This is an optimization exercise on Yosys and OpenROAD, whose aim is small area and a short achievable clock period, not a production implementation. RTL that was checked went through simulation tests only; none was proved equivalent to the original. The series may have gaps, and a smaller design here may also do less where the tests do not look. The RTL of runs 4 and 6 to 11 was laid out without a check of its function.

==> flow/design.v, too long to show whole: its modules and the start of the top module <==
// module top: 1743 lines
// module fa: 4 lines
// module ha: 4 lines
module top (input logic clk, rst,
            input logic enable, din,
            input logic signed [10:0] x,
            output logic signed [11:0] q,
            output logic spike);
  // ...
==> flow/flow/run.sh <==
#!/bin/bash
# Standard ORFS layout (standard.sh), with timing repair aimed at a
# setup slack of 8.1 ns at the design's 12 ns clock, so that the resizer keeps
# improving paths that already meet 12 ns.  Logs: standard.log and orfs/logs.
set -euo pipefail
bash standard.sh SETUP_SLACK_MARGIN=8.1  BUFFER_PORTS_ARGS="-buffer_cell sky130_fd_sc_hd__buf_2" finish > standard.log 2>&1
==> flow/standard.sh <==
#!/bin/bash
# synth_recipe.tcl (not shown) runs the flow's synth.tcl, then flattens the netlist and writes it again
# the make line also repeats each setting of config.mk as NAME=value (left out here)
make -C /OpenROAD-flow-scripts/flow DESIGN_CONFIG=/design/flow/config.mk WORK_HOME=/design/flow/orfs CLKGATE_MAP_FILE= SYNTH_SCRIPT=/design/flow/synth_recipe.tcl "${@:-finish}"
==> flow/config.mk <==
export PLATFORM = sky130hd
export DESIGN_NAME = top
export DESIGN_NICKNAME = top
export VERILOG_FILES = /design/flow/design.v
export SDC_FILE = /design/flow/constraint.sdc
export NUM_CORES = 4
export LEC_CHECK = 0
export ABC_AREA = 1
export CAP_MARGIN = 20
export CORE_MARGIN = 2
export CORE_UTILIZATION = 40
export SETUP_SLACK_MARGIN = 5
export SLEW_MARGIN = 20
export SYNTH_HIERARCHICAL = 1
export SYNTH_MINIMUM_KEEP_SIZE = 0
==> flow/constraint.sdc <==
create_clock -name core_clock -period 12.0 [get_ports {clk}]
set_input_delay 2.4000 -clock core_clock [delete_from_list [all_inputs] [get_ports {clk}]]
set_output_delay 2.4000 -clock core_clock [all_outputs]
set_load 0.01 [all_outputs]
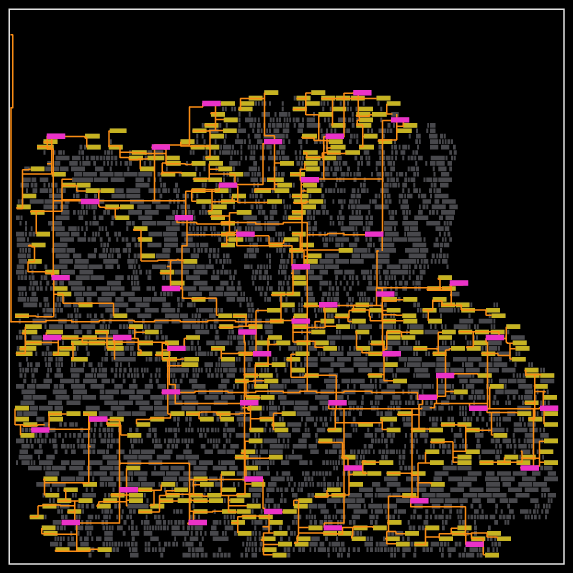
(run_1/clock_map.png)
(2 px per µm)
cells driving clock nets: drawn in magenta, count 46. clock wires: drawn in orange, length 5870 µm. flip-flops: drawn in yellow, count 403.
There are 47 routed clock nets.

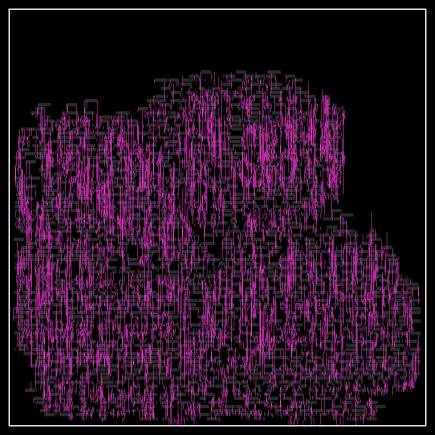
(run_1/met2.png)
(1.5 px per µm)
The layer carries 31.3 mm of wire. 3330 nets have wire on it. The longest straight run is 66.3 µm.

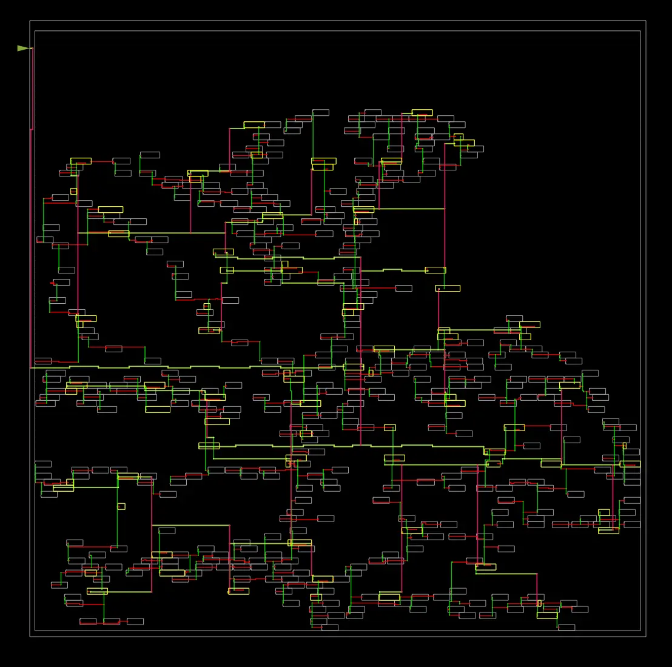
(run_1/final_clocks.png)
# clk buffers: 62
TritonCTS buffer count: 46

==> results.toml, run 1 <==
[die]
die_w_um = 276.6
tapcell.inserted = 959
die_height_um = 276.6
start_util_pct = 40.61
core_area_mm2 = 0.07321
die_area_mm2 = 0.07652
rows = 99
io_pins = 28

[timing]
worst_pin_slew_ps = 720.7
skew_ps = 26.52
drv_slew = 0
period_needed_ps = 3809
worst_hold_slack_ps = 399.8
layout_setup_ws_ps = 8191
slew_headroom_pct = 51.96
finalHoldViolCount = 0

[route]
met1_length_um = 33270
drt_iter0_drc = 1536
dr.pass1.iters = 7
routed_wirelength_um = 68830
drtAntennaViolNets = 0
route.top_layer_used = "met4"
wire_per_inst_um = 15.50
drcViolationCount = 0

[synthesis]
synthXorXnorAreaFrac_pct = 0.4714
synthSimpleGateAreaFrac_pct = 14.18
synth_edf_count = 0
synth-seq-cells = 403
synthArstFlopShare_pct = 0
yosysMostFrequentCell = "inv_1"
synthAdderAreaFrac_pct = 36.98
synth_top_family_by_area = "adder cells"
synthFlopType = "dfxtp_1"
yosysUniqueCellTypes = 54
synth_top_area_share_pct = 27.14
yosys.area.top_type = "dfxtp_1"
syn-cell-area_mm2 = 0.02973
synth_seq_area_share_pct = 27.14
syn_area_per_cell_um2 = 8.728
synth_compound_area_share_pct = 13.61

[final_layout]
multi_input_area_share_pct = 59.24
inverters = 534
fin_cells = 4442
stdcell_area_mm2 = 0.03310
seq_area_share_pct = 24.74
num-multi-input-gates = 2404
seq_area_mm2 = 0.008190
nNetsFinal = 4131
postLayoutCoreUtil_pct = 45.21
layout_commonest_cell = "inv_1"
area_delta_synth_final_pct = 11.34
n_antenna_cell = 0
multi_input_area_mm2 = 0.01961
buffers = 62
drive_above_1_share_pct = 8.872
design.seq.count = 403
dominant-cell-class = "multi-input gates"

[clock_tree]
clockBufferDepth = 3
htree_levels = 2
clock_latency_ps = 610
root_buffer = "clkbuf_16"
cts_num_sinks = 403
cts_tree = "yes"
cts-resized-gates = 60
cts_setup_buffers = 3

[global_route]
grt-busiest-layer = "met2"
gr-usage-met2_pct = 29.54
grt_pass1_wl_um = 113400
grtUsageTotal_pct = 18.25
grt_pass1_vias = 21600
grt.met1_usage_pct = 25.81

[worst_setup_path]
crit_arrival_ps = 4280
critical-path-max-stage-delay_ps = 510
critPathMaxFanout = 8
cp_cell_sequence = "fa_1, fa_1, fa_1, ha_1, nand2_1, nor2_2, o21ai_0, o211ai_1, nor2_1, o21bai_2, nand3_1, nand2_1, xor2_1, nand2_1"
end_kind = "register"
reg2reg_setup_slack_ps = 8190
r2r_cells = 14
critPathKind = "register to register"
crit_required_ps = 12470
cp-start-kind = "register"
cp_slowest_cell = "fa_1"
crit_family = "adder cells"

[hold_path]
min_path_cells = 2
hold_path.class = "register to register"

[placement]
place_area_mm2 = 0.03087
routabilityCongestion = 0.8440
placed_cells_incl_taps = 4332

[status]
status = "finished clean"

[run]
drv_cap = 0
==> run_1/final_worst_path.png <==
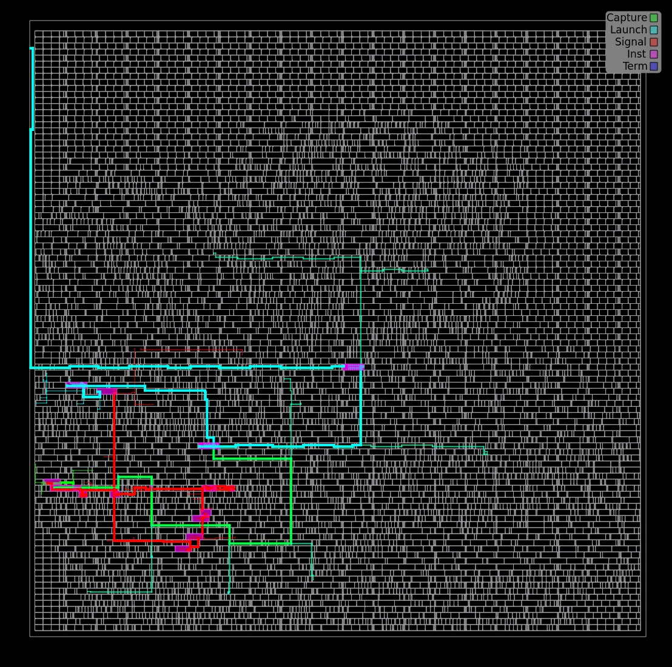

==> run 2, diff against run 1 <==
==> flow/flow/run.sh (replaced) <==
#!/bin/bash
# Standard ORFS layout (standard.sh), with timing repair aimed at a
# setup slack of 8.2 ns at the design's 12 ns clock, so that the resizer keeps
# improving paths that already meet 12 ns.  Logs: standard.log and orfs/logs.
set -euo pipefail
bash standard.sh SETUP_SLACK_MARGIN=8.2  BUFFER_PORTS_ARGS="-buffer_cell sky130_fd_sc_hd__buf_2" finish > standard.log 2>&1
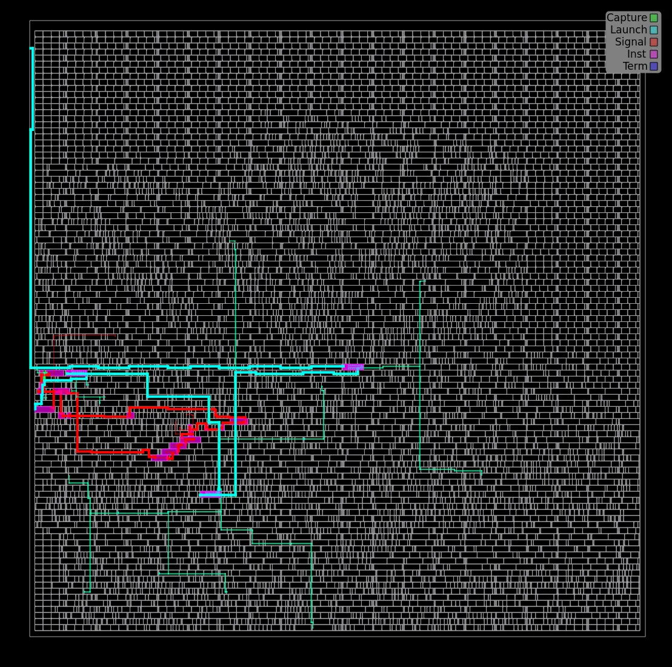
(run_2/final_worst_path.png)
Non-Filler Instances: 4449
utilization after layout: 45.44%

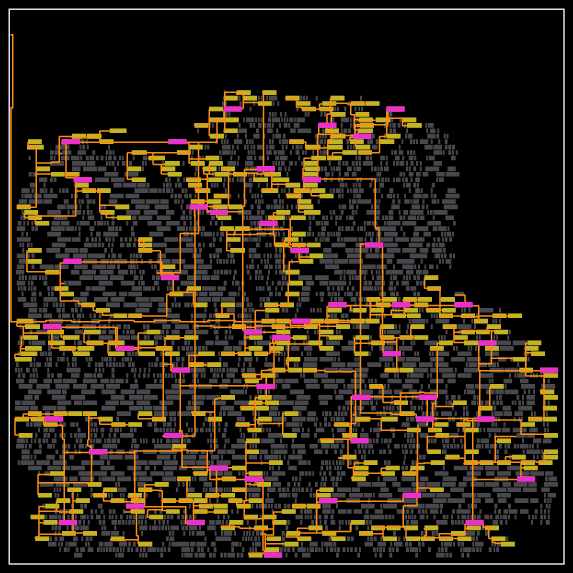
(run_2/clock_map.png)
(2 px per µm)
clock wires: drawn in orange, length 6010 µm. cells driving clock nets: drawn in magenta, count 47. flip-flops: drawn in yellow, count 403.
Position of the flops: spread over the die.

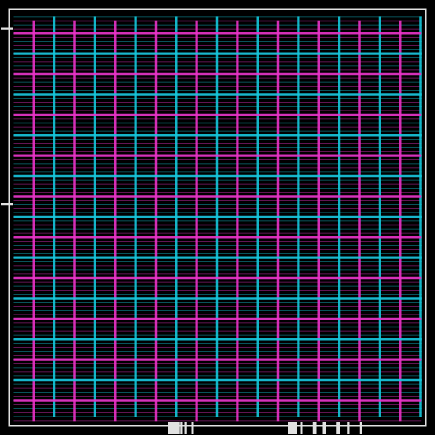
(run_2/pdn.png)
(1.5 px per µm) Pins as bars on the die edge.
VSS: drawn in magenta. VDD: drawn in cyan.
20 straps on met4. 19 straps on met5. 28 signal pins sit on the boundary. The core has 99 rows.

==> results.toml, run 2 <==
[status]
status = "finished clean"

[worst_setup_path]
critPathMaxFanout = 5
cp-start-kind = "register"
critPathKind = "register to register"
cp_slowest_cell = "fa_1"
critical-path-max-stage-delay_ps = 530
cp_cell_sequence = "buf_12, fa_1, fa_1, fa_1, ha_4, a21oi_1, inv_1, nor2_1, nand2_1, a31oi_4, o21ai_2, nand2_1, o211ai_1, or2_2, nand3_1, inv_1"
reg2reg_setup_slack_ps = 8340
crit_arrival_ps = 4170
r2r_cells = 16
crit_required_ps = 12510

[final_layout]
nNetsFinal = 4135
drive_above_1_share_pct = 10.20
inverters = 535
stdcell_area_mm2 = 0.03327
dominant-cell-class = "multi-input gates"
clkbuf_count = 68
buffers = 64
seq_area_share_pct = 24.70
seq_area_mm2 = 0.008217
area_delta_synth_final_pct = 11.90
multi_input_area_share_pct = 59.68
design.seq.count = 403
layout_commonest_cell = "inv_1"
multi_input_area_mm2 = 0.01985

[timing]
drv_slew = 0
finalHoldViolCount = 0
layout_setup_ws_ps = 8339
skew_ps = 37.24
worst_pin_slew_ps = 597.0

[synthesis]
synthXorXnorAreaFrac_pct = 0.4714
syn-cell-area_mm2 = 0.02973
synthArstFlopShare_pct = 0
synth-seq-cells = 403
synth_top_area_share_pct = 27.14
yosysUniqueCellTypes = 54
synthSimpleGateAreaFrac_pct = 14.18
synthAdderAreaFrac_pct = 36.98
yosysMostFrequentCell = "inv_1"

[clock_tree]
clock_latency_ps = 610
cts-resized-gates = 90
cts_tree = "yes"
cts_buffers = 47
root_buffer = "clkbuf_16"
clockBufferDepth = 3
cts_num_sinks = 403
cts_setup_buffers = 14
htree_levels = 2

[route]
route.top_layer_used = "met4"
drt_iter0_drc = 1339
dr.pass1.iters = 5
drcViolationCount = 0
met1_length_um = 33290
drtAntennaViolNets = 0
wire_per_inst_um = 15.53

[placement]
routabilityCongestion = 0.8503
place_area_mm2 = 0.03088
placed_cells_incl_taps = 4332

[global_route]
grt-busiest-layer = "met2"

[die]
die_height_um = 276.6
start_util_pct = 40.61
core_area_mm2 = 0.07321
tapcell.inserted = 959
rows = 99

[hold_path]
min_path_cells = 2
hold_path.class = "register to register"
==> run_2/final_clocks.png <==
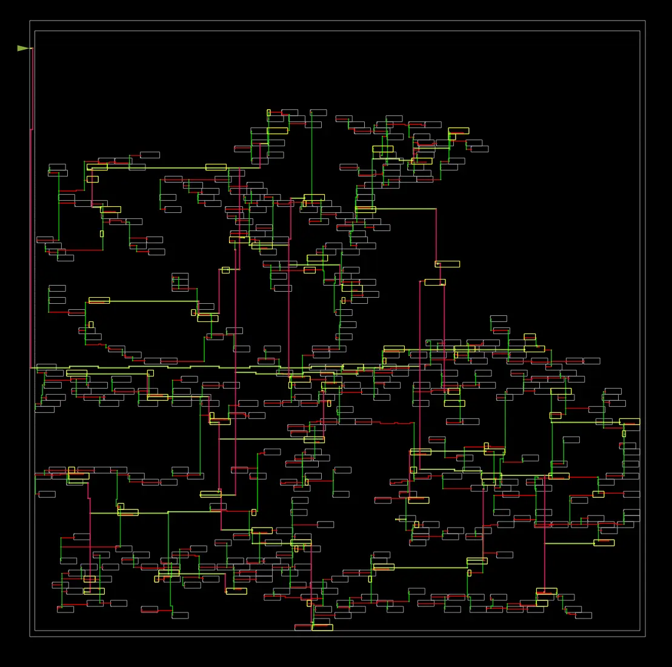

==> run 3, diff against run 2 <==
--- a/flow/config.mk
+++ b/flow/config.mk
@@ -9,6 +9,8 @@
 export CAP_MARGIN = 20
 export CORE_MARGIN = 2
 export CORE_UTILIZATION = 40
+export CTS_BUF_LIST = sky130_fd_sc_hd__clkbuf_4 sky130_fd_sc_hd__clkbuf_8
+export CTS_CLUSTER_SIZE = 20
 export SETUP_SLACK_MARGIN = 5
 export SLEW_MARGIN = 20
 export SYNTH_HIERARCHICAL = 1
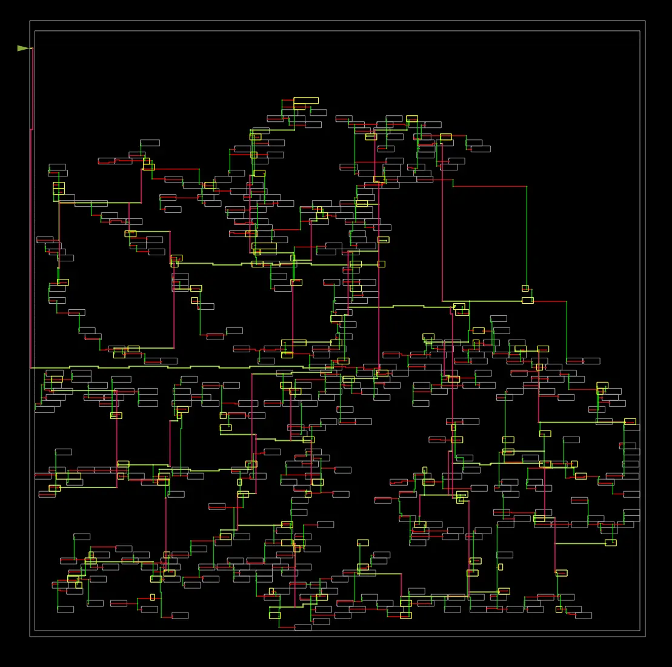
(run_3/final_clocks.png)
CTS Sinks: 403
TritonCTS buffer count: 71

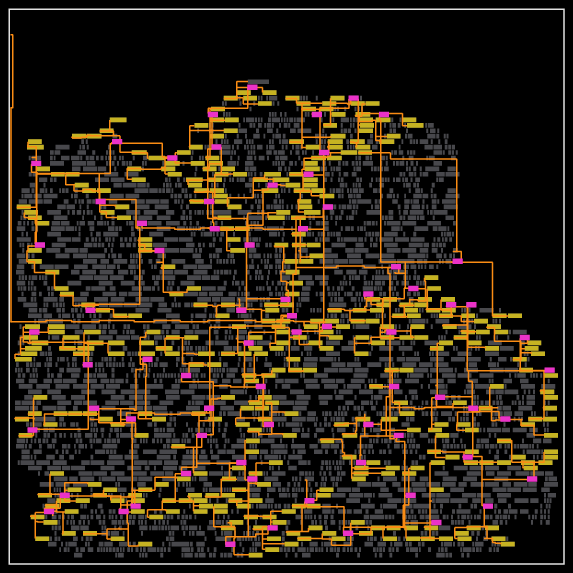
(run_3/clock_map.png)
(2 px per µm)
cells driving clock nets: drawn in magenta, count 71. flip-flops: drawn in yellow, count 403. clock wires: drawn in orange, length 6360 µm.
Position of the flops: spread over the die. There are 72 routed clock nets.

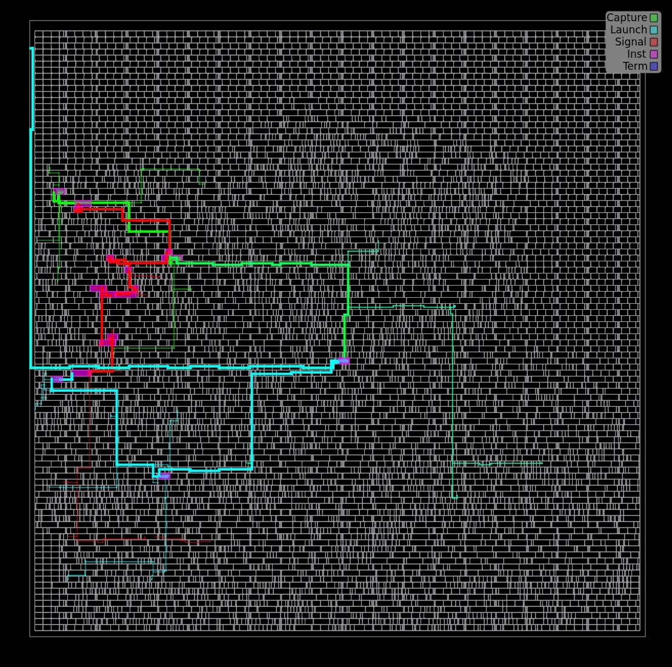
(run_3/final_worst_path.png)
utilization after layout: 45.35%
post-layout min period: 3638 ps
setup total negative slack: 0 ps
post-route setup slack: 8362 ps
Non-Filler Instances: 4478

==> results.toml, run 3 <==
[status]
status = "finished clean"

[final_layout]
nNetsFinal = 4154
stdcell_area_mm2 = 0.03320
num-multi-input-gates = 2404
drive_above_1_share_pct = 11.14
buffers = 60
n_antenna_cell = 1
inverters = 534
seq_area_share_pct = 24.77
area_delta_synth_final_pct = 11.69
multi_input_area_share_pct = 59.73
clkbuf_count = 97
multi_input_area_mm2 = 0.01983
layout_commonest_cell = "inv_1"
seq_area_mm2 = 0.008225

[synthesis]
synthAdderAreaFrac_pct = 36.98
yosysMostFrequentCell = "inv_1"
synth_seq_area_share_pct = 27.14
synth_top_area_share_pct = 27.14
synth_edf_count = 0
syn_area_per_cell_um2 = 8.728
synth_compound_area_share_pct = 13.61
syn-cell-area_mm2 = 0.02973
synthArstFlopShare_pct = 0
yosys.area.top_type = "dfxtp_1"
synth_top_family_by_area = "adder cells"
synthSimpleGateAreaFrac_pct = 14.18
synthFlopType = "dfxtp_1"
yosysUniqueCellTypes = 54
synth-seq-cells = 403
synthXorXnorAreaFrac_pct = 0.4714

[global_route]
grt-busiest-layer = "met2"
grt.met1_usage_pct = 25.87
grt_pass1_wl_um = 114400
grt_pass1_vias = 21940
gr-usage-met2_pct = 29.62
grt_start_max_net_pins = 81
grtUsageTotal_pct = 18.46

[clock_tree]
htree_levels = 3
cts-resized-gates = 88
clk_transition_reported_paths_ps = 60
root_buffer = "clkbuf_8"
cts_tree = "yes"
clockBufferDepth = 3
cts_setup_buffers = 11
clock_latency_ps = 660
cts_hold_buf = 0

[worst_setup_path]
critical-path-max-stage-delay_ps = 510
crit_buf_inv = 1
critPathMaxFanout = 8
cp_cell_sequence = "ha_1, fa_1, fa_1, fa_1, ha_4, a21oi_1, o31ai_1, a221oi_1, o211ai_1, buf_4, o21ai_0, a21oi_1"
cp-start-kind = "register"
crit_arrival_ps = 4180
end_kind = "register"
critPathKind = "register to register"
r2r_cells = 12
crit_family = "adder cells"
cp_slowest_cell = "fa_1"
crit_required_ps = 12550
reg2reg_setup_slack_ps = 8360

[die]
rows = 99
die_area_mm2 = 0.07652
core_area_mm2 = 0.07321
io_pins = 28
die_w_um = 276.6
start_util_pct = 40.61
tapcell.inserted = 959
die_height_um = 276.6

[route]
routed_wirelength_um = 69440
drtAntennaViolNets = 0
wire_per_inst_um = 15.51
drcViolationCount = 0
drt_iter0_drc = 1299
route.top_layer_used = "met4"
dr.pass1.iters = 5
met1_length_um = 33300

[timing]
finalHoldViolCount = 0
rsz0062_at_grt = "yes"
worst_pin_slew_ps = 716.0
worst_hold_slack_ps = 398.1
skew_ps = 26.83
drv_slew = 0
slew_headroom_pct = 52.27

[hold_path]
min_path_cells = 2

[run]
drv_cap = 0

[placement]
place_area_mm2 = 0.03088
routabilityCongestion = 0.8503
placed_cells_incl_taps = 4332
place_ws_ps = 7203
==> run_3/met2.png <==
(1.5 px per µm)
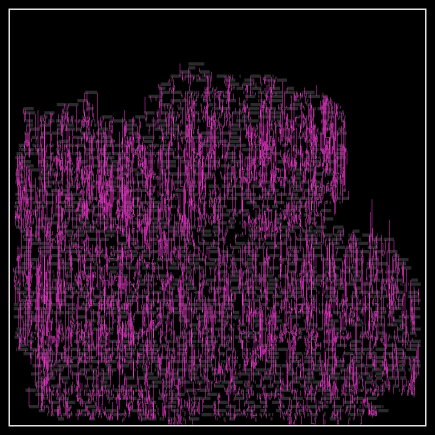

==> run 4, diff against run 3 <==
--- a/flow/design.v
+++ b/flow/design.v
@@ -522,7 +522,6 @@
 logic [10:0] z1;
 logic [10:0] z2;
 logic [10:0] z3;
-logic [10:0] z0n;
 logic [4:0] bop;
 logic [4:0] bon;
 logic [4:0] btp;
@@ -1322,7 +1321,7 @@
 assign btn_n[4] = tb[10] & ~tb[9] & ~tb[8];
 assign zs = {y2a[10], y2a};
 assign za = {z0[10], z0, 1'b0};
-assign zb = ~{z0n[10], z0n, 1'b1};
+assign zb = za;
 assign pp0[0] = (bop[0] & za[1]) | (bon[0] & ~za[1]) | (btp[0] & za[0]) | (btn[0] & ~za[0]);
 assign pp0[1] = (bop[0] & za[2]) | (bon[0] & ~za[2]) | (btp[0] & za[1]) | (btn[0] & ~za[1]);
 assign pp0[2] = (bop[0] & za[3]) | (bon[0] & ~za[3]) | (btp[0] & za[2]) | (btn[0] & ~za[2]);
@@ -1396,7 +1395,6 @@
     z1 <= 11'd0;
     z2 <= 11'd0;
     z3 <= 11'd0;
-    z0n <= 11'd2047;
     bop <= 5'd0;
     bon <= 5'd0;
     btp <= 5'd0;
@@ -1407,7 +1405,6 @@
     z1 <= z0;
     z2 <= z1;
     z3 <= z2;
-    z0n <= ~y2a;
     bop <= bop_n;
     bon <= bon_n;
     btp <= btp_n;
--- a/flow/config.mk
+++ b/flow/config.mk
@@ -9,8 +9,6 @@
 export CAP_MARGIN = 20
 export CORE_MARGIN = 2
 export CORE_UTILIZATION = 40
-export CTS_BUF_LIST = sky130_fd_sc_hd__clkbuf_4 sky130_fd_sc_hd__clkbuf_8
-export CTS_CLUSTER_SIZE = 20
 export SETUP_SLACK_MARGIN = 5
 export SLEW_MARGIN = 20
 export SYNTH_HIERARCHICAL = 1
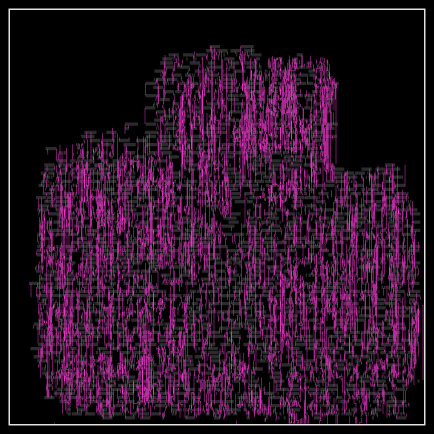
(run_4/met2.png)
(1.5 px per µm)
The layer holds 46% of the routed length. The longest straight run is 71.7 µm. The wires run mostly vertical.

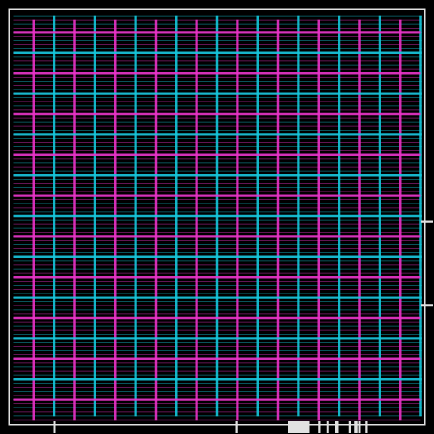
(run_4/pdn.png)
(1.5 px per µm) Pins as bars on the die edge.
VSS: drawn in magenta. VDD: drawn in cyan.
19 straps on met5. 28 signal pins sit on the boundary. The core has 99 rows.

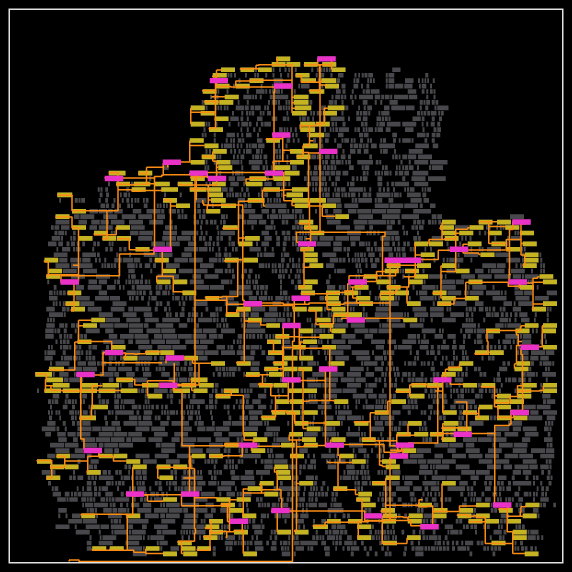
(run_4/clock_map.png)
(2 px per µm)
clock wires: drawn in orange, length 5650 µm. flip-flops: drawn in yellow, count 392. cells driving clock nets: drawn in magenta, count 45.
Position of the flops: spread over the die.

==> results.toml, run 4 <==
[status]
status = "finished clean"

[synthesis]
yosysMostFrequentCell = "inv_1"
syn-cell-area_mm2 = 0.02960
synth-seq-cells = 392
synthAdderAreaFrac_pct = 37.13
synthSimpleGateAreaFrac_pct = 14.31
synth_top_area_share_pct = 26.51
synth_compound_area_share_pct = 14.23
yosys.area.top_type = "dfxtp_1"
synth_top_family_by_area = "adder cells"
synth_warnings = 7
synth_seq_area_share_pct = 26.51
synthFlopType = "dfxtp_1"
synth_edf_count = 0
syn_area_per_cell_um2 = 8.730
synthXorXnorAreaFrac_pct = 0.4438
yosysUniqueCellTypes = 55
synthArstFlopShare_pct = 0

[final_layout]
stdcell_area_mm2 = 0.03378
seq_area_share_pct = 23.71
multi_input_area_share_pct = 59.81
fin_cells = 4457
seq_area_mm2 = 0.008009
num-multi-input-gates = 2420
drive_above_1_share_pct = 12.38
postLayoutCoreUtil_pct = 46.23
inverters = 504
multi_input_area_mm2 = 0.02021
n_antenna_cell = 0
dominant-cell-class = "multi-input gates"
buffers = 99
nNetsFinal = 4142
area_delta_synth_final_pct = 14.13
design.seq.count = 392
layout_commonest_cell = "inv_1"

[route]
drcViolationCount = 0
dr.pass1.iters = 6
drt_iter0_drc = 1257
route.top_layer_used = "met4"
wire_per_inst_um = 16.19
routed_wirelength_um = 72150
met1_length_um = 33880
drtAntennaViolNets = 0

[clock_tree]
cts_setup_buffers = 16
cts_buffers = 45
cts-resized-gates = 110
cts_tree = "yes"
htree_levels = 2
cts_num_sinks = 392
clk_transition_reported_paths_ps = 60
root_buffer = "clkbuf_16"
clockBufferDepth = 3
clock_latency_ps = 610
cts_hold_buf = 0

[placement]
placed_cells_incl_taps = 4306
portBuffers = 27
place_ws_ps = 7208
place_area_mm2 = 0.03072

[worst_setup_path]
crit_family = "adder cells"
crit_arrival_ps = 4270
crit_cells = 13
cp_slowest_cell = "fa_1"
crit_buf_inv = 3
cp-start-kind = "register"
crit_required_ps = 12460
critPathMaxFanout = 8
critPathKind = "register to register"
end_kind = "register"
r2r_cells = 13
critical-path-max-stage-delay_ps = 520
cp_cell_sequence = "clkinvlp_4, buf_4, buf_4, o21ai_0, fa_1, fa_1, ha_2, a21oi_2, o21ai_0, a2111oi_2, nand2_1, nor2_2, nor3b_2"
reg2reg_setup_slack_ps = 8190

[global_route]
gr-usage-met2_pct = 30.83
grt_pass1_wl_um = 117200
grt.met1_usage_pct = 26.39
grt_pass1_vias = 22340
grt_start_max_net_pins = 84
grt-busiest-layer = "met2"
grtUsageTotal_pct = 18.94

[hold_path]
hold_path.class = "register to register"
min_path_cells = 2

[timing]
slew_headroom_pct = 55.95
worst_pin_slew_ps = 660.7
fin_tns_setup_ps = 0
worst_hold_slack_ps = 399.5
period_needed_ps = 3815
skew_ps = 24.09
rsz0062_at_grt = "yes"
layout_setup_ws_ps = 8185
finalHoldViolCount = 0
drv_slew = 0

[run]
drv_cap = 0

[die]
rows = 99
die_height_um = 276.0
die_w_um = 276.0
io_pins = 28
tapcell.inserted = 959
start_util_pct = 40.51
core_area_mm2 = 0.07308
==> run_4/final_worst_path.png <==
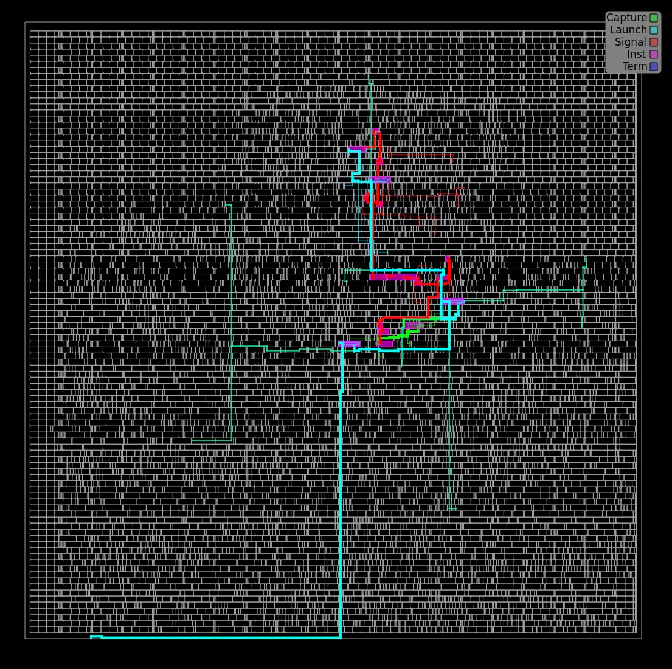

==> run 5, diff against run 4 <==
--- a/flow/design.v
+++ b/flow/design.v
@@ -522,6 +522,7 @@
 logic [10:0] z1;
 logic [10:0] z2;
 logic [10:0] z3;
+logic [10:0] z0n;
 logic [4:0] bop;
 logic [4:0] bon;
 logic [4:0] btp;
@@ -1321,7 +1322,7 @@
 assign btn_n[4] = tb[10] & ~tb[9] & ~tb[8];
 assign zs = {y2a[10], y2a};
 assign za = {z0[10], z0, 1'b0};
-assign zb = za;
+assign zb = ~{z0n[10], z0n, 1'b1};
 assign pp0[0] = (bop[0] & za[1]) | (bon[0] & ~za[1]) | (btp[0] & za[0]) | (btn[0] & ~za[0]);
 assign pp0[1] = (bop[0] & za[2]) | (bon[0] & ~za[2]) | (btp[0] & za[1]) | (btn[0] & ~za[1]);
 assign pp0[2] = (bop[0] & za[3]) | (bon[0] & ~za[3]) | (btp[0] & za[2]) | (btn[0] & ~za[2]);
@@ -1395,6 +1396,7 @@
     z1 <= 11'd0;
     z2 <= 11'd0;
     z3 <= 11'd0;
+    z0n <= 11'd2047;
     bop <= 5'd0;
     bon <= 5'd0;
     btp <= 5'd0;
@@ -1405,6 +1407,7 @@
     z1 <= z0;
     z2 <= z1;
     z3 <= z2;
+    z0n <= ~y2a;
     bop <= bop_n;
     bon <= bon_n;
     btp <= btp_n;
==> flow/flow/run.sh (replaced) <==
#!/bin/bash
# Standard ORFS layout (standard.sh), with timing repair aimed at a
# setup slack of 8.2 ns at the design's 12 ns clock, so that the resizer keeps
# improving paths that already meet 12 ns.  Logs: standard.log and orfs/logs.
set -euo pipefail
bash standard.sh SETUP_SLACK_MARGIN=8.2 TNS_END_PERCENT=30 BUFFER_PORTS_ARGS="-buffer_cell sky130_fd_sc_hd__buf_2" finish > standard.log 2>&1
--- a/flow/config.mk
+++ b/flow/config.mk
@@ -10,6 +10,6 @@
 export CORE_MARGIN = 2
 export CORE_UTILIZATION = 40
 export SETUP_SLACK_MARGIN = 5
-export SLEW_MARGIN = 20
+export SLEW_MARGIN = 60
 export SYNTH_HIERARCHICAL = 1
 export SYNTH_MINIMUM_KEEP_SIZE = 0
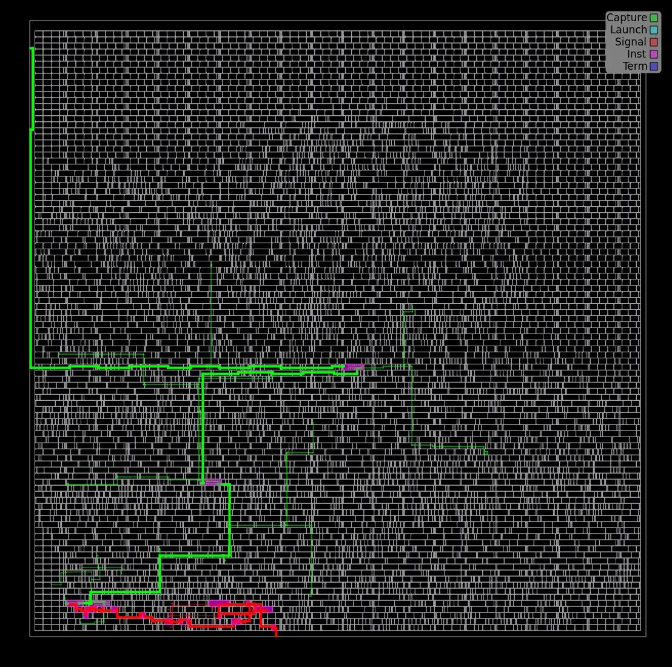
(run_5/final_worst_path.png)
post-layout min period: 3735 ps
utilization after layout: 45.38%
Non-Filler Instances: 4446
post-route setup slack: 8265 ps

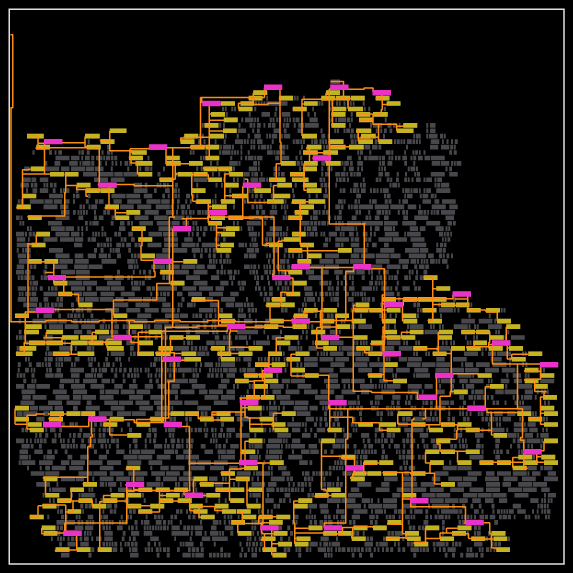
(run_5/clock_map.png)
(2 px per µm)
flip-flops: drawn in yellow, count 403. clock wires: drawn in orange, length 5870 µm. cells driving clock nets: drawn in magenta, count 46.
Position of the flops: spread over the die. There are 47 routed clock nets.

==> results.toml, run 5 <==
[clock_tree]
cts_num_sinks = 403
clk_transition_reported_paths_ps = 60
cts-resized-gates = 48
clockBufferDepth = 3
cts_setup_buffers = 3
cts_tree = "yes"
cts_buffers = 46
cts_hold_buf = 0
clock_latency_ps = 610

[synthesis]
synthSimpleGateAreaFrac_pct = 14.18
synthAdderAreaFrac_pct = 36.98
synthArstFlopShare_pct = 0
yosysMostFrequentCell = "inv_1"
synth_seq_area_share_pct = 27.14
synth-seq-cells = 403
synthFlopType = "dfxtp_1"
synth_warnings = 7
yosys.area.top_type = "dfxtp_1"
synth_top_area_share_pct = 27.14
synth_edf_count = 0
synthXorXnorAreaFrac_pct = 0.4714
synth_compound_area_share_pct = 13.61
syn_area_per_cell_um2 = 8.728

[die]
start_util_pct = 40.61
io_pins = 28
die_area_mm2 = 0.07652
core_area_mm2 = 0.07321
tapcell.inserted = 959
die_height_um = 276.6
die_w_um = 276.6

[worst_setup_path]
crit_arrival_ps = 4300
cp_slowest_cell = "fa_2"
crit_required_ps = 12560
crit_buf_inv = 5
crit_cells = 19
end_kind = "register"
critical-path-max-stage-delay_ps = 330
cp-start-kind = "input pin"
cp_cell_sequence = "buf_2, ha_4, inv_2, fa_2, inv_2, nand3_1, nand2_2, nand2_1, nand2_1, a21oi_2, nor2_1, nor2_1, o21bai_1, nand2_1, inv_1, nor2_1, nor2_1, o21ai_1, inv_1"
crit_family = "simple AND/OR/NAND/NOR gates"
r2r_cells = 15

[hold_path]
min_path_cells = 2
hold_path.class = "register to register"

[timing]
finalHoldViolCount = 0
rsz0062_at_grt = "yes"
worst_hold_slack_ps = 400.3
drv_slew = 0
worst_pin_slew_ps = 528.4

[route]
met1_length_um = 33320
routed_wirelength_um = 69030
drtAntennaViolNets = 0
wire_per_inst_um = 15.53
drcViolationCount = 0
route.top_layer_used = "met4"
drt_iter0_drc = 1509

[final_layout]
num-multi-input-gates = 2404
seq_area_share_pct = 24.72
n_antenna_cell = 0
multi_input_area_mm2 = 0.01966
dominant-cell-class = "multi-input gates"
nNetsFinal = 4136
buffers = 67
design.seq.count = 403
multi_input_area_share_pct = 59.17
area_delta_synth_final_pct = 11.75
drive_above_1_share_pct = 9.406
stdcell_area_mm2 = 0.03322
seq_area_mm2 = 0.008213
layout_commonest_cell = "inv_1"

[global_route]
grt.met1_usage_pct = 25.82
grt_pass1_wl_um = 113400
grt-busiest-layer = "met2"
gr-usage-met2_pct = 29.59
grtUsageTotal_pct = 18.27

[placement]
placed_cells_incl_taps = 4333
place_area_mm2 = 0.03096
portBuffers = 27
routabilityCongestion = 0.8440

[status]
status = "finished clean"

[run]
drv_cap = 0
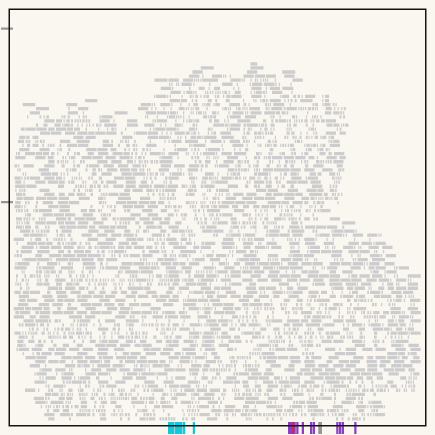
(run_5/pins.png)
(1.5 px per µm) Pins as bars across the die edge, other pins in gray.
spike: drawn in red, pins 1, direction output, edge bottom. q: drawn in purple, pins 12, direction output, edge bottom. x: drawn in cyan, pins 11, direction input, edge bottom.

==> run_5/pdn.png <==
(1.5 px per µm) Pins as bars on the die edge.
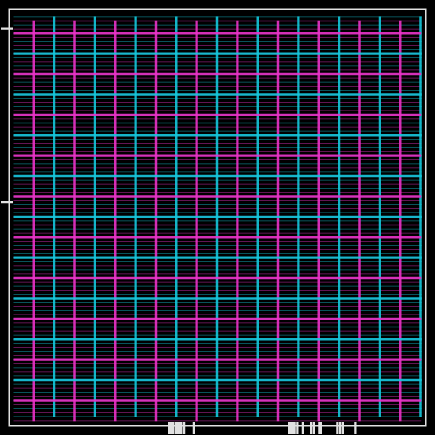

## Run 6: large edit since run 5, in outline
flow/design.v: 1752 -> 1818 lines; modules unchanged: 2
  top: edited, 1743 -> 1809 lines
==> flow/flow/run.sh (replaced) <==
#!/bin/bash
# Standard ORFS layout (standard.sh), with timing repair aimed at a
# setup slack of 8.0 ns at the design's 12 ns clock, so that the resizer keeps
# improving paths that already meet 12 ns.  Logs: standard.log and orfs/logs.
set -euo pipefail
bash standard.sh SETUP_SLACK_MARGIN=8.0 BUFFER_PORTS_ARGS="-buffer_cell sky130_fd_sc_hd__buf_2" finish > standard.log 2>&1
--- a/flow/config.mk
+++ b/flow/config.mk
@@ -6,5 +6,4 @@
 export NUM_CORES = 4
 export LEC_CHECK = 0
-export ABC_AREA = 1
 export CAP_MARGIN = 20
 export CORE_MARGIN = 2
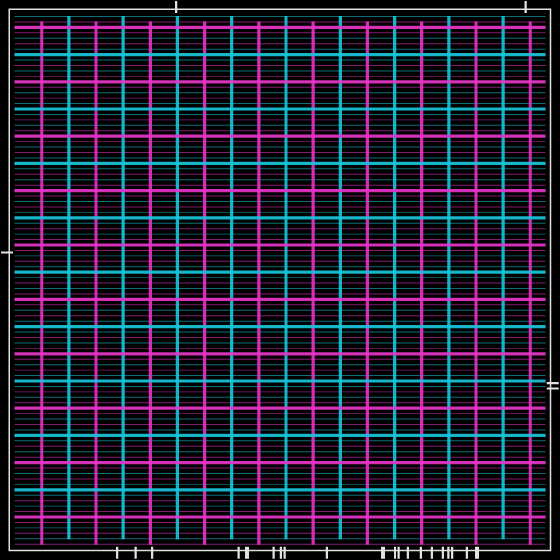
(run_6/pdn.png)
(2 px per µm) Pins as bars on the die edge.
VDD: drawn in cyan. VSS: drawn in magenta.
19 straps on met5. The core has 97 rows. 98 met1 rails follow the rows. 19 straps on met4. 28 signal pins sit on the boundary.

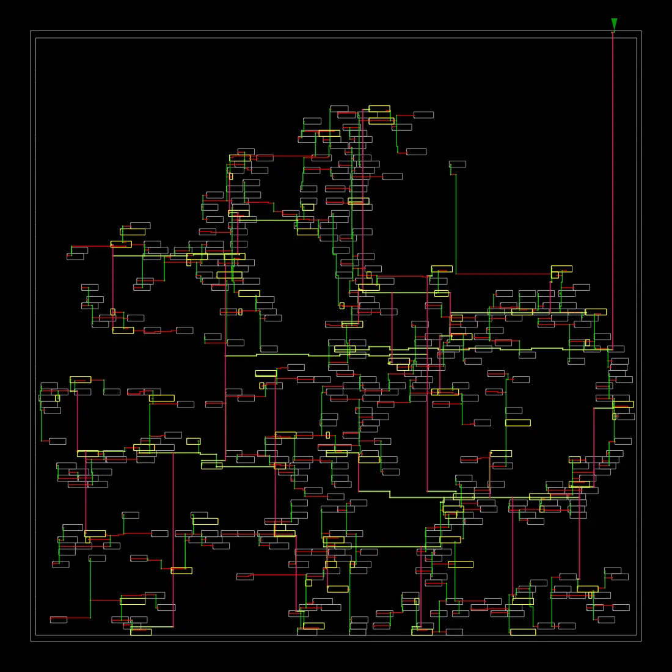
(run_6/final_clocks.png)
insertion delay to the later sink of the worst-skew pair: 600 ps
CTS Sinks: 381
TritonCTS buffer count: 46
Worst Skew: 32.48 ps
# clk buffers: 59

==> results.toml, run 6 <==
[status]
status = "finished clean"

[global_route]
grt_antenna_before_repair = 1
gr-total-overflow = 0
grt_pass1_vias = 20500
grt_pass1_wl_um = 109500
grt_start_max_net_pins = 87
gr-usage-met2_pct = 32.35
grtUsageTotal_pct = 18.63
grtUsageMet3_pct = 2.143
grt.met1_usage_pct = 24.37
grt-busiest-layer = "met2"

[final_layout]
dominant-cell-class = "multi-input gates"
drive_above_1_share_pct = 15.01
final_cell_mix = "366 x fa_1, 297 x dfxtp_1, 267 x ha_1, 228 x inv_1, 207 x nor2_1"
inverters = 238
multi_input_area_share_pct = 62.01
seq_area_share_pct = 24.06
layout_commonest_cell = "fa_1"
num-multi-input-gates = 1980
postLayoutCoreUtil_pct = 46.56
fill_cells = 6372
fin_cells = 3725
design.seq.count = 381
nNetsFinal = 3432
seq_area_mm2 = 0.007845
stdcell_area_mm2 = 0.03261
multi_input_area_mm2 = 0.02022
n_antenna_cell = 0
area_delta_synth_final_pct = 15.36
buffers = 102
clock_area_share_pct = 5.096
buf_share_pct = 2.464

[placement]
routabilityCongestion = 0.8631
dp_hpwl_um = 50660
portBuffers = 27
placed_cells_incl_taps = 3573
place_area_mm2 = 0.02951
place_ws_ps = 7481

[synthesis]
synth_top_family_by_area = "adder cells"
syn_area_per_cell_um2 = 10.53
synth_seq_area_share_pct = 26.99
synthFlopType = "dfxtp_1"
synthTopCellsByCount = "381 x dfxtp_1, 376 x fa_1, 292 x ha_1, 237 x inv_1, 210 x nor2_1"
synthSimpleGateAreaFrac_pct = 12.37
muxShareOfSynthArea_pct = 3.710
yosysUniqueCellTypes = 84
synthArstFlopShare_pct = 0
synthXorXnorAreaFrac_pct = 3.409
syn-instance-count = 2684
synth_top_cells_by_area = "dfxtp_1 27%, fa_1 27%, ha_1 13%"
synth_edf_count = 0
syn-cell-area_mm2 = 0.02826
synth_compound_area_share_pct = 9.553
synth_top_area_share_pct = 26.99
yosysMostFrequentCell = "dfxtp_1"
synth_warnings = 7
yosys.area.top_type = "dfxtp_1"
synthAdderAreaFrac_pct = 39.60
synth-seq-cells = 381

[worst_setup_path]
cp-start-kind = "register"
critPathKind = "register to register"
critical-path-max-stage-delay_ps = 530
crit_arrival_ps = 4820
cpMostUsedCell = "fa_1"
reg2reg_setup_slack_ps = 7710
crit_cells = 12
cp_slowest_cell = "fa_1"
crit_family = "adder cells"
cp_cell_sequence = "mux2i_1, nand2_1, fa_1, fa_1, fa_1, ha_4, and4_4, nand3_2, o2111a_2, or4b_4, a2111o_1, or4b_1"
end_kind = "register"
crit_buf_inv = 0
crit_required_ps = 12540
critPathMaxFanout = 5
r2r_cells = 12

[route]
route.top_layer_used = "met5"
drcViolationCount = 0
vias_per_cell = 5.146
dr.pass1.iters = 5
met1_length_um = 29890
drt_iter0_drc = 819
dr_wl_met2_um = 33550
wl_met3_um = 1956
wire_per_inst_um = 17.99
routed_wirelength_um = 67000
drtAntennaViolNets = 0
vias = 19170

[timing]
layout_setup_ws_ps = 7713
period_needed_ps = 4287
rsz0062_at_grt = "yes"
post-route-period-util_pct = 35.73
drv_slew = 0
slew_headroom_pct = 61.96
fin_tns_setup_ps = 0
worst_pin_slew_ps = 567.2
max_freq_ghz = 0.2332
finalHoldViolCount = 0
worst_hold_slack_ps = 434.7
setup_viol = 0

[clock_tree]
cts_tree = "yes"
clockBufferDepth = 3
htree_levels = 2
cts_setup_buffers = 47
root_buffer = "clkbuf_16"
cts_hold_buf = 0
cts-resized-gates = 141
clk_transition_reported_paths_ps = 60

[die]
rows = 97
die_w_um = 269.8
start_util_pct = 40.36
die_area_mm2 = 0.07280
core_area_mm2 = 0.07003
die_height_um = 269.8
tapcell.inserted = 940
io_pins = 28

[hold_path]
min_path_cells = 1
hold_path.class = "register to register"

[run]
drv_cap = 0
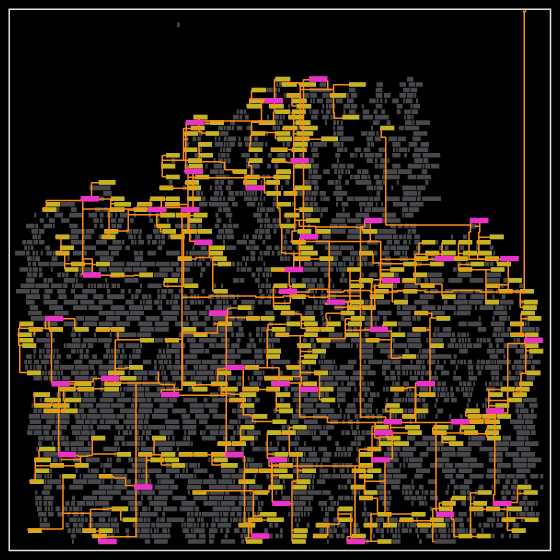
(run_6/clock_map.png)
(2 px per µm)
flip-flops: drawn in yellow, count 381. cells driving clock nets: drawn in magenta, count 46. clock wires: drawn in orange, length 5630 µm.
Position of the flops: spread over the die. There are 47 routed clock nets.

==> run_6/final_worst_path.png <==
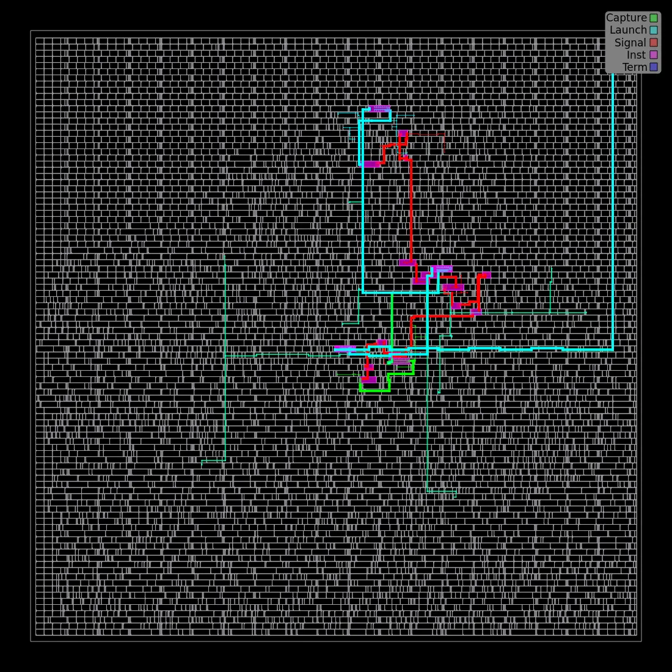

==> run 7: too many edits to list; what changed since run 6 <==
flow/design.v: 1818 -> 1756 lines; modules unchanged: 2
  top: edited, 1809 -> 1747 lines
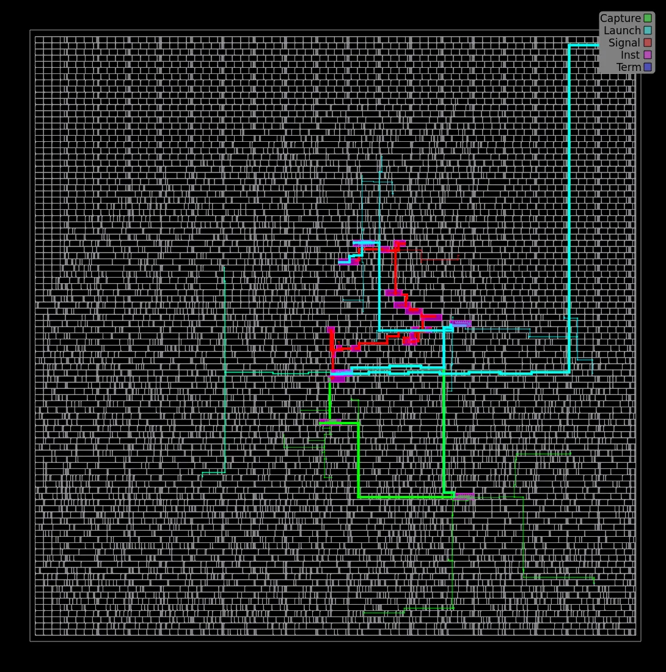
(run_7/final_worst_path.png)
Non-Filler Instances: 3832
post-route setup slack: 7856 ps

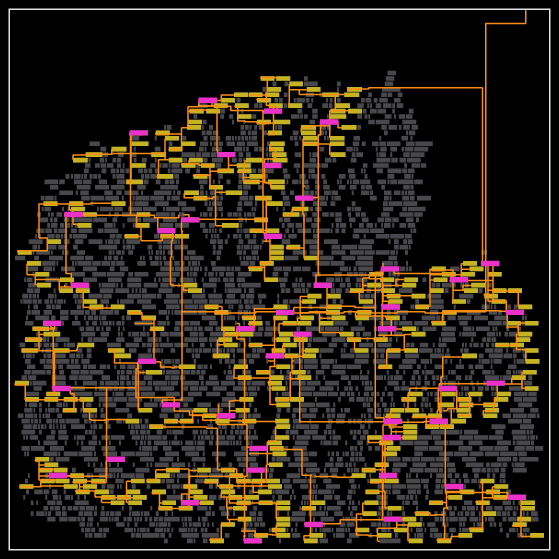
(run_7/clock_map.png)
(2 px per µm)
cells driving clock nets: drawn in magenta, count 44. clock wires: drawn in orange, length 5540 µm. flip-flops: drawn in yellow, count 370.
There are 45 routed clock nets. Position of the flops: spread over the die.

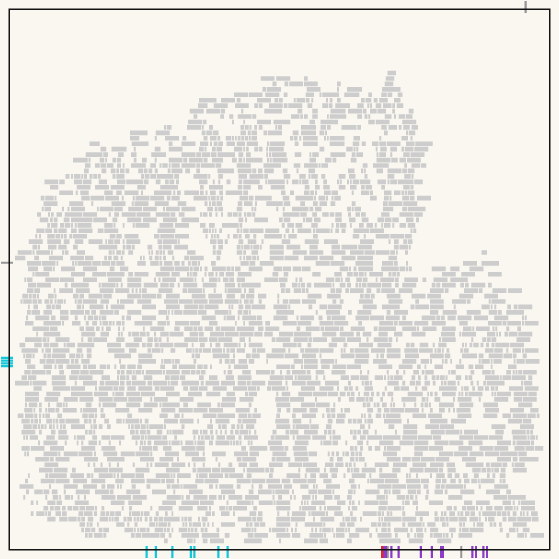
(run_7/pins.png)
(2 px per µm) Pins as bars across the die edge, other pins in gray.
x: drawn in cyan, pins 11, direction input, edge 7 bottom, 4 left. spike: drawn in red, pins 1, direction output, edge bottom. q: drawn in purple, pins 12, direction output, edge bottom.

==> results.toml, run 7 <==
[route]
vias = 19440
wl_met3_um = 1774
met1_length_um = 29480
drcViolationCount = 0
vias_per_cell = 5.074
wire_per_inst_um = 16.80
drt_iter0_drc = 893
routed_wirelength_um = 64400
drtAntennaViolNets = 0
dr_wl_met2_um = 31330
route.top_layer_used = "met4"
dr.pass1.iters = 5

[final_layout]
seq_area_share_pct = 23.38
postLayoutCoreUtil_pct = 46.20
clkbuf_count = 60
buf_share_pct = 3.351
drive_above_1_share_pct = 13.52
final_cell_mix = "349 x fa_1, 312 x dfxtp_1, 295 x ha_1, 278 x inv_1, 225 x nor2_1"
area_delta_synth_final_pct = 14.53
multi_input_area_share_pct = 61.52
clock_area_share_pct = 4.603
nNetsFinal = 3541
seq_area_mm2 = 0.007550
inverters = 293
stdcell_area_mm2 = 0.03229
buffers = 137
design.seq.count = 370
fill_cells = 6565
multi_input_area_mm2 = 0.01987
num-multi-input-gates = 2013
layout_commonest_cell = "fa_1"
dominant-cell-class = "multi-input gates"
n_antenna_cell = 0

[global_route]
grtUsageTotal_pct = 17.92
grt_start_max_net_pins = 79
gr-total-overflow = 0
grt_pass1_wl_um = 106300
grt-busiest-layer = "met2"
grt_antenna_before_repair = 0
grtUsageMet3_pct = 1.968
grt.met1_usage_pct = 23.62
grt_pass1_vias = 20560
gr-usage-met2_pct = 30.69

[timing]
setup_viol = 0
worst_pin_slew_ps = 542.0
worst_hold_slack_ps = 435.3
skew_ps = 25.90
drv_slew = 0
period_needed_ps = 4144
finalHoldViolCount = 0
fin_tns_setup_ps = 0
slew_headroom_pct = 63.87
post-route-period-util_pct = 34.53
rsz0062_at_grt = "yes"
max_freq_ghz = 0.2413

[placement]
dp_hpwl_um = 48030
place_area_mm2 = 0.02945
place_ws_ps = 7343
portBuffers = 27
placed_cells_incl_taps = 3654
routabilityCongestion = 0.8430

[clock_tree]
cts-resized-gates = 92
cts_setup_buffers = 62
clock_latency_ps = 580
htree_levels = 2
clk_transition_reported_paths_ps = 60
cts_buffers = 44
root_buffer = "clkbuf_16"
cts_hold_buf = 0
clockBufferDepth = 3
cts_num_sinks = 370
cts_tree = "yes"

[worst_setup_path]
cp-start-kind = "register"
reg2reg_setup_slack_ps = 7860
crit_required_ps = 12430
end_kind = "register"
cp_cell_sequence = "buf_6, mux2i_1, nand2_1, fa_1, fa_1, fa_1, ha_4, a21o_1, a21o_1, a21oi_2, nor2b_1, a31o_2, o41a_1, a31oi_1, xor2_1, nor2_1"
critPathMaxFanout = 4
cp_slowest_cell = "fa_1"
crit_family = "adder cells"
critical-path-max-stage-delay_ps = 540
crit_arrival_ps = 4580
r2r_cells = 16
critPathKind = "register to register"
cpMostUsedCell = "fa_1"
crit_buf_inv = 1
crit_cells = 16

[die]
die_w_um = 269.5
tapcell.inserted = 940
die_area_mm2 = 0.07264
die_height_um = 269.5
start_util_pct = 40.34
rows = 97
core_area_mm2 = 0.06991
io_pins = 28

[synthesis]
muxShareOfSynthArea_pct = 3.630
yosysUniqueCellTypes = 78
synthTopCellsByCount = "370 x dfxtp_1, 355 x fa_1, 312 x ha_1, 293 x inv_1, 228 x nor2_1"
syn-cell-area_mm2 = 0.02820
synthFlopType = "dfxtp_1"
synth_top_cells_by_area = "dfxtp_1 26%, fa_1 25%, ha_1 14%"
synth-seq-cells = 370
syn_area_per_cell_um2 = 10.25
synth_edf_count = 0
synthArstFlopShare_pct = 0
synthAdderAreaFrac_pct = 39.05
synthSimpleGateAreaFrac_pct = 12.87
synth_top_family_by_area = "adder cells"
syn-instance-count = 2751
yosys.area.top_type = "dfxtp_1"
yosysMostFrequentCell = "dfxtp_1"
synth_seq_area_share_pct = 26.27
synthXorXnorAreaFrac_pct = 3.971
synth_warnings = 7
synth_compound_area_share_pct = 9.212
synth_top_area_share_pct = 26.27

[status]
status = "finished clean"

[hold_path]
min_path_cells = 1
hold_path.class = "register to register"

[run]
drv_cap = 0
==> run_7/final_clocks.png <==
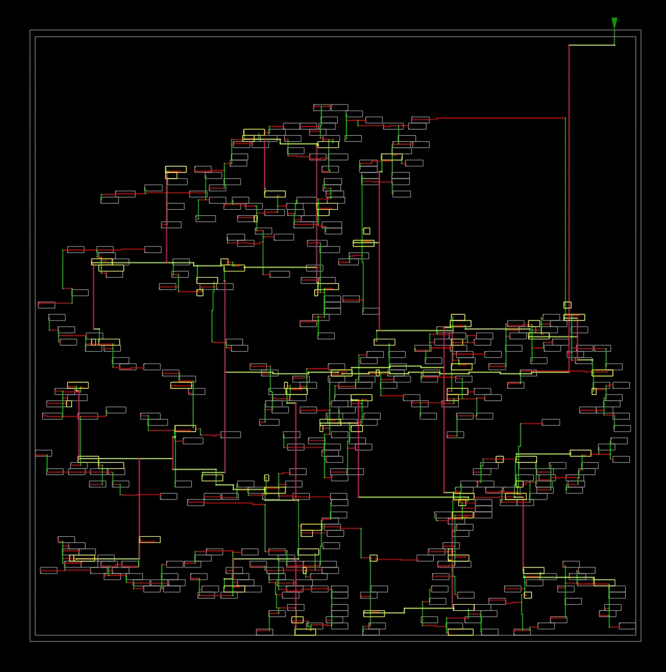

## Run 8: large edit since run 7, in outline
flow/design.v: 1756 -> 1700 lines; modules unchanged: 2
  top: edited, 1747 -> 1691 lines
==> flow/flow/run.sh (replaced) <==
#!/bin/bash
# Standard ORFS layout (standard.sh), with timing repair aimed at a
# setup slack of 8.3 ns at the design's 12 ns clock, so that the resizer keeps
# improving paths that already meet 12 ns.  Logs: standard.log and orfs/logs.
set -euo pipefail
bash standard.sh SETUP_SLACK_MARGIN=8.3 TNS_END_PERCENT=30 BUFFER_PORTS_ARGS="-buffer_cell sky130_fd_sc_hd__buf_2" finish > standard.log 2>&1
--- a/flow/config.mk
+++ b/flow/config.mk
@@ -6,4 +6,5 @@
 export NUM_CORES = 4
 export LEC_CHECK = 0
+export ABC_AREA = 1
 export CAP_MARGIN = 20
 export CORE_MARGIN = 2
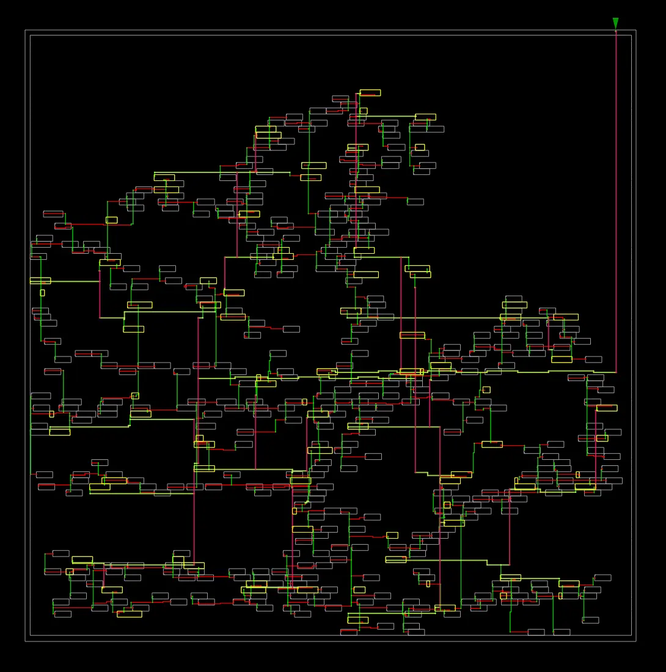
(run_8/final_clocks.png)
CTS Sinks: 403

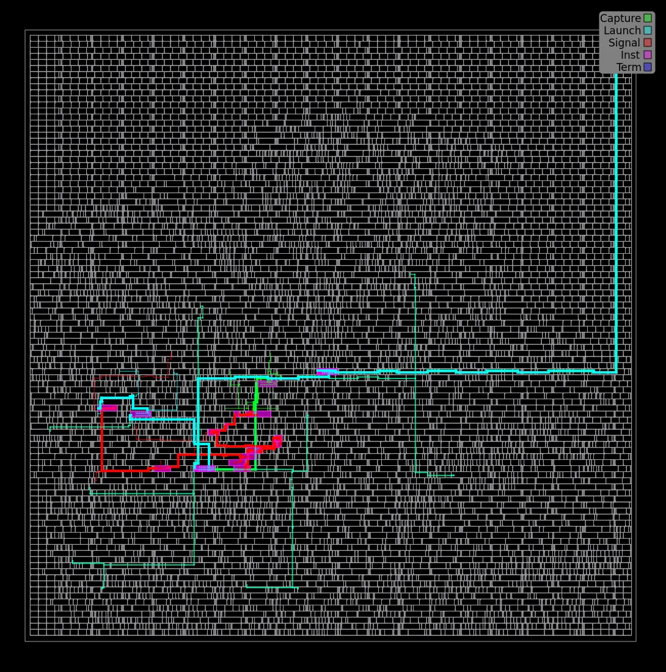
(run_8/final_worst_path.png)
Non-Filler Instances: 4398
utilization after layout: 46.51%

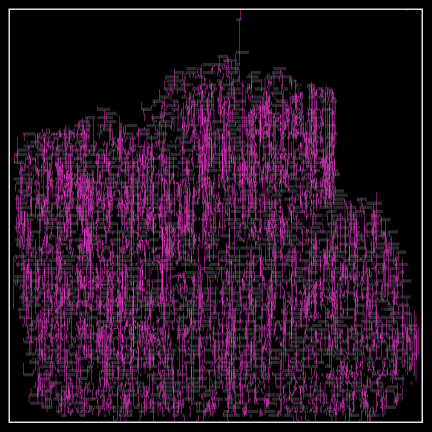
(run_8/met2.png)
(1.5 px per µm)
The wires run mostly vertical. The layer holds 46% of the routed length. The layer carries 31.7 mm of wire.

==> results.toml, run 8 <==
[status]
status = "finished clean"

[final_layout]
fill_cells = 6877
n_antenna_cell = 0
multi_input_area_mm2 = 0.01982
clkbuf_count = 59
layout_commonest_cell = "inv_1"
final_cell_mix = "476 x inv_1, 438 x nand2_1, 347 x fa_1, 338 x dfxtp_1, 306 x nor2_1"
drive_above_1_share_pct = 13.61
design.seq.count = 403
num-multi-input-gates = 2350
dominant-cell-class = "multi-input gates"
clock_area_share_pct = 5.523
area_delta_synth_final_pct = 15.68
inverters = 497
buf_share_pct = 2.390
nNetsFinal = 4058
buffers = 101
seq_area_mm2 = 0.008214
multi_input_area_share_pct = 58.61
seq_area_share_pct = 24.29
stdcell_area_mm2 = 0.03382

[global_route]
gr-total-overflow = 0
grt.met1_usage_pct = 26.14
grt-busiest-layer = "met2"
grtUsageMet3_pct = 2.461
grt_antenna_before_repair = 0
grtUsageTotal_pct = 18.83
gr-usage-met2_pct = 30.30
grt_pass1_vias = 21660
grt_pass1_wl_um = 113200
grt_start_max_net_pins = 83

[synthesis]
synth_top_cells_by_area = "dfxtp_1 28%, fa_1 25%, ha_1 12%"
synthArstFlopShare_pct = 0
synthTopCellsByCount = "487 x inv_1, 453 x nand2_1, 403 x dfxtp_1, 363 x fa_1, 316 x nor2_1"
syn-cell-area_mm2 = 0.02924
synth_top_family_by_area = "adder cells"
muxShareOfSynthArea_pct = 0
yosys.area.top_type = "dfxtp_1"
synthAdderAreaFrac_pct = 36.84
yosysMostFrequentCell = "inv_1"
synthSimpleGateAreaFrac_pct = 14.40
synth_compound_area_share_pct = 13.47
synth-seq-cells = 403
synth_top_area_share_pct = 27.59
synth_seq_area_share_pct = 27.59
synthFlopType = "dfxtp_1"
syn-instance-count = 3313
yosysUniqueCellTypes = 51
synth_warnings = 7
synthXorXnorAreaFrac_pct = 0.4793
syn_area_per_cell_um2 = 8.825
synth_edf_count = 0

[worst_setup_path]
cp_slowest_cell = "fa_1"
r2r_cells = 16
crit_buf_inv = 6
cp_cell_sequence = "buf_12, fa_1, fa_1, fa_1, ha_1, nand2_1, inv_1, nand3_1, inv_1, a21oi_1, inv_1, a21boi_0, inv_1, or2_2, nand3_1, inv_1"
critical-path-max-stage-delay_ps = 500
cpMostUsedCell = "inv_1"
critPathMaxFanout = 7
crit_required_ps = 12500
end_kind = "register"
crit_cells = 16
crit_arrival_ps = 4240
reg2reg_setup_slack_ps = 8260
crit_family = "adder cells"
critPathKind = "register to register"
cp-start-kind = "register"

[clock_tree]
clk_transition_reported_paths_ps = 60
cts_hold_buf = 0
cts_buffers = 47
root_buffer = "clkbuf_16"
cts_setup_buffers = 13
htree_levels = 2
cts_tree = "yes"
clockBufferDepth = 3
clock_latency_ps = 610
cts-resized-gates = 112

[route]
wl_met3_um = 3003
drtAntennaViolNets = 0
met1_length_um = 32760
wire_per_inst_um = 15.80
vias = 22190
dr_wl_met2_um = 31690
drcViolationCount = 0
vias_per_cell = 5.044
dr.pass1.iters = 5
drt_iter0_drc = 1352
routed_wirelength_um = 69500
route.top_layer_used = "met4"

[hold_path]
min_path_cells = 2
hold_path.class = "register to register"

[timing]
drv_slew = 0
period_needed_ps = 3736
max_freq_ghz = 0.2676
worst_hold_slack_ps = 396.7
rsz0062_at_grt = "yes"
worst_pin_slew_ps = 531.7
setup_viol = 0
layout_setup_ws_ps = 8264
post-route-period-util_pct = 31.14
skew_ps = 26.21
fin_tns_setup_ps = 0
slew_headroom_pct = 64.09
finalHoldViolCount = 0

[die]
io_pins = 28
tapcell.inserted = 959
die_area_mm2 = 0.07527
start_util_pct = 40.21
rows = 99
core_area_mm2 = 0.07271
die_height_um = 274.4
die_w_um = 274.4

[placement]
place_ws_ps = 7661
place_area_mm2 = 0.03052
dp_hpwl_um = 52320
portBuffers = 27
placed_cells_incl_taps = 4246
routabilityCongestion = 0.8781

[run]
drv_cap = 0
==> run_8/clock_map.png <==
(2 px per µm)
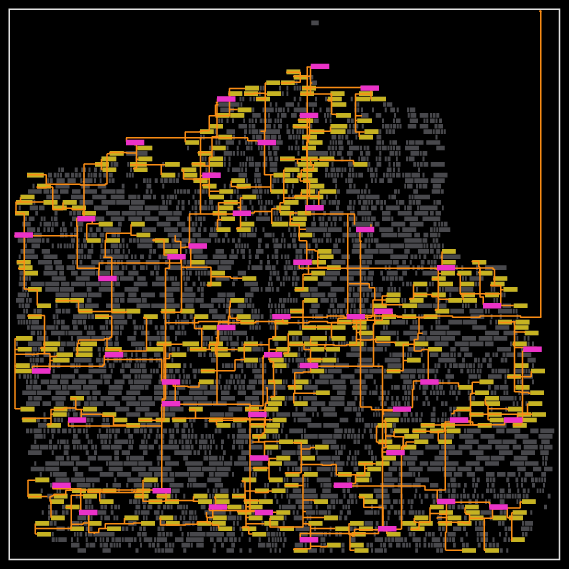

## Run 9: large edit since run 8, in outline
flow/design.v: 1700 -> 1764 lines; modules unchanged: 2
  top: edited, 1691 -> 1755 lines
==> flow/flow/run.sh (replaced) <==
#!/bin/bash
# Standard ORFS layout (standard.sh), with timing repair aimed at a
# setup slack of 8.3 ns at the design's 12 ns clock, so that the resizer keeps
# improving paths that already meet 12 ns.  Logs: standard.log and orfs/logs.
set -euo pipefail
bash standard.sh SETUP_SLACK_MARGIN=8.3  BUFFER_PORTS_ARGS="-buffer_cell sky130_fd_sc_hd__buf_2" finish > standard.log 2>&1
--- a/flow/config.mk
+++ b/flow/config.mk
@@ -11,5 +11,5 @@
 export CORE_UTILIZATION = 40
 export SETUP_SLACK_MARGIN = 5
-export SLEW_MARGIN = 60
+export SLEW_MARGIN = 20
 export SYNTH_HIERARCHICAL = 1
 export SYNTH_MINIMUM_KEEP_SIZE = 0
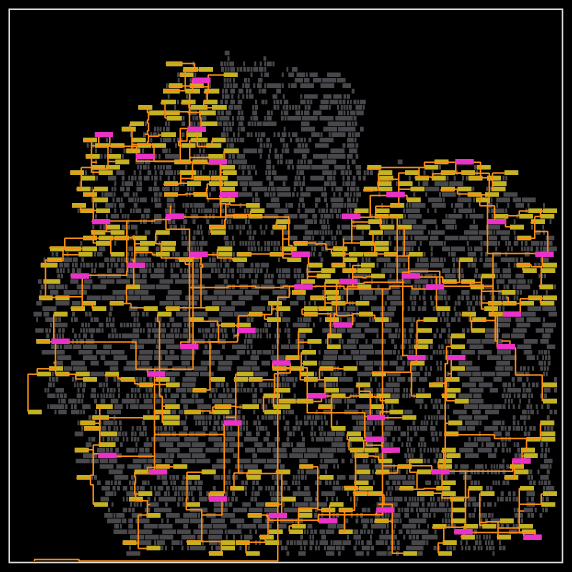
(run_9/clock_map.png)
(2 px per µm)
clock wires: drawn in orange, length 5890 µm. cells driving clock nets: drawn in magenta, count 46. flip-flops: drawn in yellow, count 404.
Position of the flops: spread over the die. There are 47 routed clock nets.

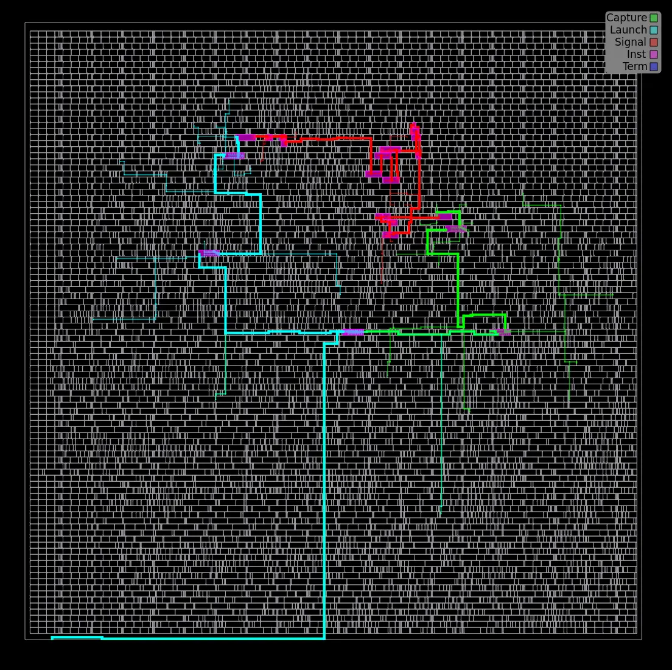
(run_9/final_worst_path.png)
post-layout min period: 3770 ps
utilization after layout: 46.58%

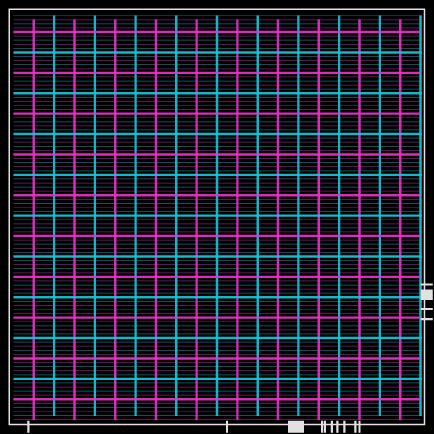
(run_9/pdn.png)
(1.5 px per µm) Pins as bars on the die edge.
VSS: drawn in magenta. VDD: drawn in cyan.
20 straps on met4. The core has 99 rows. 100 met1 rails follow the rows. 28 signal pins sit on the boundary. 19 straps on met5.

==> results.toml, run 9 <==
[synthesis]
muxShareOfSynthArea_pct = 0
synth_top_area_share_pct = 27.36
synth_top_cells_by_area = "dfxtp_1 27%, fa_1 24%, ha_1 13%"
yosysMostFrequentCell = "nand2_1"
synthSimpleGateAreaFrac_pct = 14.56
synth_edf_count = 0
syn_area_per_cell_um2 = 8.783
synth_seq_area_share_pct = 27.36
syn-instance-count = 3365
synthTopCellsByCount = "581 x nand2_1, 444 x inv_1, 404 x dfxtp_1, 358 x fa_1, 329 x a21oi_1"
synthAdderAreaFrac_pct = 37.16
yosysUniqueCellTypes = 49
yosys.area.top_type = "dfxtp_1"
synthXorXnorAreaFrac_pct = 0.4445
synthFlopType = "dfxtp_1"
synth-seq-cells = 404
synth_compound_area_share_pct = 13.82
syn-cell-area_mm2 = 0.02956
synth_top_family_by_area = "adder cells"

[die]
die_height_um = 275.8
rows = 99
io_pins = 28
start_util_pct = 40.44
die_w_um = 275.8
die_area_mm2 = 0.07608
core_area_mm2 = 0.07308

[route]
dr_wl_met2_um = 32820
vias_per_cell = 5.077
dr.pass1.iters = 26
drcViolationCount = 0
wl_met3_um = 3602
drtAntennaViolNets = 0
route.top_layer_used = "met4"
vias = 22590
routed_wirelength_um = 73150
wire_per_inst_um = 16.44
met1_length_um = 35220
drt_iter0_drc = 1493

[final_layout]
area_delta_synth_final_pct = 15.19
clkbuf_count = 65
seq_area_share_pct = 24.24
seq_area_mm2 = 0.008254
multi_input_area_mm2 = 0.02040
inverters = 455
buffers = 111
drive_above_1_share_pct = 14.04
fin_cells = 4450
stdcell_area_mm2 = 0.03405
fill_cells = 6914
dominant-cell-class = "multi-input gates"
n_antenna_cell = 0
buf_share_pct = 2.517
final_cell_mix = "567 x nand2_1, 427 x inv_1, 350 x fa_1, 339 x dfxtp_1, 291 x a21oi_1"
nNetsFinal = 4136
clock_area_share_pct = 4.609
multi_input_area_share_pct = 59.93
design.seq.count = 404

[clock_tree]
cts_hold_buf = 0
cts_tree = "yes"
cts-resized-gates = 127
clock_latency_ps = 590
cts_setup_buffers = 17
cts_buffers = 46
cts_num_sinks = 404
clockBufferDepth = 3
root_buffer = "clkbuf_16"
htree_levels = 2
clk_transition_reported_paths_ps = 60

[hold_path]
hold_path.class = "register to register"

[placement]
dp_hpwl_um = 55740
placed_cells_incl_taps = 4291
place_area_mm2 = 0.03084
place_ws_ps = 7149
routabilityCongestion = 0.9137
portBuffers = 27

[global_route]
grt_antenna_before_repair = 0
grtUsageTotal_pct = 19.46
grt_pass1_vias = 22060
gr-total-overflow = 0
grt_start_max_net_pins = 103
gr-usage-met2_pct = 31.24
grt-busiest-layer = "met2"
grt.met1_usage_pct = 27.80

[timing]
slew_headroom_pct = 37.08
worst_pin_slew_ps = 943.8
rsz0062_at_grt = "yes"
drv_slew = 0
setup_viol = 0
post-route-period-util_pct = 31.42
finalHoldViolCount = 0
worst_hold_slack_ps = 369.5
skew_ps = 11.20
max_freq_ghz = 0.2652
fin_tns_setup_ps = 0
layout_setup_ws_ps = 8230

[status]
status = "finished clean"

[worst_setup_path]
cp_cell_sequence = "clkinv_4, nand2_1, o21ai_1, o211ai_1, fa_1, fa_1, fa_1, ha_4, nand4_1, nor3_2, nand2_1, nand2_4, a21boi_4, buf_6, or2_4, a21oi_2"
crit_family = "adder cells"
critPathMaxFanout = 6
cpMostUsedCell = "fa_1"
critical-path-max-stage-delay_ps = 610
cp_slowest_cell = "fa_1"
r2r_cells = 16
crit_cells = 16
cp-start-kind = "register"
crit_buf_inv = 2
reg2reg_setup_slack_ps = 8230
end_kind = "register"
crit_arrival_ps = 4280
==> run_9/final_clocks.png <==
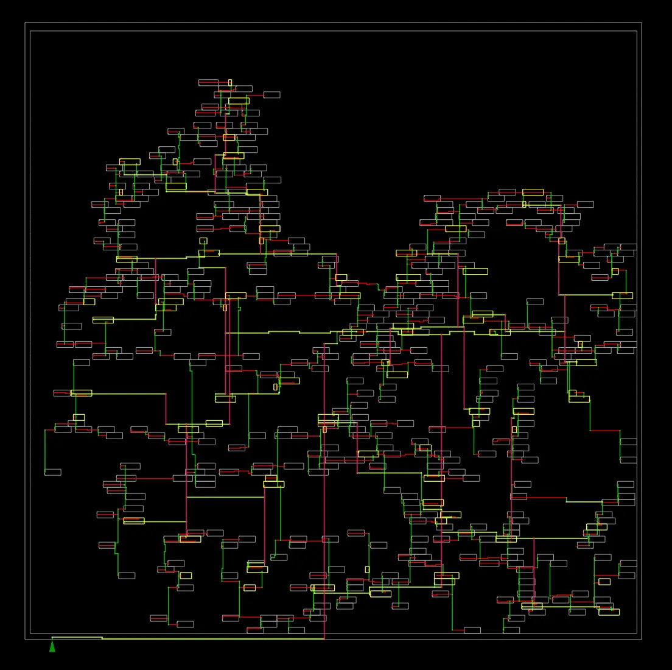

--- run 10: outline of the changes from run 9 ---
flow/design.v: 1764 -> 1689 lines; modules unchanged: 2
  top: edited, 1755 -> 1680 lines
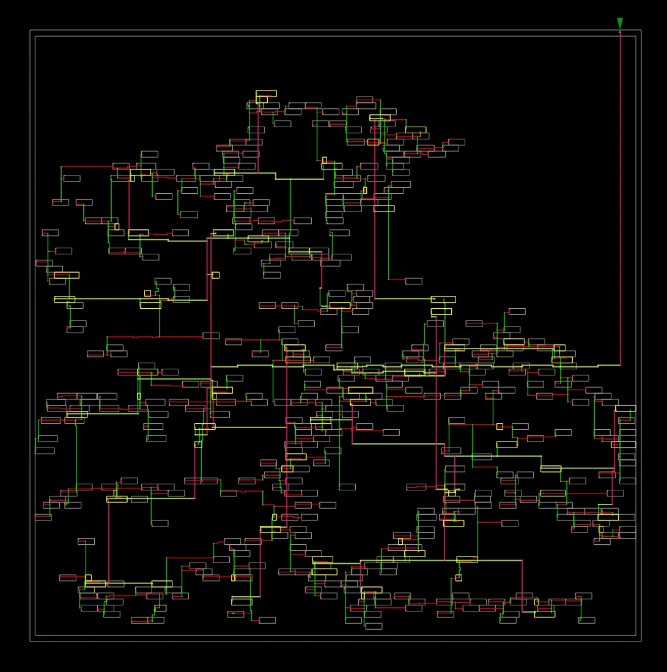
(run_10/final_clocks.png)
TritonCTS buffer count: 44
FF+latch count: 403

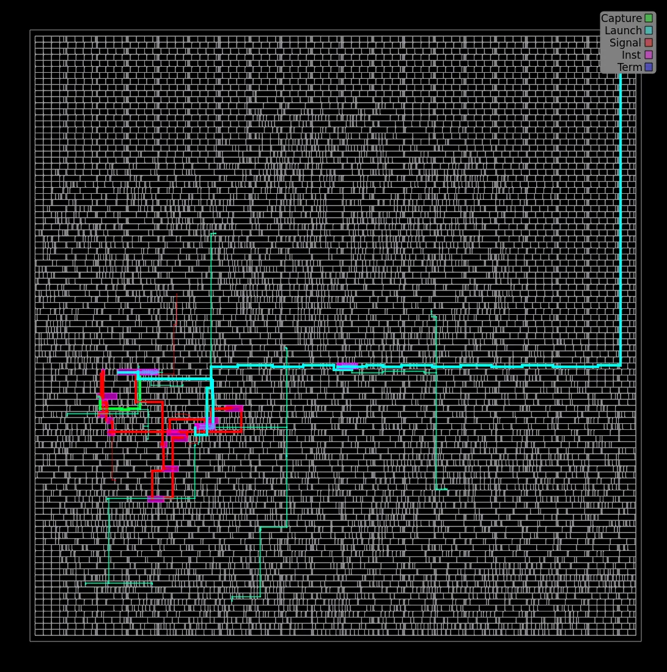
(run_10/final_worst_path.png)
post-route setup slack: 8299 ps
Non-Filler Instances: 4454

==> results.toml, run 10 <==
[timing]
rsz0062_at_grt = "yes"
fin_tns_setup_ps = 0
drv_slew = 0
finalHoldViolCount = 0
setup_viol = 0
worst_hold_slack_ps = 400.1
post-route-period-util_pct = 30.84
skew_ps = 37.95
slew_headroom_pct = 59.46
period_needed_ps = 3701
max_freq_ghz = 0.2702
worst_pin_slew_ps = 608.1

[worst_setup_path]
critPathMaxFanout = 7
crit_family = "adder cells"
cp_slowest_cell = "fa_1"
r2r_cells = 12
crit_buf_inv = 2
cp-start-kind = "register"
critical-path-max-stage-delay_ps = 570
critPathKind = "register to register"
crit_arrival_ps = 4190
crit_required_ps = 12490
cp_cell_sequence = "buf_4, fa_1, fa_1, fa_1, ha_4, nand3_4, nor4_4, a21oi_2, o21a_1, or2_2, nand3_2, inv_1"
end_kind = "register"
cpMostUsedCell = "fa_1"
reg2reg_setup_slack_ps = 8300
crit_cells = 12

[hold_path]
min_path_cells = 2
hold_path.class = "register to register"

[synthesis]
synthXorXnorAreaFrac_pct = 0.5077
synth_top_cells_by_area = "dfxtp_1 28%, fa_1 24%, ha_1 12%"
yosys.area.top_type = "dfxtp_1"
synth_compound_area_share_pct = 14.04
synth_edf_count = 0
synthFlopType = "dfxtp_1"
synthAdderAreaFrac_pct = 36.65
syn-cell-area_mm2 = 0.02933
synth_seq_area_share_pct = 27.51
synthSimpleGateAreaFrac_pct = 13.87
yosysMostFrequentCell = "inv_1"
synth_top_area_share_pct = 27.51
syn_area_per_cell_um2 = 8.744
synth_top_family_by_area = "adder cells"
yosysUniqueCellTypes = 49
synthArstFlopShare_pct = 0
muxShareOfSynthArea_pct = 0
synth-seq-cells = 403
synth_warnings = 7
synthTopCellsByCount = "505 x inv_1, 449 x nand2_1, 403 x dfxtp_1, 355 x fa_1, 319 x nor2_1"
syn-instance-count = 3354

[route]
routed_wirelength_um = 71590
met1_length_um = 33640
route.top_layer_used = "met4"
vias = 22530
drcViolationCount = 0
vias_per_cell = 5.059
drtAntennaViolNets = 0
dr_wl_met2_um = 32850
wl_met3_um = 3484
dr.pass1.iters = 5
wire_per_inst_um = 16.07
drt_iter0_drc = 1496

[final_layout]
stdcell_area_mm2 = 0.03406
multi_input_area_mm2 = 0.02009
dominant-cell-class = "multi-input gates"
seq_area_share_pct = 24.30
inverters = 513
nNetsFinal = 4126
clkbuf_count = 54
final_cell_mix = "491 x inv_1, 429 x nand2_1, 351 x fa_1, 325 x dfxtp_1, 302 x nor2_1"
num-multi-input-gates = 2374
buf_share_pct = 2.972
n_antenna_cell = 0
postLayoutCoreUtil_pct = 46.84
multi_input_area_share_pct = 59.00
buffers = 129
area_delta_synth_final_pct = 16.13
clock_area_share_pct = 4.390
drive_above_1_share_pct = 14.82
seq_area_mm2 = 0.008275
layout_commonest_cell = "inv_1"
fill_cells = 6932

[placement]
routabilityCongestion = 0.8558
place_ws_ps = 7207
place_area_mm2 = 0.03049
portBuffers = 27
placed_cells_incl_taps = 4278
dp_hpwl_um = 53640

[global_route]
grt_start_max_net_pins = 86
grt_pass1_wl_um = 115900
gr-total-overflow = 0
grtUsageTotal_pct = 19.15
grtUsageMet3_pct = 2.418
gr-usage-met2_pct = 30.92
grt-busiest-layer = "met2"
grt_pass1_vias = 22230
grt.met1_usage_pct = 27.08
grt_antenna_before_repair = 0

[die]
die_height_um = 274.8
tapcell.inserted = 959
start_util_pct = 40.33
io_pins = 28
rows = 99
die_area_mm2 = 0.07550
core_area_mm2 = 0.07271
die_w_um = 274.8

[clock_tree]
cts_tree = "yes"
cts-resized-gates = 190
cts_num_sinks = 403
clock_latency_ps = 600
clockBufferDepth = 3
htree_levels = 2
clk_transition_reported_paths_ps = 60
cts_setup_buffers = 32
root_buffer = "clkbuf_16"
cts_hold_buf = 0

[run]
drv_cap = 0

[status]
status = "finished clean"
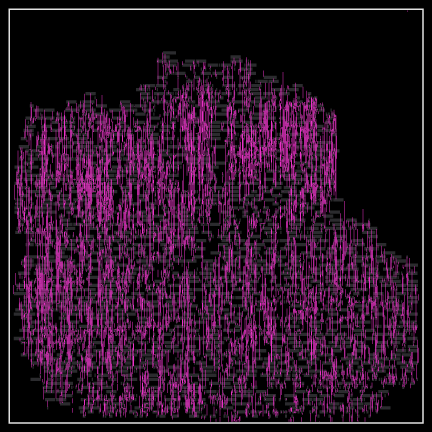
(run_10/met2.png)
(1.5 px per µm)
3382 nets have wire on it. The wires run mostly vertical. The longest straight run is 78.5 µm. The layer holds 46% of the routed length. The layer carries 32.8 mm of wire.

==> run_10/pdn.png <==
(1.5 px per µm) Pins as bars on the die edge.
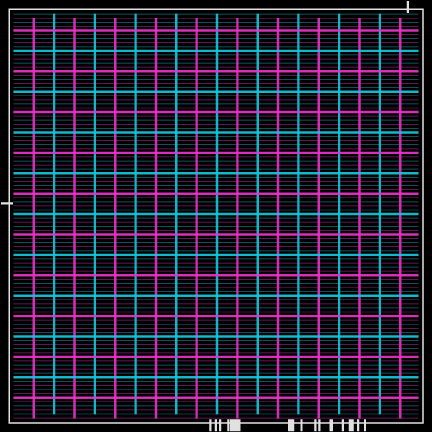

==> run 11, diff against run 10 <==
==> flow/flow/run.sh (replaced) <==
#!/bin/bash
# Standard ORFS layout (standard.sh), with timing repair aimed at a
# setup slack of 8.2 ns at the design's 12 ns clock, so that the resizer keeps
# improving paths that already meet 12 ns.  Logs: standard.log and orfs/logs.
set -euo pipefail
bash standard.sh SETUP_SLACK_MARGIN=8.2  BUFFER_PORTS_ARGS="-buffer_cell sky130_fd_sc_hd__buf_2" finish > standard.log 2>&1
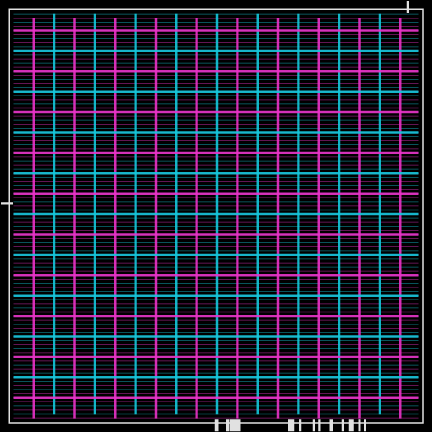
(run_11/pdn.png)
(1.5 px per µm) Pins as bars on the die edge.
VDD: drawn in cyan. VSS: drawn in magenta.
28 signal pins sit on the boundary. 19 straps on met5. 19 straps on met4. 100 met1 rails follow the rows. The core has 99 rows.

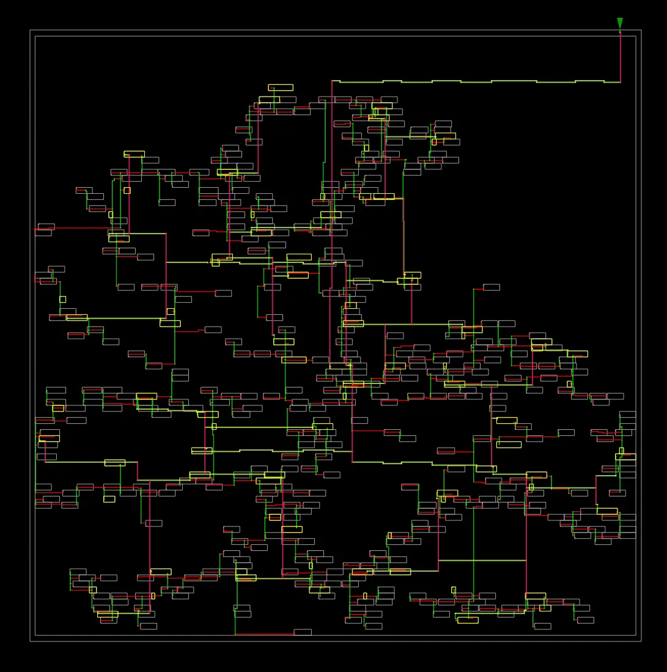
(run_11/final_clocks.png)
# clk buffers: 63
Worst Skew: 26.51 ps
TritonCTS buffer count: 46

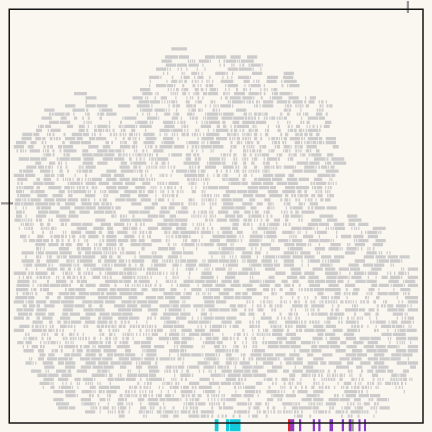
(run_11/pins.png)
(1.5 px per µm) Pins as bars across the die edge, other pins in gray.
spike: drawn in red, pins 1, direction output, edge bottom. x: drawn in cyan, pins 11, direction input, edge bottom. q: drawn in purple, pins 12, direction output, edge bottom.
All pins by edge: 26 bottom, 1 top, 1 left.

==> results.toml, run 11 <==
[timing]
worst_hold_slack_ps = 400.2
max_freq_ghz = 0.2637
finalHoldViolCount = 0
worst_pin_slew_ps = 685.2
setup_viol = 0
post-route-period-util_pct = 31.61
drv_slew = 0
rsz0062_at_grt = "yes"
period_needed_ps = 3793
layout_setup_ws_ps = 8207

[synthesis]
synthSimpleGateAreaFrac_pct = 13.87
yosysUniqueCellTypes = 49
synth_warnings = 7
synthXorXnorAreaFrac_pct = 0.5077
synthFlopType = "dfxtp_1"
synthArstFlopShare_pct = 0
syn-cell-area_mm2 = 0.02933
synthAdderAreaFrac_pct = 36.65
synth_top_family_by_area = "adder cells"
syn-instance-count = 3354
muxShareOfSynthArea_pct = 0
syn_area_per_cell_um2 = 8.744
synthTopCellsByCount = "505 x inv_1, 449 x nand2_1, 403 x dfxtp_1, 355 x fa_1, 319 x nor2_1"
synth_seq_area_share_pct = 27.51
synth_edf_count = 0

[placement]
portBuffers = 27
dp_hpwl_um = 54300
placed_cells_incl_taps = 4279
place_area_mm2 = 0.03048
place_ws_ps = 7475

[worst_setup_path]
crit_required_ps = 12450
r2r_cells = 15
crit_cells = 15
end_kind = "register"
critical-path-max-stage-delay_ps = 560
critPathMaxFanout = 7
critPathKind = "register to register"
crit_family = "adder cells"

[final_layout]
dominant-cell-class = "multi-input gates"
drive_above_1_share_pct = 12.92
fin_cells = 4449
stdcell_area_mm2 = 0.03364
n_antenna_cell = 0
layout_commonest_cell = "inv_1"
inverters = 514
design.seq.count = 403
seq_area_mm2 = 0.008230
fill_cells = 6967
clock_area_share_pct = 4.705
multi_input_area_mm2 = 0.01981
buffers = 114
final_cell_mix = "494 x inv_1, 437 x nand2_1, 351 x fa_1, 333 x dfxtp_1, 308 x nor2_1"

[die]
tapcell.inserted = 959
io_pins = 28
start_util_pct = 40.33
die_height_um = 274.8
die_area_mm2 = 0.07550
rows = 99

[route]
vias_per_cell = 5.022
dr_wl_met2_um = 32680
dr.pass1.iters = 6
met1_length_um = 33840
routed_wirelength_um = 71420
route.top_layer_used = "met4"
drcViolationCount = 0
vias = 22340
wire_per_inst_um = 16.05
drtAntennaViolNets = 0

[global_route]
gr-usage-met2_pct = 30.73
grt_pass1_wl_um = 115000
grt_antenna_before_repair = 0
grt-busiest-layer = "met2"
gr-total-overflow = 0
grt_pass1_vias = 21480
grtUsageTotal_pct = 19.06
grtUsageMet3_pct = 2.767

[clock_tree]
root_buffer = "clkbuf_16"
cts_setup_buffers = 18
clock_latency_ps = 600
cts-resized-gates = 103
cts_tree = "yes"
cts_hold_buf = 0

[hold_path]
hold_path.class = "register to register"
min_path_cells = 2

[status]
status = "finished clean"

==> gallery <==
The metal 2 layer.
Plate I
(2 px per µm)
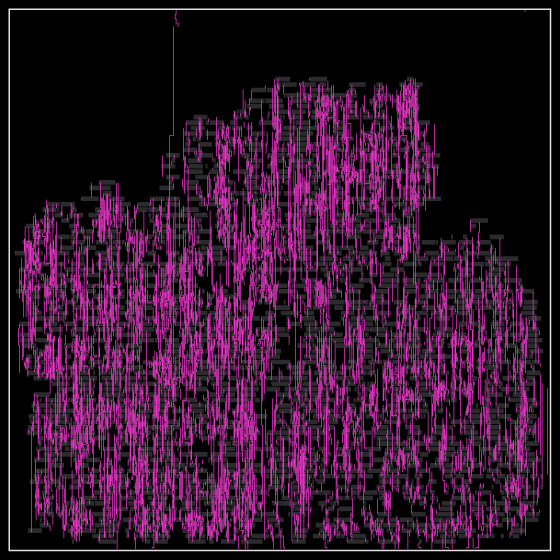
Plate II
(1.5 px per µm)
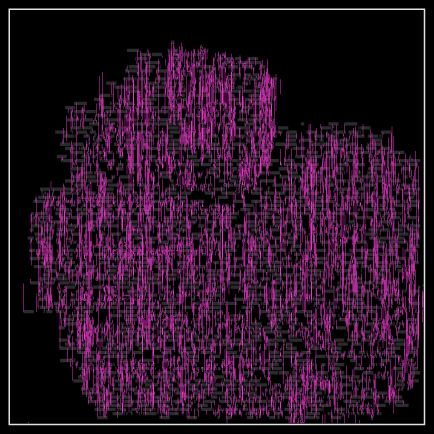
Plate III
(1.5 px per µm)
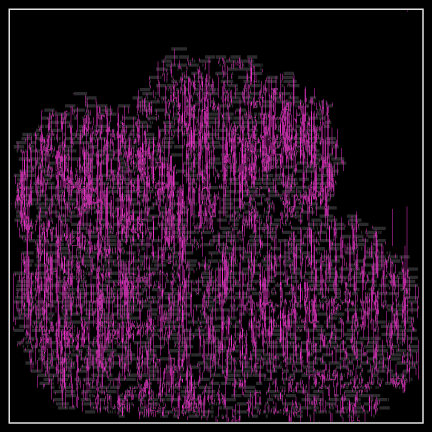
Plate I comes from run 6.
Plate III comes from run 11.
Plate II comes from run 9.

Key to Plate I:
The wires run mostly vertical. The longest straight run is 88.7 µm. The layer carries 33.5 mm of wire.

[what the ideal ports hide]
No port has a modelled driver above. Below, the same layouts with a new extraction and two added sets of constraints.
Step 1, drivers: a clkbuf_16 drives clk and a buf_2 each remaining input, both assumed.
Step 2, shift: input delay + t, output delay - t, t = (earliest + latest rising clock arrival at the registers) / 2. This alone moves slack from input paths to output paths.
a / b / c = no drivers / after step 1 / after step 2; a / b = the first two.
run | t, ns | setup slack, ns | hold WS [ns] | worst register clock-pin slew, ns | cell pins on the clock port's net
run 1 | 0.660 | 8.191 / 8.191 / 7.644 | 0.400 / 0.400 / 0.400 | 0.06 / 0.06 | 1
run 2 | 0.659 | 8.339 / 8.339 / 7.760 | 0.398 / 0.398 / 0.398 | 0.06 / 0.06 | 1
run 3 | 0.703 | 8.362 / 8.362 / 7.695 | 0.398 / 0.398 / 0.398 | 0.08 / 0.08 | 1
run 4 | 0.651 | 8.185 / 8.185 / 7.612 | 0.400 / 0.400 / 0.400 | 0.07 / 0.07 | 1
run 5 | 0.657 | 8.265 / 8.265 / 7.642 | 0.400 / 0.400 / 0.400 | 0.06 / 0.06 | 1
run 6 | 0.648 | 7.713 / 7.713 / 7.713 | 0.435 / 0.435 / 0.435 | 0.06 / 0.06 | 1
run 7 | 0.630 | 7.856 / 7.856 / 7.567 | 0.435 / 0.435 / 0.435 | 0.07 / 0.07 | 1
run 8 | 0.658 | 8.264 / 8.264 / 7.788 | 0.397 / 0.397 / 0.397 | 0.07 / 0.07 | 1
run 9 | 0.643 | 8.230 / 8.230 / 7.629 | 0.369 / 0.369 / 0.369 | 0.06 / 0.06 | 1
run 10 | 0.641 | 8.299 / 8.299 / 7.661 | 0.400 / 0.400 / 0.400 | 0.07 / 0.07 | 1
run 11 | 0.645 | 8.207 / 8.207 / 7.743 | 0.400 / 0.400 / 0.400 | 0.06 / 0.06 | 1
After both steps every run listed still meets setup and hold. The setup slack of run 3, which loses most, moves by 0.000 ns with the drivers and by -0.667 ns with both steps.
